Source: an optimization exercise on an open RTL-to-GDS flow (aim: a short achievable clock period and few clock cycles). Production flows keep margins and buffers that such runs may drop. RTL that was checked went through simulation tests only; none was proved equivalent to the original. Some runs may be left out. An edit can pass the tests and still lose a function that they never use. Only the layout flow was run in run 3; the RTL was not checked for function there.

==> design/flow/design.v <==
module ysyx_25030093(
    input                clock,
    input wire           reset,
    output               io_ifu_reqValid,
    output  [31:0]       io_ifu_addr,
    input                io_ifu_respValid,
    input   [31:0]       io_ifu_rdata,
    output               io_lsu_reqValid,
    output  [31:0]       io_lsu_addr,
    output  [1:0]        io_lsu_size,
    output               io_lsu_wen,
    output  [31:0]       io_lsu_wdata,
    output  [3:0]        io_lsu_wmask,
    input                io_lsu_respValid,
    input   [31:0]       io_lsu_rdata
);
integer i;
reg         f_req;       
reg         f_wait;      
reg         f_room;      
reg  [31:0] f_addr;      
reg  [31:0] f_pc;        
reg  [127:0] q_inst;
reg  [127:0] q_pc;
reg  [2:0]   q_cnt;
reg         e_valid;
reg  [31:0] e_pc;
reg  [31:0] e_a;         
reg  [31:0] e_x;         
reg  [31:0] e_sd;        
reg  [3:0]  e_rd;
reg         e_wr;        
reg         e_load, e_store, e_word, e_jalr, e_ecall, e_mret, e_cf, e_csr, e_csrrs;
reg         e_p_mtvec, e_p_mepc, e_p_mcause, e_p_mstatus, e_p_mvid, e_p_march;
reg  [511:0] rf;         
reg  [31:0] mtvec, mepc, mcause, mstatus, mvendorid, marchid;
reg         ls_req;
reg  [31:0] ls_addr;
reg  [1:0]  ls_size;
reg         ls_wen;
reg  [31:0] ls_wdata;
reg  [3:0]  ls_wmask;
reg         ls_busy;     
reg         ld_pend;     
reg         ld_we;       
reg  [3:0]  ld_rd;
reg         ld_lbu;
reg  [1:0]  ld_off;
wire        e_mem    = e_load | e_store;
wire        lsu_free = ~ls_busy | io_lsu_respValid;
wire        e_go     = e_valid & (~e_mem | lsu_free);
wire        e_busy   = e_valid & e_mem & ~lsu_free;    
wire [31:0] e_sum    = e_a + e_x;
wire [31:0] e_pc4    = e_pc + 32'd4;
wire        ls_inwin = (e_sum[31:12] == 20'h10000) | (e_sum[31:25] == 7'b1000000);
wire [31:0] csr_rv = ({32{e_p_mtvec}}   & mtvec)   |
                     ({32{e_p_mepc}}    & mepc)    |
                     ({32{e_p_mcause}}  & mcause)  |
                     ({32{e_p_mstatus}} & mstatus) |
                     ({32{e_p_mvid}}    & mvendorid) |
                     ({32{e_p_march}}   & marchid);
wire [31:0] csr_wv = e_csrrs ? (csr_rv | e_a) : e_a;
wire [31:0] e_result = e_jalr ? e_pc4 : (e_csr ? csr_rv : e_sum);
wire        e_fwd    = e_valid & e_wr & ~e_mem;        
wire [31:0] e_target = e_jalr ? {e_sum[31:1], 1'b0} : (e_ecall ? mtvec : mepc);
wire        cf_req   = e_valid & e_cf;
wire [7:0]  ld_byte = (ld_off == 2'd0) ? io_lsu_rdata[7:0] :
                      (ld_off == 2'd1) ? io_lsu_rdata[15:8] :
                      (ld_off == 2'd2) ? io_lsu_rdata[23:16] : io_lsu_rdata[31:24];
wire [31:0] ld_data = ld_lbu ? {24'd0, ld_byte} : io_lsu_rdata;
wire        ld_fwd  = ld_pend & ld_we & io_lsu_respValid;
wire        ld_kill = ld_pend & e_fwd & (e_rd == ld_rd);   
wire resp_cf = io_ifu_rdata[6] & ~io_ifu_rdata[12] & ~io_ifu_rdata[13];
wire seq_req = io_ifu_respValid & f_room & ~resp_cf;
assign io_ifu_reqValid = f_req | seq_req | cf_req;
assign io_ifu_addr     = cf_req ? e_target : f_addr;
wire        d_from_q = (q_cnt != 3'd0);
wire        d_valid  = d_from_q | io_ifu_respValid;
wire [31:0] d_inst   = d_from_q ? q_inst[31:0] : io_ifu_rdata;
wire [31:0] d_pc     = d_from_q ? q_pc[31:0]   : f_pc;
wire [6:0]  op    = d_inst[6:0];
wire [2:0]  f3    = d_inst[14:12];
wire [3:0]  d_rd  = d_inst[10:7];
wire [3:0]  d_rs1 = d_inst[18:15];
wire [3:0]  d_rs2 = d_inst[23:20];
wire d_load  = ~op[6] & ~op[5] & ~op[4];           
wire d_store = ~op[6] &  op[5] & ~op[4];           
wire d_addi  = ~op[6] & ~op[5] &  op[4];           
wire d_add   = ~op[6] &  op[5] &  op[4] & ~op[2];  
wire d_lui   = ~op[6] &  op[5] &  op[4] &  op[2];  
wire d_jalr  =  op[6] & ~op[4];                    
wire d_sys   =  op[6] &  op[4];                    
wire d_csr   = d_sys & (f3[0] | f3[1]);
wire d_csrrs = d_sys & f3[1];
wire d_priv  = d_sys & ~f3[0] & ~f3[1];            
wire d_ecall = d_priv & ~d_inst[28];
wire d_mret  = d_priv &  d_inst[28];
wire d_cf    = d_jalr | d_priv;
wire d_use1  = ~d_lui & ~d_priv;
wire d_use2  = d_add | d_store;
wire d_wr    = ~d_store & ~d_priv & (d_rd != 4'd0);
wire [31:0] imm_i = {{20{d_inst[31]}}, d_inst[31:20]};
wire [31:0] imm_s = {{20{d_inst[31]}}, d_inst[31:25], d_inst[11:7]};
wire [31:0] imm_u = {d_inst[31:12], 12'd0};
wire [11:0] d_csrn = d_inst[31:20];
wire p_mtvec  = (d_csrn == 12'h305);
wire p_mepc   = (d_csrn == 12'h341);
wire p_mcause = (d_csrn == 12'h342);
wire p_mvid   = (d_csrn == 12'hf11);
wire p_march  = (d_csrn == 12'hf12);
wire p_zero   = (d_csrn == 12'hb00) | (d_csrn == 12'hb80);
wire p_mstatus = ~(p_mtvec | p_mepc | p_mcause | p_mvid | p_march | p_zero);
reg [31:0] rf1, rf2;
always @(*) begin
    rf1 = 32'd0;
    rf2 = 32'd0;
    for (i = 1; i < 16; i = i + 1) begin
        if (d_rs1 == i) rf1 = rf[32*i +: 32];
        if (d_rs2 == i) rf2 = rf[32*i +: 32];
    end
end
wire [31:0] rs1v = (d_rs1 == 4'd0) ? 32'd0 :
                   (e_fwd  & (e_rd  == d_rs1)) ? e_result :
                   (ld_fwd & (ld_rd == d_rs1)) ? ld_data : rf1;
wire [31:0] rs2v = (d_rs2 == 4'd0) ? 32'd0 :
                   (e_fwd  & (e_rd  == d_rs2)) ? e_result :
                   (ld_fwd & (ld_rd == d_rs2)) ? ld_data : rf2;
wire haz_e = e_valid & e_load & e_wr &
             ((d_use1 & (d_rs1 == e_rd)) | (d_use2 & (d_rs2 == e_rd)));
wire haz_l = ld_pend & ld_we & ~io_lsu_respValid &
             ((d_use1 & (d_rs1 == ld_rd)) | (d_use2 & (d_rs2 == ld_rd)));
wire d_go = d_valid & ~e_busy & ~haz_e & ~haz_l;
wire        q_deq = d_from_q & d_go;
wire        q_enq = io_ifu_respValid & (d_from_q | ~d_go);
wire [2:0]  q_cnt_d = q_cnt - {2'd0, q_deq};
wire [2:0]  q_cnt_n = q_cnt_d + {2'd0, q_enq};
always @(posedge clock) begin
    if (reset) begin
        f_req  <= 1'b1;
        f_wait <= 1'b0;
        f_room <= 1'b1;
        f_addr <= 32'h30000000;
        q_cnt  <= 3'd0;
        e_valid <= 1'b0;
        ls_req  <= 1'b0;
        ls_busy <= 1'b0;
        ld_pend <= 1'b0;
        ld_we   <= 1'b0;
    end else begin
        if (io_ifu_reqValid) begin
            f_pc   <= io_ifu_addr;
            f_addr <= io_ifu_addr + 32'd4;
        end
        f_req  <= f_wait & (q_cnt_n != 3'd4);
        if (f_wait & (q_cnt_n != 3'd4))
            f_wait <= 1'b0;
        else if (io_ifu_respValid & ~resp_cf & ~f_room)
            f_wait <= 1'b1;
        f_room <= (q_cnt_n <= 3'd2);
        q_cnt <= q_cnt_n;
        e_valid <= d_go | e_busy;
        if (e_go & e_mem) begin
            ls_req  <= 1'b1;
            ls_busy <= 1'b1;
            ld_pend <= e_load;
            ld_we   <= e_load & e_wr;
        end else begin
            ls_req <= 1'b0;
            if (io_lsu_respValid) begin
                ls_busy <= 1'b0;
                ld_pend <= 1'b0;
            end
            if (ld_kill) ld_we <= 1'b0;
        end
    end
    for (i = 0; i < 4; i = i + 1) begin
        if (q_enq & (q_cnt_d == i)) begin
            q_inst[32*i +: 32] <= io_ifu_rdata;
            q_pc[32*i +: 32]   <= f_pc;
        end else if (q_deq & (i < 3)) begin
            q_inst[32*i +: 32] <= q_inst[32*(i+1) +: 32];
            q_pc[32*i +: 32]   <= q_pc[32*(i+1) +: 32];
        end
    end
    if (d_go) begin
        e_pc    <= d_pc;
        e_a     <= d_lui ? 32'd0 : rs1v;
        e_x     <= d_add ? rs2v : d_lui ? imm_u : d_store ? imm_s : imm_i;
        e_sd    <= rs2v;
        e_rd    <= d_rd;
        e_wr    <= d_wr;
        e_load  <= d_load;
        e_store <= d_store;
        e_word  <= f3[1];
        e_jalr  <= d_jalr;
        e_ecall <= d_ecall;
        e_mret  <= d_mret;
        e_cf    <= d_cf;
        e_csr   <= d_csr;
        e_csrrs <= d_csrrs;
        e_p_mtvec   <= p_mtvec;
        e_p_mepc    <= p_mepc;
        e_p_mcause  <= p_mcause;
        e_p_mstatus <= p_mstatus;
        e_p_mvid    <= p_mvid;
        e_p_march   <= p_march;
    end
    for (i = 1; i < 16; i = i + 1) begin
        if (e_fwd & (e_rd == i))
            rf[32*i +: 32] <= e_result;
        else if (ld_fwd & ~ld_kill & (ld_rd == i))
            rf[32*i +: 32] <= ld_data;
    end
    if (e_go & e_mem) begin
        ls_addr  <= ls_inwin ? e_sum : {e_sum[31:2], 2'b00};
        ls_size  <= e_word ? 2'b10 : 2'b00;
        ls_wen   <= e_store;
        ls_wmask <= e_word ? 4'b1111 : (4'b0001 << e_sum[1:0]);
        ls_wdata <= (~e_word & ls_inwin) ? (e_sd << {e_sum[1:0], 3'b000}) : e_sd;
        ld_rd    <= e_rd;
        ld_lbu   <= ~e_word;
        ld_off   <= e_sum[1:0];
    end
    if (reset) begin
        mepc      <= 32'd0;
        mcause    <= 32'd0;
        mstatus   <= 32'h1800;
        mvendorid <= 32'h79737978;
        marchid   <= 32'd25030093;
    end else if (e_valid & e_ecall) begin
        mepc   <= e_pc;
        mcause <= 32'd11;
    end else if (e_valid & e_csr) begin
        if (e_p_mepc)    mepc      <= csr_wv;
        if (e_p_mcause)  mcause    <= csr_wv;
        if (e_p_mstatus) mstatus   <= csr_wv;
        if (e_p_mvid)    mvendorid <= csr_wv;
        if (e_p_march)   marchid   <= csr_wv;
    end
    if (~reset & e_valid & e_csr & e_p_mtvec)
        mtvec <= csr_wv;
end
assign io_lsu_reqValid = ls_req;
assign io_lsu_addr     = ls_addr;
assign io_lsu_size     = ls_size;
assign io_lsu_wen      = ls_wen;
assign io_lsu_wdata    = ls_wdata;
assign io_lsu_wmask    = ls_wmask;
endmodule
==> design/flow/run.sh <==
#!/bin/bash
# synth_recipe.tcl (not shown) runs the flow's synth.tcl, then flattens the netlist and writes it again
# the make line also repeats each setting of config.mk as NAME=value (left out here)
make -C /OpenROAD-flow-scripts/flow DESIGN_CONFIG=/design/flow/config.mk WORK_HOME=/design/flow/orfs CLKGATE_MAP_FILE= SYNTH_SCRIPT=/design/flow/synth_recipe.tcl finish
==> design/flow/config.mk <==
export PLATFORM = sky130hd
export DESIGN_NAME = ysyx_25030093
export DESIGN_NICKNAME = ysyx_25030093
export VERILOG_FILES = /design/flow/design.v
export SDC_FILE = /design/flow/constraint.sdc
export NUM_CORES = 4
export LEC_CHECK = 0
export CAP_MARGIN = 20
export CORE_MARGIN = 2
export CORE_UTILIZATION = 40
export SLEW_MARGIN = 20
==> design/flow/constraint.sdc <==
create_clock -name core_clock -period 9.0 [get_ports {clock}]
set_input_delay 1.8000 -clock core_clock [delete_from_list [all_inputs] [get_ports {clock}]]
set_output_delay 1.8000 -clock core_clock [all_outputs]
set_load 0.01 [all_outputs]
### The routed nets, run 1

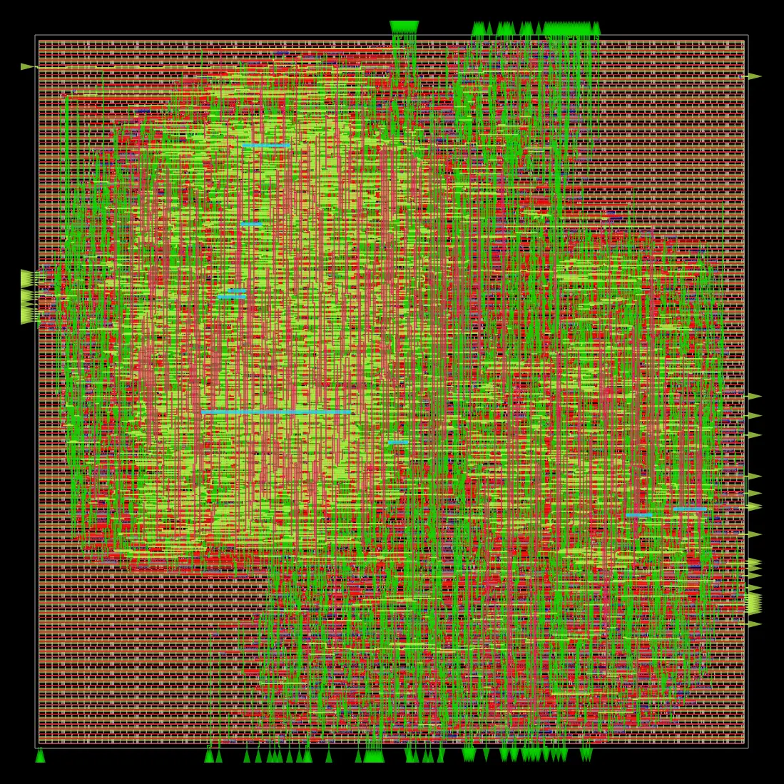
Highest Signal Layer: met5
WL/cell: 32.2 um
drt total wl: 274000 um

### Port wiring, run 1

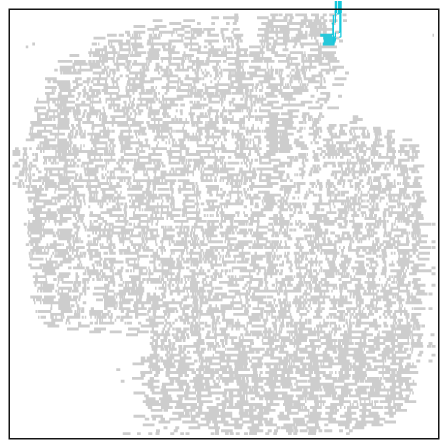
io_lsu_wmask: drawn in cyan, bits 4, direction output, edge top, end cells 4, buffers 4, wire 112 um.

==> results by group, run 1 <==
Drt
  – M1 WL: 95200 um
  – DRT antenna net count: 0
  – Pre-antenna DRT Iters: 10
  – Via density: 6.57
  – WL met2: 117000 um
  – Iter 0 DRT Violations: just over 10000
  – Met3 wire length: ~38000 um
  – Via count: roughly 56000
  – DRC: 0

Synth
  – Largest family of logic cells by synthesized area: compound AO/OA/AOI/OAI gates
  – Sequential share of the synthesized area: 0.548
  – Mapped Area: 62800 sq um
  – Post-Synth XOR/XNOR Area: 0.0119
  – Post-synthesis net count: 6398
  – Avg Inst Size Synth: approximately 10 sq um
  – Synth warn: 3
  – Post-synthesis mux area share: 0.0527
  – Post-Synth Adder-Cell Area: 0.00769
  – Simple-gate share of the synthesized area: 0.137
  – Primary FF master, synth: edfxtp_1
  – Mapped Cells: around 6300
  – Share of the synthesized area in the top cell type: 0.484
  – Register bit count reported by yosys: around 1200
  – Count leader, synth: nand2_1
  – Leading area contributor after synthesis: edfxtp_1
  – Async S/R FF share, synth: 0
  – Synth unique cells: 97
  – Commonest cells in the netlist: 1054 x nand2_1, 1012 x edfxtp_1, 607 x o21ai_0

Global route
  – Tot GR Track Use: 0.330
  – Gr ovfl total: 0
  – GR Layer Usage met3: 0.108
  – Largest net degree at the start of global routing: 77
  – Vias in the first global route: about 52000
  – Grt peak-use layer: met2
  – First-pass GRT wire length: 382000 um
  – Met2 usage: 0.494
  – GR Util met1: 0.402

Min path
  – Hold_sp: f_addr[13]
  – Worst Hold End: f_addr[13]
  – Hold Crit Class: reg -> reg
  – Hold Crit Depth: 2

STA
  – Tcrit/Tclk final: 0.845
  – Final hold viol count: 0
  – Setup ws final: 1.39 ns
  – Final TNS setup: 0 ns
  – Slew Viols, Final: 0
  – Headroom to the max-slew limit: 0.118
  – RSZ-0062 raised after global routing: no
  – Minimum clock period: 7.61 ns
  – FMAX: 0.131 GHz
  – Worst Max-Slew Pin Slew: 1.32 ns
  – Final setup viols: 0
  – Fin Hold WS: ~0.45 ns
  – Worst Skew: 0.0675 ns

Critical path
  – Worst r2r src: q_cnt[0]
  – Critical R2R Capture: q_inst[77]
  – Reg2Reg Setup Slack: between 2 and 2.5 ns
  – CP startpoint: io_ifu_rdata[23]
  – Path depth of the worst reg2reg path: 16
  – Worst Path Max Fanout: 61
  – Worst path slowest cell: nand2_4
  – Crit path largest cell delay: roughly 1.0 ns
  – Req. time, crit path: around 9.4 ns
  – Worst Path Buf+Inv: 4
  – Critical path endpoint: q_inst[77]
  – Critical path endpoint category: flop
  – WP data arrival: 8.02 ns
  – Worst path depth: 17
  – CP startpoint kind: input port
  – Largest delay contributor family on the critical path: simple AND/OR/NAND/NOR gates
  – CP cell instances: clkdlybuf4s50_1 -> nor4b_1 -> or2_1 -> buf_4 -> xnor2_1 -> nand4_1 -> o32a_1 -> o221ai_1 -> nand2b_1 -> clkinvlp_4 -> nand2_1 -> inv_1 -> ha_1 -> ha_1 -> xnor2_1 -> nand4_4 -> nand2_4

Floorplanning
  – DIE HEIGHT: 400 um
  – Core Area: 156000 sq um
  – Initial core utilization: 0.403
  – Cell Rows: around 150
  – I/O pins: 173
  – Die Area: ~160000 sq um
  – Tapcells inserted: 2058
  – Die Wd: 400 um

Layout
  – Clock buffer count: ~180
  – Most common cell after layout, fill and taps aside: nand2_1
  – Seq area share: 0.478
  – Multi-input gates: 4436
  – Fill cells: roughly 14000
  – Sequential cell count: 1215
  – Final core occ: 0.462
  – Sequential Area: 34500 sq um
  – Non-filler instance count after layout: 8495
  – Biggest regs: rf x480, q_pc x128, q_inst x116
  – Final non-clock buffer share: 0.0520
  – Multi-input logic portion of the cell area: 0.366
  – Inverters: 89
  – Layout cells sized above 1: 0.0961
  – Max reg flops: 480
  – Layout area overhead: 14.7%
  – Layout net count: 6423

Clock tree
  – PostCTS Resize Cnt: 0
  – Clock transition at path regs: ~0.060 ns
  – CTS Hold Bufs: 0
  – Postcts setup bufs: 0
  – Worst-Skew Late Latency: ~0.84 ns
  – CTS tree: built
  – Clock sinks: approximately 1200

Placed design
  – HPWL Detailed: 177000 um
  – Final Wtd Congestion: 1.03
  – Placed cell areas: 67400 sq um
  – IO buf count: around 170

Outcome
  – Status: complete, no violations
Testbench counts for the RTL of run 1, summed over its fixed seeds: cycles 49,560.
### Clock network drawn from the DEF, run 1

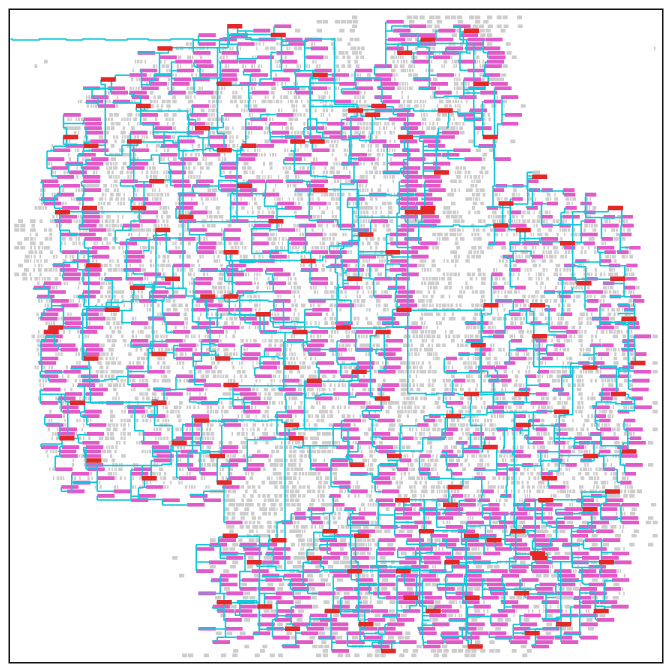
flip-flops: drawn in magenta, count 1215. clock wires: drawn in cyan, length 16400 um. cells driving clock nets: drawn in red, count 138.
There are 139 routed clock nets. Position of the flops: widely spread.

==> run 2: a larger rewrite; changed files in full <==
==> design/flow/design.v <==
module ysyx_25030093_add32(
    input  [31:0] a,
    input  [31:0] b,
    output [31:0] s
);
wire [31:0] p0 = a ^ b;
wire [31:0] g0 = a & b;
wire [31:0] g1, p1, g2, p2, g3, p3, g4, p4, g5;
genvar k;
generate
for (k = 0; k < 32; k = k + 1) begin : pfx
    if (k >= 1)  begin assign g1[k] = g0[k] | (p0[k] & g0[k-1]);  assign p1[k] = p0[k] & p0[k-1]; end
    else         begin assign g1[k] = g0[k];                      assign p1[k] = p0[k]; end
    if (k >= 2)  begin assign g2[k] = g1[k] | (p1[k] & g1[k-2]);  assign p2[k] = p1[k] & p1[k-2]; end
    else         begin assign g2[k] = g1[k];                      assign p2[k] = p1[k]; end
    if (k >= 4)  begin assign g3[k] = g2[k] | (p2[k] & g2[k-4]);  assign p3[k] = p2[k] & p2[k-4]; end
    else         begin assign g3[k] = g2[k];                      assign p3[k] = p2[k]; end
    if (k >= 8)  begin assign g4[k] = g3[k] | (p3[k] & g3[k-8]);  assign p4[k] = p3[k] & p3[k-8]; end
    else         begin assign g4[k] = g3[k];                      assign p4[k] = p3[k]; end
    if (k >= 16) begin assign g5[k] = g4[k] | (p4[k] & g4[k-16]); end
    else         begin assign g5[k] = g4[k]; end
end
endgenerate
assign s = p0 ^ {g5[30:0], 1'b0};
endmodule
module ysyx_25030093(
    input                clock,
    input wire           reset,
    output               io_ifu_reqValid,
    output  [31:0]       io_ifu_addr,
    input                io_ifu_respValid,
    input   [31:0]       io_ifu_rdata,
    output               io_lsu_reqValid,
    output  [31:0]       io_lsu_addr,
    output  [1:0]        io_lsu_size,
    output               io_lsu_wen,
    output  [31:0]       io_lsu_wdata,
    output  [3:0]        io_lsu_wmask,
    input                io_lsu_respValid,
    input   [31:0]       io_lsu_rdata
);
integer i;
localparam QW = 32 + 32 + 32 + 3*16 + 5*4 + 13 + 6;
reg         f_req;       
reg         f_wait;      
reg         f_room;      
reg         f_req_d;     
reg  [31:0] f_ad, f_ad4;   
reg  [31:0] f_s;         
reg  [31:0] f_pcr, f_pc4r;   
reg  [4*QW-1:0] q_e;
reg  [3:0]   q_fast;     
reg  [1:0]   q_rp, q_wp;
reg  [2:0]   q_cnt;
reg         x_valid;
reg  [31:0] x_a;         
reg  [31:0] x_b;         
reg  [31:0] x_sd;        
reg  [31:0] x_pc, x_pc4;
reg  [11:0] x_imm12;
reg  [15:0] x_rd_oh;
reg  [3:0]  x_rd;
reg         x_load, x_store, x_jalr, x_ecall, x_priv, x_csr, x_csrrs, x_word, x_wr, x_fast;
reg         x_p_mtvec, x_p_mepc, x_p_mcause, x_p_mstatus, x_p_mvid, x_p_march;
reg  [511:0] rf;
reg  [3:0]   lw_rd;      
reg  [31:0]  lw_val;     
reg  [31:0] mtvec, mepc, mcause, mstatus, mvendorid, marchid;
reg         ls_valid;
reg  [31:0] ls_addr;
reg  [1:0]  ls_size;
reg         ls_wen;
reg  [31:0] ls_wdata;
reg  [3:0]  ls_wmask;
reg         h_load, h_we, h_lbu;
reg  [3:0]  h_rd;
reg  [1:0]  h_off;
reg         ls_busy;
reg         ld_pend, ld_we, ld_lbu;
reg  [3:0]  ld_rd;
reg  [1:0]  ld_off;
wire        ls_send = ls_valid & (~ls_busy | io_lsu_respValid);
wire [7:0]  ld_byte = (ld_off == 2'd0) ? io_lsu_rdata[7:0] :
                      (ld_off == 2'd1) ? io_lsu_rdata[15:8] :
                      (ld_off == 2'd2) ? io_lsu_rdata[23:16] : io_lsu_rdata[31:24];
wire [31:0] ld_data = ld_lbu ? {24'd0, ld_byte} : io_lsu_rdata;
wire        ld_wb   = ld_pend & ld_we & io_lsu_respValid;
wire        h_live  = ls_valid & h_load & h_we;
wire        o_live  = ld_pend & ld_we;
wire        h_free  = ~ls_valid | ls_send;
assign io_lsu_reqValid = ls_send;
assign io_lsu_addr     = ls_addr;
assign io_lsu_size     = ls_size;
assign io_lsu_wen      = ls_wen;
assign io_lsu_wdata    = ls_wdata;
assign io_lsu_wmask    = ls_wmask;
wire        x_mem   = x_load | x_store;
wire        x_stall = x_valid & x_mem & ~h_free;
wire [31:0] x_sum;
ysyx_25030093_add32 u_add (.a(x_a), .b(x_b), .s(x_sum));
wire [31:0] csr_rv = ({32{x_p_mtvec}}   & mtvec)   |
                     ({32{x_p_mepc}}    & mepc)    |
                     ({32{x_p_mcause}}  & mcause)  |
                     ({32{x_p_mstatus}} & mstatus) |
                     ({32{x_p_mvid}}    & mvendorid) |
                     ({32{x_p_march}}   & marchid);
wire [31:0] csr_wv = x_csrrs ? (csr_rv | x_a) : x_a;
wire        x_csrw = x_valid & x_csr;
wire [31:0] x_result = x_jalr ? x_pc4 : (x_csr ? csr_rv : x_sum);
wire        x_wb     = x_valid & x_wr & ~x_mem;
wire        ld_kill = x_wb & (x_rd == ld_rd);
wire        xl_live = x_valid & x_load & x_wr;
wire        h_kill  = x_wb & (x_rd == h_rd);
wire [19:0] a_hi    = x_a[31:12];
wire [12:0] a_lo    = {1'b0, x_a[11:0]} + {1'b0, x_imm12};
wire        a_c     = a_lo[12];
wire        a_s     = x_imm12[11];
wire        a_m40   = (a_hi[19:13] == 7'b1000000);
wire        w_zero  = (a_hi == 20'h10000) | a_m40;
wire        w_plus  = (a_hi == 20'h0ffff) | (a_hi == 20'h7ffff) | (a_m40 & (a_hi[12:0] != 13'h1fff));
wire        w_minus = (a_hi == 20'h10001) | (a_hi == 20'h82000) | (a_m40 & (a_hi[12:0] != 13'h0000));
wire        x_inwin = (a_c & ~a_s) ? w_plus : (~a_c & a_s) ? w_minus : w_zero;
wire        x_redir  = x_valid & (x_jalr | x_priv) & ~x_fast;
wire [31:0] x_target = x_jalr ? {x_sum[31:1], 1'b0} : (x_ecall ? mtvec : mepc);
wire resp_cf   = io_ifu_rdata[6] & ~io_ifu_rdata[12] & ~io_ifu_rdata[13];
wire seq_req   = io_ifu_respValid & f_room & ~resp_cf;
assign io_ifu_reqValid = f_req | seq_req;
wire [31:0] seq_addr = f_req_d ? f_ad4 : f_s;
wire [31:0] cur_pc   = f_req_d ? f_ad  : f_pcr;
wire [31:0] cur_pc4  = f_req_d ? f_ad4 : f_pc4r;
assign io_ifu_addr     = seq_addr;
wire        resp_priv = resp_cf & io_ifu_rdata[4];
wire        fast_priv = io_ifu_respValid & resp_priv & (q_cnt == 3'd0);
wire        resp_jalr = io_ifu_rdata[6] & ~io_ifu_rdata[4];
wire [3:0]  j_rs      = io_ifu_rdata[18:15];
wire [31:0] j_imm     = {{20{io_ifu_rdata[31]}}, io_ifu_rdata[31:20]};
wire        j_x       = x_wb & (x_rd == j_rs);
wire        j_xalu    = j_x & ~x_jalr & ~x_csr;
wire        j_pend    = (xl_live & (x_rd == j_rs)) | (h_live & (h_rd == j_rs)) |
                        (o_live & (ld_rd == j_rs));
wire        j_lw      = (lw_rd == j_rs) & (lw_rd != 4'd0);
wire        j_ok      = j_xalu | (~j_x & ~j_pend & j_lw);
wire        fast_jalr = io_ifu_respValid & resp_jalr & (q_cnt == 3'd0) & j_ok;
wire [31:0] j_s = x_a ^ x_b ^ j_imm;
wire [31:0] j_c = (x_a & x_b) | (x_a & j_imm) | (x_b & j_imm);
wire [31:0] j_sumx, j_suml;
ysyx_25030093_add32 u_jaddx (.a(j_s), .b({j_c[30:0], 1'b0}), .s(j_sumx));
ysyx_25030093_add32 u_jaddl (.a(lw_val), .b(j_imm), .s(j_suml));
wire [31:0] j_sum = j_xalu ? j_sumx : j_suml;
wire        fast      = fast_priv | fast_jalr;
wire [31:0] mtvec_f   = (x_csrw & x_p_mtvec) ? csr_wv : mtvec;
wire [31:0] mepc_f    = (x_valid & x_ecall) ? x_pc : (x_csrw & x_p_mepc) ? csr_wv : mepc;
wire [31:0] fast_target = resp_jalr ? {j_sum[31:1], 1'b0} :
                          io_ifu_rdata[28] ? mepc_f : mtvec_f;
wire [31:0] r = io_ifu_rdata;
wire r_load  = ~r[6] & ~r[5] & ~r[4];           
wire r_store = ~r[6] &  r[5] & ~r[4];           
wire r_add   = ~r[6] &  r[5] &  r[4] & ~r[2];   
wire r_lui   = ~r[6] &  r[5] &  r[4] &  r[2];   
wire r_jalr  =  r[6] & ~r[4];                   
wire r_sys   =  r[6] &  r[4];                   
wire r_csr   = r_sys & (r[12] | r[13]);
wire r_csrrs = r_sys & r[13];
wire r_priv  = r_sys & ~r[12] & ~r[13];         
wire r_ecall = r_priv & ~r[28];
wire r_use1  = ~r_lui & ~r_priv;
wire r_use2  = r_add | r_store;
wire [3:0] r_rs1 = r_use1 ? r[18:15] : 4'd0;
wire [3:0] r_rs2 = r_use2 ? r[23:20] : 4'd0;
wire [3:0] r_rd  = (~r_store & ~r_priv) ? r[10:7] : 4'd0;
wire r_wr    = (r_rd != 4'd0);
wire [31:0] r_imm = r_lui ? {r[31:12], 12'd0} :
                    r_store ? {{20{r[31]}}, r[31:25], r[11:7]} : {{20{r[31]}}, r[31:20]};
wire [11:0] r_csrn = r[31:20];
wire rp_mtvec  = (r_csrn == 12'h305);
wire rp_mepc   = (r_csrn == 12'h341);
wire rp_mcause = (r_csrn == 12'h342);
wire rp_mvid   = (r_csrn == 12'hf11);
wire rp_march  = (r_csrn == 12'hf12);
wire rp_zero   = (r_csrn == 12'hb00) | (r_csrn == 12'hb80);
wire rp_mstatus = ~(rp_mtvec | rp_mepc | rp_mcause | rp_mvid | rp_march | rp_zero);
wire [15:0] r_rs1_oh = (16'd1 << r[18:15]) & 16'hfffe;
wire [15:0] r_rs2_oh = (16'd1 << r[23:20]) & 16'hfffe;
wire [15:0] r_rd_oh  = (16'd1 << r_rd)  & 16'hfffe;
wire [QW-1:0] r_entry = {r[18:15], r[23:20], cur_pc, cur_pc4, r_imm, r_rs1_oh, r_rs2_oh, r_rd_oh, r_rs1, r_rs2, r_rd,
        r_load, r_store, r_add, r_lui, r_jalr, r_ecall, r_priv, r_csr, r_csrrs, r[13],
        r_use1, r_use2, r_wr,
        rp_mtvec, rp_mepc, rp_mcause, rp_mstatus, rp_mvid, rp_march};
wire          d_from_q = (q_cnt != 3'd0);
wire          d_valid  = d_from_q | io_ifu_respValid;
reg  [QW-1:0] q_head;
always @(*) begin
    case (q_rp)
    2'd0:    q_head = q_e[QW-1:0];
    2'd1:    q_head = q_e[2*QW-1:QW];
    2'd2:    q_head = q_e[3*QW-1:2*QW];
    default: q_head = q_e[4*QW-1:3*QW];
    endcase
end
wire [QW-1:0] d_entry  = d_from_q ? q_head : r_entry;
wire          d_fast   = d_from_q ? q_fast[q_rp] : fast;
wire [3:0]    q_head_rs1 = q_head[QW-1:QW-4];
wire [3:0]    q_head_rs2 = q_head[QW-5:QW-8];
wire [31:0] d_pc, d_pc4, d_imm;
wire [15:0] d_rs1_oh, d_rs2_oh, d_rd_oh;
wire [3:0]  d_rs1, d_rs2, d_rd;
wire d_load, d_store, d_add, d_lui, d_jalr, d_ecall, d_priv, d_csr, d_csrrs, d_word;
wire d_use1, d_use2, d_wr;
wire p_mtvec, p_mepc, p_mcause, p_mstatus, p_mvid, p_march;
wire [3:0] d_rs1x, d_rs2x;
assign {d_rs1x, d_rs2x, d_pc, d_pc4, d_imm, d_rs1_oh, d_rs2_oh, d_rd_oh, d_rs1, d_rs2, d_rd,
        d_load, d_store, d_add, d_lui, d_jalr, d_ecall, d_priv, d_csr, d_csrrs, d_word,
        d_use1, d_use2, d_wr,
        p_mtvec, p_mepc, p_mcause, p_mstatus, p_mvid, p_march} = d_entry;
reg [31:0] rf1q, rf2q, rf1r, rf2r;
always @(*) begin
    rf1q = 32'd0;
    rf2q = 32'd0;
    rf1r = 32'd0;
    rf2r = 32'd0;
    for (i = 1; i < 16; i = i + 1) begin
        rf1q = rf1q | ({32{d_rs1_oh[i]}} & rf[32*i +: 32]);
        rf2q = rf2q | ({32{d_rs2_oh[i]}} & rf[32*i +: 32]);
        rf1r = rf1r | ({32{r_rs1_oh[i]}} & rf[32*i +: 32]);
        rf2r = rf2r | ({32{r_rs2_oh[i]}} & rf[32*i +: 32]);
    end
end
wire [31:0] rf1 = d_from_q ? rf1q : rf1r;
wire [31:0] rf2 = d_from_q ? rf2q : rf2r;
wire [3:0]  d_rs1raw = d_from_q ? q_head_rs1 : r[18:15];
wire [3:0]  d_rs2raw = d_from_q ? q_head_rs2 : r[23:20];
wire x_hit1r = x_wb & (x_rd == d_rs1raw);
wire x_hit2r = x_wb & (x_rd == d_rs2raw);
wire x_hit1  = x_hit1r & d_use1;
wire x_hit2  = x_hit2r & d_use2;
wire [31:0] rs1v = x_hit1r ? x_result : rf1;
wire [31:0] rs2v = x_hit2r ? x_result : rf2;
wire haz1 = ~x_hit1 & ((xl_live & (x_rd == d_rs1)) |
                       (h_live & (h_rd == d_rs1)) | (o_live & (ld_rd == d_rs1)));
wire haz2 = ~x_hit2 & ((xl_live & (x_rd == d_rs2)) |
                       (h_live & (h_rd == d_rs2)) | (o_live & (ld_rd == d_rs2)));
wire d_go = d_valid & ~haz1 & ~haz2 & ~x_stall;
wire            q_deq  = d_from_q & d_go;
wire            q_enq  = io_ifu_respValid & (d_from_q | ~d_go);
wire [2:0]      q_cnt_p = q_cnt + 3'd1;
wire [2:0]      q_cnt_m = q_cnt - 3'd1;
wire [2:0]      q_cnt_n = (q_enq & ~q_deq) ? q_cnt_p : (~q_enq & q_deq) ? q_cnt_m : q_cnt;
wire            room_n  = (q_enq & ~q_deq) ? (q_cnt <= 3'd1) :
                          (~q_enq & q_deq) ? (q_cnt <= 3'd3) : (q_cnt <= 3'd2);
wire            owed_go = f_wait & (~q_cnt[2] | q_deq);
always @(posedge clock) begin
    if (reset) begin
        f_req   <= 1'b1;
        f_wait  <= 1'b0;
        f_room  <= 1'b1;
        f_s     <= 32'h30000000;
        f_req_d <= 1'b0;
        q_cnt   <= 3'd0;
        q_rp    <= 2'd0;
        q_wp    <= 2'd0;
        x_valid <= 1'b0;
        ls_valid <= 1'b0;
        ls_busy <= 1'b0;
        ld_pend <= 1'b0;
        ld_we   <= 1'b0;
    end else begin
        f_req_d <= io_ifu_reqValid;
        if (x_redir)
            f_s <= x_target;
        else if (fast)
            f_s <= fast_target;
        else if (f_req_d)
            f_s <= f_ad4;
        f_req  <= owed_go | x_redir | fast;
        if (owed_go)
            f_wait <= 1'b0;
        else if (io_ifu_respValid & ~resp_cf & ~f_room)
            f_wait <= 1'b1;
        f_room <= room_n;
        q_cnt <= q_cnt_n;
        if (q_enq) q_wp <= q_wp + 2'd1;
        if (q_deq) q_rp <= q_rp + 2'd1;
        x_valid <= d_go | x_stall;
        if (x_valid & x_mem & h_free)
            ls_valid <= 1'b1;
        else if (ls_send)
            ls_valid <= 1'b0;
        if (ls_send) begin
            ls_busy <= 1'b1;
            ld_pend <= h_load;
            ld_we   <= h_load & h_we & ~h_kill;
        end else begin
            if (io_lsu_respValid) begin
                ls_busy <= 1'b0;
                ld_pend <= 1'b0;
            end
            if (ld_kill) ld_we <= 1'b0;
        end
    end
    f_ad  <= seq_addr;
    f_ad4 <= seq_addr + 32'd4;
    if (f_req_d) begin
        f_pcr  <= f_ad;
        f_pc4r <= f_ad4;
    end
    for (i = 0; i < 4; i = i + 1) begin
        if (io_ifu_respValid & (q_wp == i)) begin
            q_e[QW*i +: QW] <= r_entry;
            q_fast[i]       <= fast;
        end
    end
    if (~x_stall) begin
        x_a     <= rs1v & {32{~d_lui}};
        x_b     <= d_add ? rs2v : d_imm;
        x_sd    <= rs2v;
        x_pc    <= d_pc;
        x_pc4   <= d_pc4;
        x_imm12 <= d_imm[11:0];
        x_rd_oh <= d_rd_oh;
        x_rd    <= d_rd;
        x_load  <= d_load;
        x_store <= d_store;
        x_jalr  <= d_jalr;
        x_ecall <= d_ecall;
        x_priv  <= d_priv;
        x_csr   <= d_csr;
        x_csrrs <= d_csrrs;
        x_word  <= d_word;
        x_wr    <= d_wr;
        x_fast  <= d_fast;
        x_p_mtvec   <= p_mtvec;
        x_p_mepc    <= p_mepc;
        x_p_mcause  <= p_mcause;
        x_p_mstatus <= p_mstatus;
        x_p_mvid    <= p_mvid;
        x_p_march   <= p_march;
    end
    if (reset)
        lw_rd  <= 4'd0;
    else if (x_wb) begin
        lw_rd  <= x_rd;
        lw_val <= x_result;
    end else if (ld_wb) begin
        lw_rd  <= ld_rd;
        lw_val <= ld_data;
    end
    for (i = 1; i < 16; i = i + 1) begin
        if (x_wb & x_rd_oh[i])
            rf[32*i +: 32] <= x_result;
        else if (ld_wb & ~ld_kill & (ld_rd == i))
            rf[32*i +: 32] <= ld_data;
    end
    if (x_valid & x_mem & h_free) begin
        ls_addr  <= {x_sum[31:2], x_sum[1:0] & {2{x_inwin}}};
        ls_size  <= x_word ? 2'b10 : 2'b00;
        ls_wen   <= x_store;
        ls_wmask <= x_word ? 4'b1111 : (4'b0001 << x_sum[1:0]);
        ls_wdata <= (~x_word & x_inwin) ? {4{x_sd[7:0]}} : x_sd;
        h_load   <= x_load;
        h_we     <= x_load & x_wr;
        h_rd     <= x_rd;
        h_lbu    <= ~x_word;
        h_off    <= x_sum[1:0];
    end else if (h_kill)
        h_we     <= 1'b0;
    if (ls_send) begin
        ld_rd    <= h_rd;
        ld_lbu   <= h_lbu;
        ld_off   <= h_off;
    end
    if (reset) begin
        mepc      <= 32'd0;
        mcause    <= 32'd0;
        mstatus   <= 32'h1800;
        mvendorid <= 32'h79737978;
        marchid   <= 32'd25030093;
    end else if (x_valid & x_ecall) begin
        mepc   <= x_pc;
        mcause <= 32'd11;
    end else if (x_csrw) begin
        if (x_p_mepc)    mepc      <= csr_wv;
        if (x_p_mcause)  mcause    <= csr_wv;
        if (x_p_mstatus) mstatus   <= csr_wv;
        if (x_p_mvid)    mvendorid <= csr_wv;
        if (x_p_march)   marchid   <= csr_wv;
    end
    if (~reset & x_csrw & x_p_mtvec)
        mtvec <= csr_wv;
end
endmodule
==> design/flow/config.mk <==
export PLATFORM = sky130hd
export DESIGN_NAME = ysyx_25030093
export DESIGN_NICKNAME = ysyx_25030093
export VERILOG_FILES = /design/flow/design.v
export SDC_FILE = /design/flow/constraint.sdc
export NUM_CORES = 4
export LEC_CHECK = 0
export CAP_MARGIN = 20
export CORE_MARGIN = 2
export CORE_UTILIZATION = 40
export SETUP_SLACK_MARGIN = 5
export SLEW_MARGIN = 20
### The routed nets, run 2

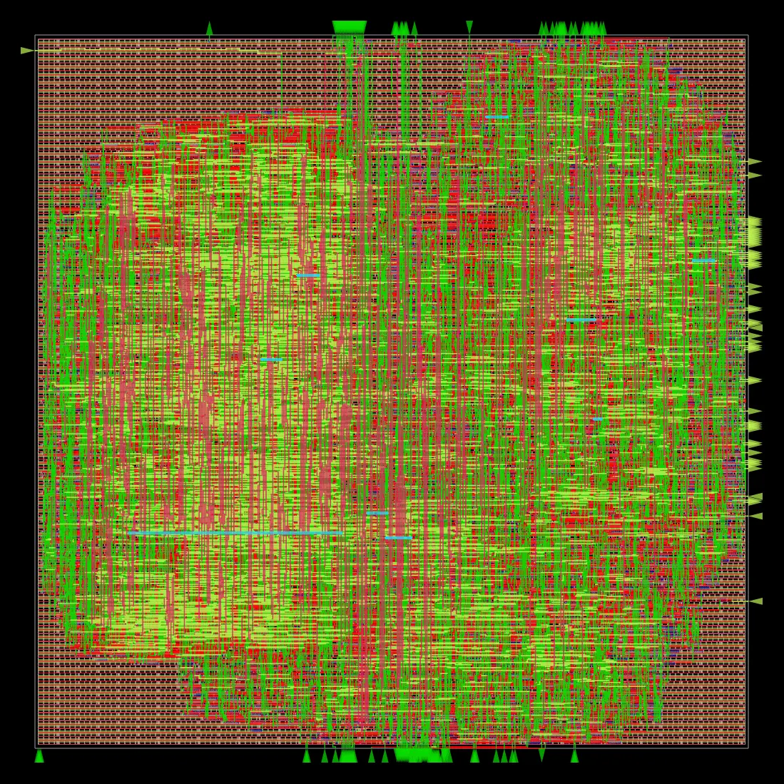
via count: 84000
met3 wire length: 61300 um

### Congestion heat map, run 2

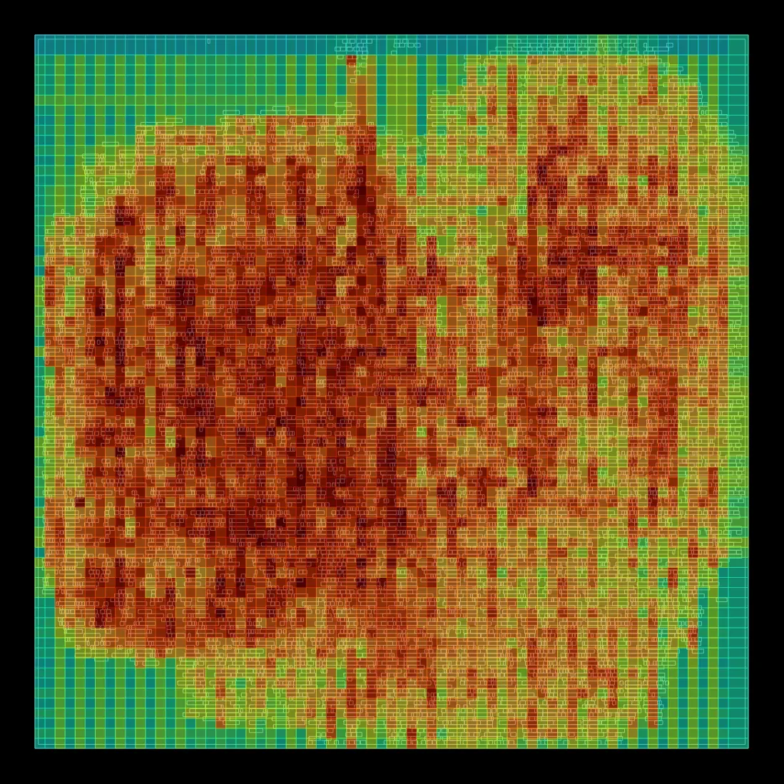
WL/cell: 39.3 um
GR Layer Usage met3: 0.115
final core occ: 0.484

### M3 wires, run 2

Cells faint in the background.
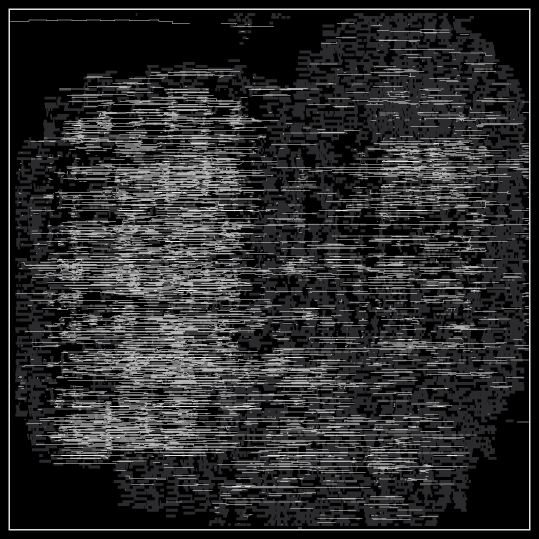
The layer holds 13% of the routed length. The longest straight run is 276 um.

### Clock network drawn from the DEF, run 2

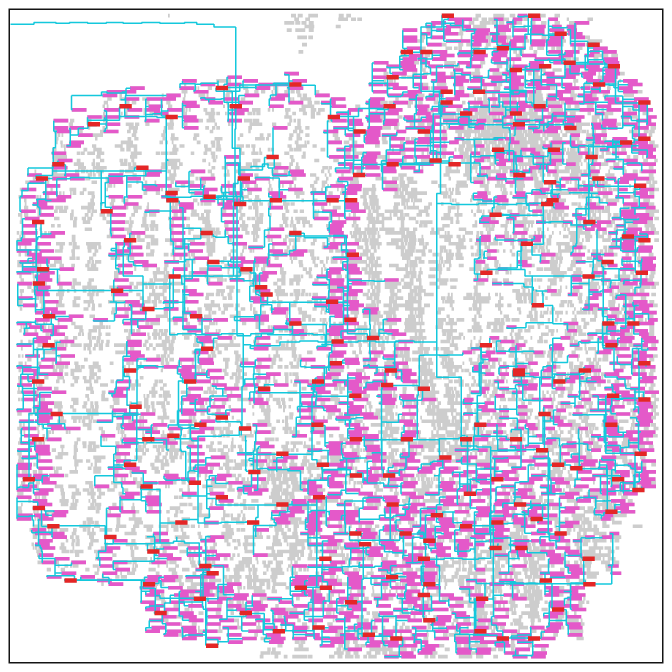
cells driving clock nets: drawn in red, count 201. clock wires: drawn in cyan, length 24.6 mm. flip-flops: drawn in magenta, count 1899.
Position of the flops: widely spread.

==> run 2 against run 1 <==
Against the previous run:
- still clean on timing, DRC and antenna
- utilization is 2.3 points higher
- routed wire length up 74%
- final cell count increased by 42%
- synthesized cell count increased by 35%
- register-to-register slack improved by 2.6 ns
- die area rose by 50%
- clock skew is 0.018 ns higher
- non-clock buffer count grew 317
- fmax is 75% higher
==> results by group, run 2 <==
Global route
  – GR Util met1: 0.480 (+0.0788)
  – Tot GR Track Use: 0.382 (+0.0524)
  – Vias in the first global route: 77800 (+51%)
  – Largest net degree at the start of global routing: 115 (+49%)
  – Gr ovfl total: 0 (unchanged)
  – Met2 usage: 0.557 (+0.0628)
  – First-pass GRT wire length: 637000 um (+67%)
  – Grt peak-use layer: met2

Drt
  – Via density: 6.95 (+5.8%)
  – WL met2: 200000 um (+71%)
  – Highest Signal Layer: met5
  – Pre-antenna DRT Iters: 9 (-1)
  – M1 WL: 171000 um (+79%)
  – DRT antenna net count: 0 (unchanged)
  – DRC: 0 (unchanged)
  – Iter 0 DRT Violations: 15400 (+49%)
  – Drt total wl: 475000 um (+74%)

Floorplanning
  – I/O pins: 173 (unchanged)
  – Tapcells inserted: 3150 (+53%)
  – Cell Rows: 178 (+23%)
  – DIE HEIGHT: 490 um (+22%)
  – Die Wd: 490 um (+22%)
  – Initial core utilization: 0.402 (-0.000865)
  – Core Area: 235000 sq um (+51%)
  – Die Area: 240000 sq um (+50%)

Critical path
  – Largest delay contributor family on the critical path: compound AO/OA/AOI/OAI gates
  – Worst Path Buf+Inv: 2 (-2)
  – CP cell instances: buf_12 -> nor2_4 -> a21boi_4 -> a21o_1 -> buf_2
  – Critical R2R Capture: x_b[4]
  – Req. time, crit path: 7.20 ns (-2.21 ns)
  – Path depth of the worst reg2reg path: 13 (-3)
  – Crit path largest cell delay: 0.23 ns (-0.80 ns)
  – Worst Path Max Fanout: 2 (-97%)
  – Worst r2r src: q_rp[1]
  – Reg2Reg Setup Slack: 4.84 ns (+2.64 ns)
  – Critical path endpoint category: output port
  – CP startpoint kind: input port
  – Worst path slowest cell: a21o_1
  – WS Path Type: in -> out
  – Critical path endpoint: io_ifu_reqValid
  – CP startpoint: io_ifu_rdata[12]
  – WP data arrival: 2.54 ns (-5.48 ns)
  – Worst path depth: 5 (-12)

STA
  – Final hold viol count: 0 (unchanged)
  – Tcrit/Tclk final: 0.482 (-0.363)
  – Fin Hold WS: 0.444 ns (-0.00246 ns)
  – Slew Viols, Final: 0 (unchanged)
  – Worst Skew: 0.0859 ns (+0.0184 ns)
  – Headroom to the max-slew limit: 0.178 (+0.0600)
  – Setup ws final: 4.66 ns (+3.27 ns)
  – FMAX: 0.231 GHz (+75%)
  – Minimum clock period: 4.34 ns (-3.27 ns)
  – RSZ-0062 raised after global routing: yes
  – Worst Max-Slew Pin Slew: 1.23 ns (-0.0852 ns)
  – Final setup viols: 0 (unchanged)
  – Final TNS setup: 0 ns (unchanged)

Placed design
  – Placed cell areas: 101000 sq um (+49%)
  – IO buf count: 168 (unchanged)
  – HPWL Detailed: 281000 um (+59%)
  – Placed Instances: 11400
  – Final Wtd Congestion: 0.996 (-3.1%)

Layout
  – Final non-clock buffer share: 0.0701 (+0.0181)
  – Biggest regs: q_e x720, rf x480
  – Fill cells: 20800 (+44%)
  – Most common cell after layout, fill and taps aside: edfxtp_1
  – Multi-input gates: 5710 (+29%)
  – Multi-input logic portion of the cell area: 0.355 (-0.0102)
  – Sequential Area: 53700 sq um (+56%)
  – N_diodes: 23
  – Clock network area share: 0.0616
  – Non-filler instance count after layout: 12100 (+42%)
  – Commonest cells after routing, fill and taps aside: 1561 x edfxtp_1, 955 x nand2_1, 682 x a22oi_1, 671 x o21ai_0, 423 x buf_4
  – Max reg flops: 720 (+50%)
  – Inverters: 175 (+97%)
  – Sequential cell count: 1899 (+56%)
  – Layout cells sized above 1: 0.176 (+0.0800)
  – Clock buffer count: 261 (+48%)
  – Layout net count: 8961 (+40%)
  – Layout area overhead: 20.5%
  – Seq area share: 0.472 (-0.00671)

Clock tree
  – PostCTS Resize Cnt: 759 (+759)
  – CTS tree: built
  – Clock transition at path regs: 0.06 ns (about the same)
  – Postcts setup bufs: 156 (+156)
  – Clock sinks: 1899 (+56%)
  – Clock buffer depth: 3
  – Worst-Skew Late Latency: 0.97 ns (+0.13 ns)
  – H-tree depth: 4
  – CTS Hold Bufs: 0 (unchanged)

Synth
  – Async S/R FF share, synth: 0 (unchanged)
  – Sequential share of the synthesized area: 0.568 (+0.0198)
  – Synth warn: 1 (-2)
  – Synth unique cells: 92 (-5.2%)
  – Simple-gate share of the synthesized area: 0.101 (-0.0352)
  – Avg Inst Size Synth: 11.1 sq um (+11%)
  – Post-synthesis net count: 8739 (+37%)
  – Primary FF master, synth: edfxtp_1
  – Share of the synthesized area in the top cell type: 0.497 (+0.0128)
  – Post-synth EDFFs: 1561
  – Leading area contributor after synthesis: edfxtp_1
  – Mapped Area: 94400 sq um (+50%)
  – Register bit count reported by yosys: 1899 (+56%)
  – Mapped Cells: 8519 (+35%)
  – Post-synthesis mux area share: 0.0253 (-0.0273)
  – Post-Synth XOR/XNOR Area: 0.0125 (+0.000675)
  – Count leader, synth: edfxtp_1
  – Commonest cells in the netlist: 1561 x edfxtp_1, 988 x nand2_1, 751 x o21ai_0
  – Post-Synth Adder-Cell Area: 0.0228 (+0.0151)
  – Largest family of logic cells by synthesized area: compound AO/OA/AOI/OAI gates

Min path
  – Hold Crit Class: reg -> reg
  – Worst Hold End: ld_off[1]
  – Hold_sp: h_off[1]
  – Hold Crit Depth: 0 (-2)

Flow run
  – Max Cap Viol: 0

Outcome
  – Status: complete, no violations
Testbench counts for the RTL of run 2, summed over its fixed seeds: cycles 48,179.
## Run 3: files that changed since run 2, shown whole
==> design/flow/design.v <==
module ysyx_25030093_IFU(
    input                 in_valid,
    input                 clock,
    input                 reset,
    output                valid,
    input                 ready,
    output  reg  [31:0]   inst_wire,
    input        [31:0]   pc,
    output  reg  [31:0]   IFU_addr,
    input        [31:0]   IFU_rdata,
    output  reg           IFU_reqValid,
    input                 IFU_respValid
);
parameter IDLE =2'b00,Prepare_data = 2'b01,Occurrence_data = 2'b10;
reg [1:0] state;
reg IFU_single;
always@(posedge clock)begin
    if(reset)begin
        state <= IDLE;
        IFU_reqValid <= 1'b0;
        IFU_single <= 1'b1;
    end
    else begin
        case(state)
        IDLE:begin
           if((ready & in_valid)||(IFU_single)) begin
                state <= Prepare_data;
                IFU_addr <= pc;
                IFU_reqValid <= 1'b1;
                IFU_single <= 1'b0;
           end
           else state <= IDLE;
        end
        Prepare_data:begin
            IFU_reqValid <= 1'b0;
            if(IFU_respValid) begin
                 inst_wire <= IFU_rdata;
                 state <= Occurrence_data;
            end
            else state <= Prepare_data;
        end
        Occurrence_data:begin
            state <= IDLE;
        end
        default:begin
            state <= IDLE;
        end
        endcase
    end
end
     assign valid = (state == Occurrence_data);
endmodule
module ysyx_25030093_imm(
    input       [31:0]        inst,
    input       [1:0]         imm_type,
    output reg  [31:0]        imm_ex
);
   always@(*)begin
    case(imm_type)
    2'b00: imm_ex =  {{21{inst[31]}},inst[30:20]};  
    2'b01: imm_ex = {inst[31:12],{12{1'b0}}};   
    2'b10: imm_ex = {{21{inst[31]}},inst[30:25],inst[11:8],inst[7]};  
    default: imm_ex =32'd0;
    endcase
   end
endmodule
module ysyx_25030093_IDU(
    output wire             out_valid,
    output wire             out_ready,
    input                   in_valid,
    input                   in_ready,
    output      [1:0]       alu_single,
    output      [1:0]       pc_single,
    output                  wen,
    output                  wen_read,
    input       [31:0]      inst_wire,
    output      [31:0]      imm_data,
    output      [4:0]       rd,
    output      [4:0]       rs1,
    output      [4:0]       rs2,
    output                  ecall_single,
    output                  wen_csr,
    output      [1:0]       imm_or_rs2_other,
    output      [1:0]       rs1_pc_other,
    input                   clock,
    input                   reset,
    output      [2:0]       LSU_single,
    output                  rd_or_LSU_single
);
reg [31:0] inst;
parameter IDLE =2'b00,Prepare_data = 2'b01,Occurrence_data = 2'b10;
reg [1:0] state;
always@(posedge clock)begin
    if(reset)begin
        state <= IDLE;
    end
    else begin
        case(state)
        IDLE:begin
           if(in_ready & in_valid) begin
                state <= Prepare_data;
           end
           else state <= IDLE;
        end
        Prepare_data:begin
            inst <= inst_wire;
            state <= Occurrence_data;
        end
        Occurrence_data:begin
            state <= IDLE;
        end
        default:begin
            state <= IDLE;
        end
        endcase
    end
end
assign out_ready = (state == IDLE);
assign out_valid = (state == Occurrence_data);
wire [1:0] imm_type;
assign rd  = inst[11:7];
assign rs1 = inst[19:15];
assign rs2 = inst[24:20];
wire RISCV_ADD_OP                               = (inst[6:0] == 7'b0110011);
wire RISCV_LUI_OP                               = (inst[6:0] == 7'b0110111);
wire RISCV_ADDI_OP                              = (inst[6:0] == 7'b0010011);
wire RISCV_JALR_OP                              = (inst[6:0] == 7'b1100111);
wire RISCV_LW_OP                                = (inst[6:0] == 7'b0000011);
wire RISCV_LBU_OP                               = (inst[6:0] == 7'b0000011);
wire RISCV_ECALL_OP                             = (inst[6:0] == 7'b1110011);
wire RISCV_MRET_OP                              = (inst[6:0] == 7'b1110011);
wire RISCV_CSRRW_OP                             = (inst[6:0] == 7'b1110011);
wire RISCV_CSRRS_OP                             = (inst[6:0] == 7'b1110011);
wire RISCV_SW_OP                                = (inst[6:0] == 7'b0100011);
wire RISCV_SB_OP                                = (inst[6:0] == 7'b0100011);
wire RISCV_ADD_FUNT3                            = (inst[14:12] == 3'b000);
wire RISCV_ADDI_FUNT3                           = (inst[14:12] == 3'b000);
wire RISCV_JALR_FUNT3                           = (inst[14:12] == 3'b000);
wire RISCV_LW_FUNT3                             = (inst[14:12] == 3'b010);
wire RISCV_LBU_FUNT3                            = (inst[14:12] == 3'b100);
wire RISCV_ECALL_FUNT3                          = (inst[14:12] == 3'b000);
wire RISCV_MRET_FUNT3                           = (inst[14:12] == 3'b000);
wire RISCV_CSRRW_FUNT3                          = (inst[14:12] == 3'b001);
wire RISCV_CSRRS_FUNT3                          = (inst[14:12] == 3'b010);
wire RISCV_SW_FUNT3                             = (inst[14:12] == 3'b010);
wire RISCV_SB_FUNT3                             = (inst[14:12] == 3'b000);
wire RISCV_ADD_FUNT7                            = (inst[31:25] == 7'b0000000);
wire RISCV_ECALL_FUNT7                          = (inst[31:25] == 7'b0000000);
wire RISCV_MRET_FUNT7                           = (inst[31:25] == 7'b0011000);
wire add                                        =(RISCV_ADD_OP & RISCV_ADD_FUNT3 & RISCV_ADD_FUNT7);
wire lui                                        = RISCV_LUI_OP;
wire addi                                       =(RISCV_ADDI_OP & RISCV_ADDI_FUNT3); 
wire jalr                                       =(RISCV_JALR_OP & RISCV_JALR_FUNT3);
wire lw                                         =(RISCV_LW_OP & RISCV_LW_FUNT3);
wire lbu                                        =(RISCV_LBU_OP & RISCV_LBU_FUNT3);
wire csrrw                                      =(RISCV_CSRRW_OP & RISCV_CSRRW_FUNT3);
wire csrrs                                      =(RISCV_CSRRS_OP & RISCV_CSRRS_FUNT3);
wire ecall                                      =(RISCV_ECALL_OP & RISCV_ECALL_FUNT3 & RISCV_ECALL_FUNT7);
wire mret                                       =(RISCV_MRET_OP & RISCV_MRET_FUNT3 & RISCV_MRET_FUNT7);
wire sw                                         =(RISCV_SW_OP & RISCV_SW_FUNT3);
wire sb                                         =(RISCV_SB_OP & RISCV_SB_FUNT3);
assign imm_or_rs2_other[0] = addi | lui | lw | sw | lbu | sb;
assign imm_or_rs2_other[1] = jalr;
assign rs1_pc_other[0] = jalr | lui;
assign rs1_pc_other[1] = lui;
assign alu_single[0] = csrrw;
assign alu_single[1] = csrrs;
assign LSU_single[0] = lw | sw;
assign LSU_single[1] = lbu | sw;
assign LSU_single[2] = sb;
assign rd_or_LSU_single                            =  lw | lbu  ;
assign wen                                         = addi | csrrw |csrrs| lui |jalr | lw |add |lbu;
assign wen_read                                    = addi |lw |csrrw|csrrs| sw  | add |lbu|sb;
assign wen_csr                                     = (csrrw | csrrs);
assign imm_type[0]                                 = lui ;
assign imm_type[1]                                 = sw | sb ;
assign pc_single[0]                                = jalr;    
assign pc_single[1]                                = ecall | mret;                
ysyx_25030093_imm u_ysyx_25030093_imm(
    .inst     	(inst      ),
    .imm_type 	(imm_type  ),
    .imm_ex   	(imm_data    )
);
assign ecall_single = ecall;
endmodule
module ysyx_25030093_alu(
    input                   alu_run,
    input      [1:0]        alu_single,
    output reg [31:0]       rd_data,
    input wire [31:0]       csr_data,
    output reg [31:0]       csr_wdata,
    input      [31:0]       alu_data2,
    input      [31:0]       alu_data1,
    input                   reset
    );
reg [31:0] t;
always@(*)begin
        rd_data = 32'd0;
        csr_wdata = 32'd0;
        t = 32'd0;
    if(reset)begin
        rd_data = 32'd0;
        csr_wdata = 32'd0;
        t = 32'd0;
    end
    else if(alu_run) begin
    case(alu_single)
    2'b00: rd_data = alu_data1 + alu_data2;
    2'b01: begin
        t = csr_data;
        rd_data = t;
        csr_wdata = alu_data1;
    end
    2'b10: begin
        t = csr_data;
        rd_data = t; 
        csr_wdata = alu_data1 | t;
    end
    default: rd_data = 32'd0;
    endcase
    end
   else begin
        rd_data = 32'd0;
        csr_wdata = 32'd0;
        t = 32'd0;
   end
end
endmodule
module ysyx_25030093_EXU(
    output wire                 out_valid,
    output wire                 out_ready,
    input                       in_valid,
    input                       in_ready,
    input                       clock,
    input                       reset,
    input      [1:0]            alu_single,
    output reg [31:0]           rd_data,
    input wire [31:0]           csr_data,
    output reg [31:0]           csr_wdata,
    input      [31:0]           alu_data2,
    input      [31:0]           alu_data1
);
parameter IDLE =2'b00,Prepare_data = 2'b01,Occurrence_data = 2'b10;
reg [1:0] state;
reg alu_run;
always@(posedge clock)begin
    if(reset)begin
        state <= IDLE;
    end
    else begin
        case(state)
        IDLE:begin
           if(in_ready & in_valid) begin
                state <= Prepare_data;
                 alu_run <= 1'b0;
           end
           else begin
            state <= IDLE;
        end
           end 
        Prepare_data:begin
            alu_run <= 1'b1;
            state <= Occurrence_data;
        end
        Occurrence_data:begin
            state <= IDLE;
        end
        default:begin
            state <= IDLE;
        end
        endcase
    end
end
assign out_ready = (state == IDLE);
assign out_valid =  (state == Occurrence_data);
ysyx_25030093_alu u_ysyx_25030093_alu(
   .alu_run     (alu_run),
    .alu_single  (alu_single),
    .rd_data      	(rd_data       ),
    .reset          (reset),
     .csr_data   (csr_data),
    .csr_wdata  (csr_wdata),
    .alu_data2  (alu_data2),
    .alu_data1  ( alu_data1)
);
endmodule
module ysyx_25030093_mux41(
    input [31:0] a,
    input [31:0] b,
    output reg [31:0] y,
    input [1:0] s
);
always @(*) begin
    case(s)
    2'b00: y = a;
    2'b01: y = b;
    2'b10: y = 32'd4;
    2'b11: y = 32'd0;
    endcase
end
endmodule
module ysyx_25030093_LSU(
    input                in_valid,
    input                in_ready,
    output               out_ready,
    output               out_valid,
    input       [31:0]   rd_data,
    input       [31:0]   rs2_data,
    output reg  [31:0]   LSU_data,
    input       [2:0]    LSU_single,
    input                clock,
    input                reset,
    output reg           lsu_reqValid,  
    output reg  [31:0]   lsu_addr,      
    output      [1:0]    lsu_size,      
    output               lsu_wen,       
    output reg  [31:0]   lsu_wdata,     
    output reg  [3:0]    lsu_wmask,     
    input                lsu_respValid, 
    input       [31:0]   lsu_rdata     
);
assign  lsu_wen = ((LSU_single == 3'b100) | (LSU_single == 3'b011)) ? 1'b1 : 1'b0;
assign  lsu_size= ((LSU_single == 3'b001) | (LSU_single == 3'b011)) ? 2'b10 : 2'b00; 
wire  UART_or_RAM_or_Flash;
assign UART_or_RAM_or_Flash = ((rd_data >= 32'h10000000) & (rd_data <= 32'h10000fff)) | ((rd_data >= 32'h80000000) & (rd_data <= 32'h81ffffff)) ? 1'b1 : 1'b0;
parameter IDLE =2'b00,Prepare_data = 2'b01,Occurrence_data = 2'b10;
reg [1:0] state;
wire [31:0] offset;
wire [3:0] wstrb;
always@(posedge clock)begin
  if(reset)begin
    state <= IDLE;
    lsu_reqValid <= 1'b0;
  end
  else begin
  case(state)
IDLE:begin
  if(in_valid & in_ready)begin
    state        <= Prepare_data;
    lsu_addr     <= (UART_or_RAM_or_Flash)&(LSU_single != 3'b000)? rd_data : {rd_data[31:2],2'b00};
    lsu_reqValid <= (LSU_single != 3'b000) ? 1'b1 : 1'b0;
    lsu_wmask    <= (LSU_single != 3'b000) ? wstrb : 4'b0;
    lsu_wdata    <= (UART_or_RAM_or_Flash) &(LSU_single != 3'b000) ? rs2_data << offset: rs2_data ;
  end
  else begin
    state <= IDLE;
  end
end
Prepare_data:begin
  lsu_reqValid <= 1'b0;
if(lsu_respValid & !lsu_wen ) begin
  case(LSU_single)
    3'b001:begin 
      LSU_data <= lsu_rdata;
      state    <= Occurrence_data;
    end
    3'b010:begin 
      case(rd_data[1:0])
    2'b00:  LSU_data <= {{24{1'b0}},lsu_rdata[7:0]};
    2'b01:  LSU_data <= {{24{1'b0}},lsu_rdata[15:8]};
    2'b10:  LSU_data <= {{24{1'b0}},lsu_rdata[23:16]};
    2'b11:  LSU_data <= {{24{1'b0}},lsu_rdata[31:24]};
    endcase
      state    <= Occurrence_data;
    end
    default:begin
      state <= Prepare_data;
    end
   endcase
end
else if(lsu_respValid & lsu_wen) begin
  state <= Occurrence_data;
end
else if(LSU_single == 3'b000)begin
  state <= Occurrence_data;
end
else begin
      state <= Prepare_data;
end
end
Occurrence_data:begin
  state <= IDLE;
end
default:begin
  state <= IDLE;
end
  endcase
  end
end
assign out_ready = (state == IDLE);
assign out_valid = (state == Occurrence_data);
assign wstrb  =   ((rd_data[1:0] == 2'b00) & (LSU_single == 3'b100)) ? 4'b0001 :
                  ((rd_data[1:0] == 2'b01) & (LSU_single == 3'b100)) ? 4'b0010 :
                  ((rd_data[1:0] == 2'b10) & (LSU_single == 3'b100)) ? 4'b0100 :
                  ((rd_data[1:0] == 2'b11) & (LSU_single == 3'b100)) ? 4'b1000 :
                  (LSU_single == 3'b011) ? 4'b1111 :
                  4'b0001;
assign offset =   ((wstrb == 4'b0001) & (LSU_single == 3'b100)) ?  32'd0 :
                  ((wstrb == 4'b0010) & (LSU_single == 3'b100)) ?  32'd8 :
                  ((wstrb == 4'b0100) & (LSU_single == 3'b100)) ?  32'd16 :
                  ((wstrb == 4'b1000) & (LSU_single == 3'b100)) ?  32'd24 :
                  (LSU_single == 3'b011) ? 32'd0 : 32'd0;
endmodule
module ysyx_25030093_Register #(ADDR_WIDTH = 5, DATA_WIDTH = 32) (
  input                   clock,
  input [DATA_WIDTH-1:0]  wdata,
  input [ADDR_WIDTH-1:0]  waddr,
  input                   wen,
  input                   wen_read,
 output [DATA_WIDTH-1:0]  rs1_data,
 input [ADDR_WIDTH-1:0]   rs1_addr,
 output [DATA_WIDTH-1:0]  rs2_data,
 input [ADDR_WIDTH-1:0]   rs2_addr,
 input                    in_valid
);
  reg [DATA_WIDTH-1:0] rf [15:0];
  always @(posedge clock) begin
     if ((wen & waddr != 0) & in_valid) begin
       rf[waddr[3:0]] <= wdata;
    end
  end
  assign rs1_data =((rs1_addr == 0)&(wen_read == 1'b1))?0:rf[rs1_addr[3:0]];
  assign rs2_data =((rs2_addr == 0)&(wen_read == 1'b1))?0:rf[rs2_addr[3:0]];
endmodule
module ysyx_25030093_CSR_REG(
  input                  clock,
  input                  reset,
  output wire [31:0]     csr_data,
  output wire [31:0]     csr_data_pc,
  input       [31:0]     imm_csr,
  input                  ecall_single,
  input       [31:0]     ecall_now_pc,
  input       [31:0]     csr_wdata,
  input                  wen_csr,
  input                  in_valid 
);
  reg [31:0] csr_mtvec, csr_mepc, csr_mcause, csr_mstatus, csr_mvendorid, csr_marchid;
  reg [2:0] position;
  localparam mtvec = 3'd0,mepc = 3'd1, mcause = 3'd2,mstatus = 3'd3;
  localparam mvendorid = 3'd4 ,marchid = 3'd5,mcycle = 3'd6,mcycleh = 3'd7;
  always@(*)begin
  case(imm_csr[11:0])
  12'h305: begin position = mtvec;end
  12'h341: begin position = mepc;end
  12'h342: begin position = mcause;end
  12'h300: begin position = mstatus;end
  12'hf11: begin position = mvendorid;end
  12'hf12: begin position = marchid;end
  12'hb00: begin position = mcycle;end
  12'hb80: begin position = mcycleh;end
  default: begin
    position = 3'd3;
  end
  endcase
end
wire csr_write = wen_csr & in_valid;
always@(posedge clock)begin
  if (reset) begin
    csr_mepc      <= 32'b0;
    csr_mcause    <= 32'b0;
    csr_mstatus   <= 32'h1800;
    csr_mvendorid <= 32'h79737978;
    csr_marchid   <= 32'd25030093;
  end else if (ecall_single & in_valid) begin
    csr_mepc   <= ecall_now_pc;
    csr_mcause <= 32'd11;
  end else if (csr_write) begin
    case (position)
      mepc:      csr_mepc      <= csr_wdata;
      mcause:    csr_mcause    <= csr_wdata;
      mstatus:   csr_mstatus   <= csr_wdata;
      mvendorid: csr_mvendorid <= csr_wdata;
      marchid:   csr_marchid   <= csr_wdata;
      default: ;
    endcase
  end
end
always@(posedge clock)begin
  if (csr_write & (position == mtvec) & ~ecall_single)
    csr_mtvec <= csr_wdata;
end
assign csr_data_pc = (ecall_single)?csr_mtvec:csr_mepc; 
assign csr_data = (position == mtvec)     ? csr_mtvec :
                  (position == mepc)      ? csr_mepc :
                  (position == mcause)    ? csr_mcause :
                  (position == mstatus)   ? csr_mstatus :
                  (position == mvendorid) ? csr_mvendorid :
                  (position == marchid)   ? csr_marchid : 32'd0;
endmodule
module ysyx_25030093_WBU(
   input                in_valid,
   output               out_valid,
   output               out_ready,
   input                reset,
   input                clock,
   input   [31:0]       rd_data,
   input   [31:0]       LSU_data,
   input                rd_or_LSU_single,
   output  [31:0]       WBU_data
);
parameter IDLE =2'b00,Prepare_data = 2'b01,Occurrence_data = 2'b10;
reg [1:0] state;
always@(posedge clock)begin
    if(reset)begin
        state <= IDLE;
    end
    else begin
        case(state)
        IDLE:begin
           if(in_valid) begin
                state <= Prepare_data;
           end
           else begin
            state <= IDLE;
           end
        end
        Prepare_data:begin
            state <= Occurrence_data;
        end
        Occurrence_data:begin
            state <= IDLE;
        end
        default:begin
            state <= IDLE;
        end
        endcase
    end
end
assign out_ready = (state == IDLE);
assign out_valid = (state == Occurrence_data);
assign WBU_data = ((rd_or_LSU_single) & out_valid ) ? LSU_data : rd_data;
endmodule
module ysyx_25030093_pc(
    input       [1:0]             pc_single,
    input       [31:0]            rs1_data,
    input       [31:0]            imm_data,
    input                         reset,
    input                         clock,
    output      [31:0]            pc,
    input       [31:0]            csr_data_pc,
    input       [31:0]            inst,
    input                         in_valid_WBU,
    output reg                    out_valid_pc
);
reg [31:0] pc_current;
always@(posedge clock)begin
    if(reset) begin
        pc_current <=32'h30000000;
    end
    else begin
      if(in_valid_WBU) begin
        case(pc_single)
      2'b00:begin
           out_valid_pc <=1'b1;
           pc_current <= pc_current + 32'd4;
       end
       2'b01:begin
            pc_current <= (rs1_data + imm_data)& (~32'h1); 
            out_valid_pc <=1'b1;
       end
       2'b10:begin
         pc_current <= csr_data_pc;
         out_valid_pc <=1'b1;
       end
        default:pc_current <= pc_current ;
        endcase
        end
        else begin
            out_valid_pc <= 1'b0;
        end
    end
    end
assign pc = pc_current;
endmodule
module ysyx_25030093(
    input                clock,
    input wire           reset,
    output               io_ifu_reqValid,
    output  [31:0]       io_ifu_addr,
    input                io_ifu_respValid, 
    input   [31:0]       io_ifu_rdata,     
    output               io_lsu_reqValid,  
    output  [31:0]       io_lsu_addr,      
    output  [1:0]        io_lsu_size,      
    output               io_lsu_wen,       
    output  [31:0]       io_lsu_wdata,     
    output  [3:0]        io_lsu_wmask,     
    input                io_lsu_respValid, 
    input   [31:0]       io_lsu_rdata     
);
wire [31:0] pc;
wire [1:0] rs1_pc_other;
wire [1:0] imm_or_rs2_other;
wire [31:0] WBU_data;
wire inst_done = out_valid_WBU;
wire [31:0] inst_wire;
wire out_valid_IFU;
wire out_valid_IDU_EXU;
wire out_ready_IDU_IFU;
wire out_ready_EXU_IDU;
wire out_valid_EXU_LSU;
wire out_valid_LSU_WBU;
wire out_ready_LSU_EXU;
wire out_ready_WBU_LSU;
wire out_valid_WBU;
wire out_valid_pc;
 ysyx_25030093_IFU IFU(
    .in_valid               (out_valid_pc),
     .clock             	(clock    ),
     .reset   	            (reset    ),
     .valid 	            (out_valid_IFU  ),
     .ready 	            (out_ready_IDU_IFU  ),
     .inst_wire  	        (inst_wire   ),
     .pc    	            (pc     ),
     .IFU_addr              (io_ifu_addr),
     .IFU_rdata             (io_ifu_rdata),
     .IFU_reqValid          (io_ifu_reqValid),
     .IFU_respValid         (io_ifu_respValid)
 );
wire [1:0] pc_single;  
wire [4:0] rd,rs1,rs2;
wire rd_or_LSU_single;
wire [2:0] LSU_single;
wire wen; 
wire wen_read; 
wire [31:0] imm_data;
wire wen_csr;
wire [31:0] csr_data;
wire [31:0] csr_data_pc;
wire [31:0] csr_wdata;
wire ecall_single;
wire [1:0] alu_single; 
ysyx_25030093_IDU 
IDU(
    .imm_or_rs2_other (imm_or_rs2_other),
    .rs1_pc_other     (rs1_pc_other),
    .out_valid        (out_valid_IDU_EXU),
    .out_ready        (out_ready_IDU_IFU),
    .in_valid         (out_valid_IFU),
    .in_ready         (out_ready_EXU_IDU),
    .alu_single       (alu_single),
    .pc_single        (pc_single),
    .wen              (wen),
    .wen_read         (wen_read),
    .inst_wire        (inst_wire),
    .imm_data 	      (imm_data  ),
    .rd               (rd),
    .rs1              (rs1),
    .rs2              (rs2),
    .ecall_single     (ecall_single),
    .wen_csr          (wen_csr),
    .clock              (clock),
    .reset              (reset),
    .LSU_single       (LSU_single),
    .rd_or_LSU_single (rd_or_LSU_single)
);
wire [31:0] rs1_data; 
wire [31:0] rs2_data; 
wire [31:0] rd_data;
wire [31:0] alu_data2;
wire [31:0] alu_data1;
ysyx_25030093_EXU EXU(
    .in_valid       (out_valid_IDU_EXU),
    .in_ready       (out_ready_LSU_EXU),
    .out_ready      (out_ready_EXU_IDU),
    .out_valid      (out_valid_EXU_LSU),
    .clock           (clock),
    .reset            (reset),
    .alu_single  (alu_single),
    .rd_data      	(rd_data       ),
     .csr_data   (csr_data),
    .csr_wdata  (csr_wdata),
    .alu_data2  (alu_data2),
    .alu_data1  ( alu_data1)
);
wire [31:0] LSU_data;
ysyx_25030093_mux41 imm_data_or_rs2_data_mux41(
    .a 	(rs2_data  ),
    .b 	(imm_data  ),
    .y 	(alu_data2  ),
    .s 	(imm_or_rs2_other  )
);
ysyx_25030093_mux41 u_ysyx_25030093_mux41(
    .a 	(rs1_data  ),
    .b 	(pc  ),
    .y 	(alu_data1  ),
    .s 	(rs1_pc_other  )
);
ysyx_25030093_LSU LSU(
    .in_valid    	  (out_valid_EXU_LSU     ),
    .in_ready         (out_ready_WBU_LSU),
    .out_ready        (out_ready_LSU_EXU),
    .out_valid        (out_valid_LSU_WBU),
    .rd_data    	  (rd_data     ),
    .rs2_data   	  (rs2_data    ),
    .LSU_data   	  (LSU_data    ),
    .LSU_single 	  (LSU_single  ),
    .clock        	  (clock         ),
    .reset              (reset),
    .lsu_addr           (io_lsu_addr),
    .lsu_rdata          (io_lsu_rdata),
    .lsu_reqValid       (io_lsu_reqValid),
    .lsu_respValid      (io_lsu_respValid),
    .lsu_size           (io_lsu_size),
    .lsu_wdata          (io_lsu_wdata),
    .lsu_wen            (io_lsu_wen),
    .lsu_wmask          (io_lsu_wmask)
);
ysyx_25030093_Register Register(
    .in_valid   (out_valid_WBU),
    .clock      	(clock       ),
    .wdata    	(WBU_data    ),
    .waddr    	(rd     ),
    .wen      	(wen       ),
    .wen_read   (wen_read),
    .rs1_data 	(rs1_data  ),
    .rs1_addr 	(rs1  ),
    .rs2_data   (rs2_data),
    .rs2_addr   (rs2)
);
ysyx_25030093_CSR_REG CSR_REG(
    .clock          	(clock           ),
    .reset              (reset),
    .csr_data     	(csr_data      ),
    .csr_data_pc  	(csr_data_pc   ),
    .imm_csr      	(imm_data      ),
    .ecall_single 	(ecall_single  ),
    .ecall_now_pc 	(pc  ),
    .csr_wdata    	(csr_wdata     ),
    .wen_csr        (wen_csr),
    .in_valid       (out_valid_WBU)
);
ysyx_25030093_WBU WBU(
    .reset            (reset),
    .clock          	(clock           ),
    .rd_data    	(rd_data     ),
    .LSU_data   	(LSU_data    ),
    .rd_or_LSU_single	(rd_or_LSU_single  ),
    .in_valid           (out_valid_LSU_WBU),
    .out_ready      (out_ready_WBU_LSU),
    .out_valid          (out_valid_WBU),
    .WBU_data           (WBU_data)
);
ysyx_25030093_pc npc(
    .in_valid_WBU   (out_valid_WBU),
    .pc_single(pc_single),
    .imm_data (imm_data),
    .rs1_data (rs1_data),
    .clock        (clock),
    .pc       	(pc      ),
    .reset        (reset),
    .csr_data_pc (csr_data_pc),
    .inst         (inst_wire),
    .out_valid_pc (out_valid_pc)
);
endmodule
==> design/flow/config.mk <==
export PLATFORM = sky130hd
export DESIGN_NAME = ysyx_25030093
export DESIGN_NICKNAME = ysyx_25030093
export VERILOG_FILES = /design/flow/design.v
export SDC_FILE = /design/flow/constraint.sdc
export NUM_CORES = 4
export LEC_CHECK = 0
export CAP_MARGIN = 20
export CORE_MARGIN = 2
export CORE_UTILIZATION = 40
export SLEW_MARGIN = 20
### The routed nets, run 3

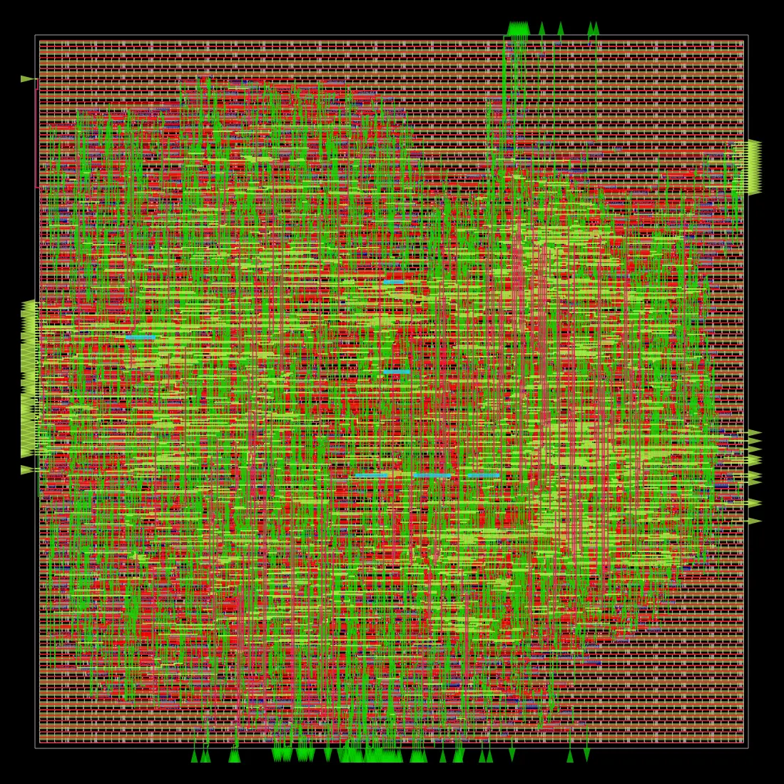
met3 wire length: 20000 um
drt total wl: 180000 um
Tot GR Track Use: 0.290

### Port wiring, run 3

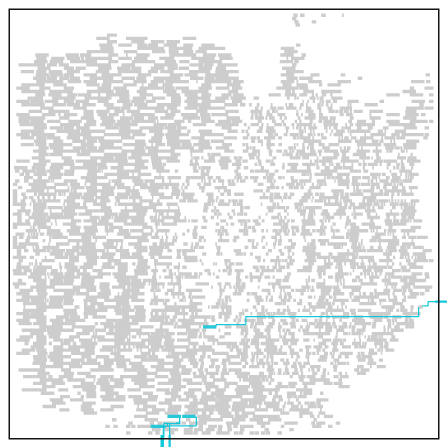
io_lsu_wmask: drawn in cyan, bits 4, direction output, edge 3 bottom, 1 right, end cells 4, buffers 4, wire 296 um.
I/O pins: 173
IO buf count: 171

### Congestion heat map, run 3

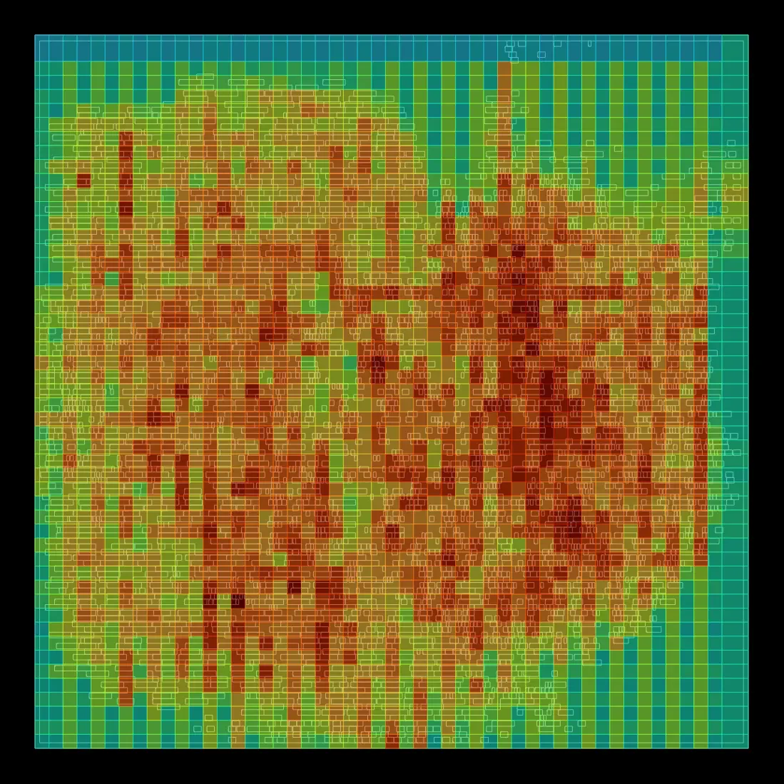
GR Layer Usage met3: 0.0702
met2 usage: 0.445
GR Util met1: 0.392

### Clock network drawn from the DEF, run 3

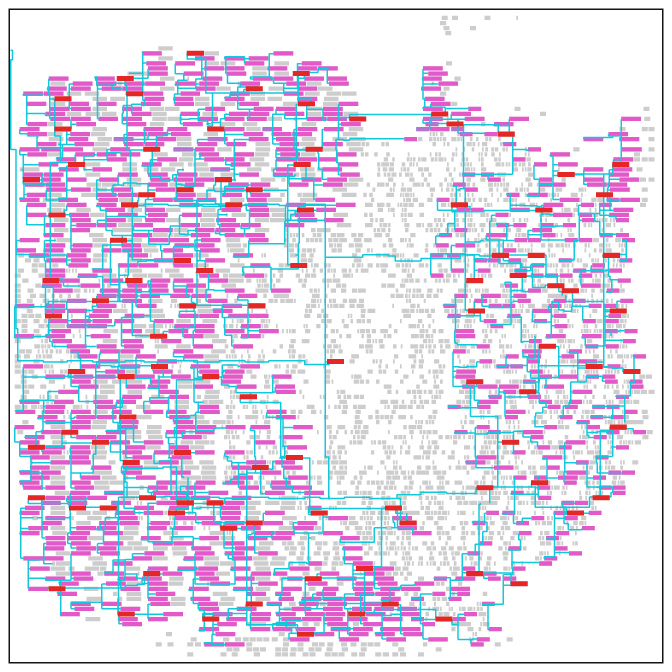
flip-flops: drawn in magenta, count 955. clock wires: drawn in cyan, length 12100 um. cells driving clock nets: drawn in red, count 101.
There are 102 routed clock nets.
Worst Skew: 0.0561 ns
Worst-Skew Late Latency: 0.74 ns

==> run 3 against run 2 <==
Against the previous run:
- still clean on timing, DRC and antenna
- cell area decreased by 51%
- area after synthesis decreased by 49%
- hold slack got worse by 0.025 ns
- via count decreased by 57%
- synthesized cell count decreased by 55%
==> results by group, run 3 <==
Critical path
  – Reg2Reg Setup Slack: 1.15 ns (-3.69 ns)
  – CP startpoint kind: flop
  – Worst Path Buf+Inv: 1 (-1)
  – Worst r2r src: IDU.inst[2]
  – Req. time, crit path: 9.52 ns (+2.32 ns)
  – Path depth of the worst reg2reg path: 21 (+8)
  – Critical path endpoint: LSU.lsu_wdata[13]
  – Worst Path Max Fanout: 36 (+34)
  – Worst path depth: 21 (+16)
  – CP startpoint: IDU.inst[2]
  – Critical path endpoint category: flop
  – Critical R2R Capture: LSU.lsu_wdata[13]
  – Crit path largest cell delay: 0.84 ns (+0.61 ns)
  – Worst path slowest cell: nor4bb_1
  – Largest delay contributor family on the critical path: simple AND/OR/NAND/NOR gates
  – WS Path Type: reg -> reg
  – Critical Path Most Common Cell: a21oi_1
  – WP data arrival: 8.37 ns (+5.83 ns)
  – CP cell instances: nor4bb_1 -> nand3_1 -> o211a_2 -> or4_1 -> buf_4 -> and3_1 -> a22o_1 -> ha_1 -> or3_1 -> a21oi_1 -> a21oi_1 -> o211ai_1 -> nor3_1 -> a2111oi_0 -> xnor2_1 -> a22oi_1 -> nand4_1 -> nor4b_4 -> a21oi_2 -> nand2b_1 -> o31ai_1

Layout
  – Commonest cells after routing, fill and taps aside: 742 x edfxtp_1, 526 x nand2_1, 319 x mux4_2, 260 x a21oi_1, 211 x nor2_1
  – Multi-input gates: 2525 (-56%)
  – Max reg flops: 512 (-29%)
  – Layout cells sized above 1: 0.176 (about the same)
  – Fill cells: 10600 (-49%)
  – Final core occ: 0.463 (-0.0208)
  – Multi-input logic portion of the cell area: 0.372 (+0.0168)
  – Layout net count: 4055 (-55%)
  – Layout area overhead: 15.1%
  – Sequential Area: 26600 sq um (-50%)
  – Inverters: 58 (-67%)
  – Non-filler instance count after layout: 5624 (-53%)
  – Seq area share: 0.479 (+0.00756)
  – Final non-clock buffer share: 0.0465 (-0.0235)
  – N_diodes: 5 (-78%)
  – Clock network area share: 0.0617 (+0.000122)
  – Sequential cell count: 955 (-50%)
  – Most common cell after layout, fill and taps aside: edfxtp_1
  – Clock buffer count: 123 (-53%)

Drt
  – DRC: 0 (unchanged)
  – Pre-antenna DRT Iters: 8 (-1)
  – WL met2: 80400 um (-60%)
  – M1 WL: 70200 um (-59%)
  – Iter 0 DRT Violations: 5267 (-66%)
  – DRT antenna net count: 0 (unchanged)
  – Highest Signal Layer: met5
  – Via density: 6.39 (-8.1%)
  – WL/cell: 32.0 um (-19%)
  – Via count: 35900 (-57%)

Synth
  – Avg Inst Size Synth: 12.7 sq um (+15%)
  – Primary FF master, synth: edfxtp_1
  – Sequential share of the synthesized area: 0.551 (-0.0174)
  – Mapped Area: 48200 sq um (-49%)
  – Post-Synth Adder-Cell Area: 0.0184 (-0.00434)
  – Largest family of logic cells by synthesized area: multiplexers
  – Synth warn: 11 (+10)
  – Async S/R FF share, synth: 0 (unchanged)
  – Share of the synthesized area in the top cell type: 0.462 (-0.0342)
  – Post-Synth XOR/XNOR Area: 0.0105 (-0.00198)
  – Post-synthesis net count: 3931 (-55%)
  – Count leader, synth: edfxtp_1
  – Leading area contributor after synthesis: edfxtp_1
  – Post-synth EDFFs: 742 (-52%)
  – Post-synthesis mux area share: 0.164 (+0.139)
  – Register bit count reported by yosys: 955 (-50%)
  – Mapped Cells: 3794 (-55%)
  – Simple-gate share of the synthesized area: 0.108 (+0.00633)
  – Commonest cells in the netlist: 742 x edfxtp_1, 528 x nand2_1, 319 x mux4_2
  – Synth unique cells: 96 (+4.3%)

Clock tree
  – PostCTS Resize Cnt: 0 (-100%)
  – Clock Tree Root: clkbuf_16
  – Clock transition at path regs: 0.06 ns (about the same)
  – Clock sinks: 955 (-50%)
  – Clock buffer depth: 3 (unchanged)
  – H-tree depth: 3 (-1)
  – CTS Hold Bufs: 0 (unchanged)
  – CTS tree: built
  – CTS buffer count: 101
  – Postcts setup bufs: 0 (-100%)

Floorplanning
  – DIE HEIGHT: 351 um (-28%)
  – Die Area: 123000 sq um (-49%)
  – Tapcells inserted: 1612 (-49%)
  – Cell Rows: 127 (-29%)
  – Die Wd: 351 um (-28%)
  – Initial core utilization: 0.403 (+0.000984)
  – Core Area: 120000 sq um (-49%)

STA
  – Minimum clock period: 7.85 ns (+3.51 ns)
  – Setup ws final: 1.15 ns (-3.51 ns)
  – Final setup viols: 0 (unchanged)
  – Headroom to the max-slew limit: 0.241 (+0.0637)
  – Final hold viol count: 0 (unchanged)
  – Worst Max-Slew Pin Slew: 1.11 ns (-0.124 ns)
  – RSZ-0062 raised after global routing: no
  – Tcrit/Tclk final: 0.872 (+0.390)
  – FMAX: 0.127 GHz (-45%)
  – Fin Hold WS: 0.418 ns (-0.0253 ns)
  – Final TNS setup: 0 ns (unchanged)
  – Slew Viols, Final: 0 (unchanged)

Placed design
  – HPWL Detailed: 124000 um (-56%)
  – Placed Instances: 5427 (-52%)
  – Placed cell areas: 52000 sq um (-48%)
  – Final Wtd Congestion: 1.01 (+1.7%)

Global route
  – Gr ovfl total: 0 (unchanged)
  – Vias in the first global route: 34500 (-56%)
  – First-pass GRT wire length: 255000 um (-60%)
  – Grt peak-use layer: met2
  – Largest net degree at the start of global routing: 74 (-36%)

Min path
  – Hold Crit Depth: 0 (unchanged)
  – Hold_sp: IFU.inst_wire[30]
  – Worst Hold End: IDU.inst[30]
  – Hold Crit Class: reg -> reg

Flow run
  – Max Cap Viol: 0 (unchanged)

Outcome
  – Status: complete, no violations

separate check: timing with driven ports:
In the flow no input, the clock included, has a driving cell. The finished layouts below were timed again as built, in two steps. Step 1: set_driving_cell puts a clkbuf_16 on clock and a buf_2 on each other input, an assumption about the parent block. Step 2, shift: input delay + t, output delay - t, t = (earliest + latest rising clock arrival at the registers) / 2. This alone moves slack from input paths to output paths. Three values: ideal ports, drivers, drivers and shift; two values: the first two.
| run | t, ns | slack for setup (ns) | worst setup path after step 2 |
|---|---|---|---|
| run 1 | 0.912 | 1.394 / 1.465 / 0.561 | input to register |
| run 2 | 1.012 | 4.664 / 4.530 / 3.784 | input to register |
| run 3 | 0.794 | 1.150 / 1.150 / 1.150 | register to register |
After both steps setup and hold are still met in every run listed. For run 2, which loses most, drivers alone change the setup slack by -0.134 ns; drivers and shift together by -0.880 ns.
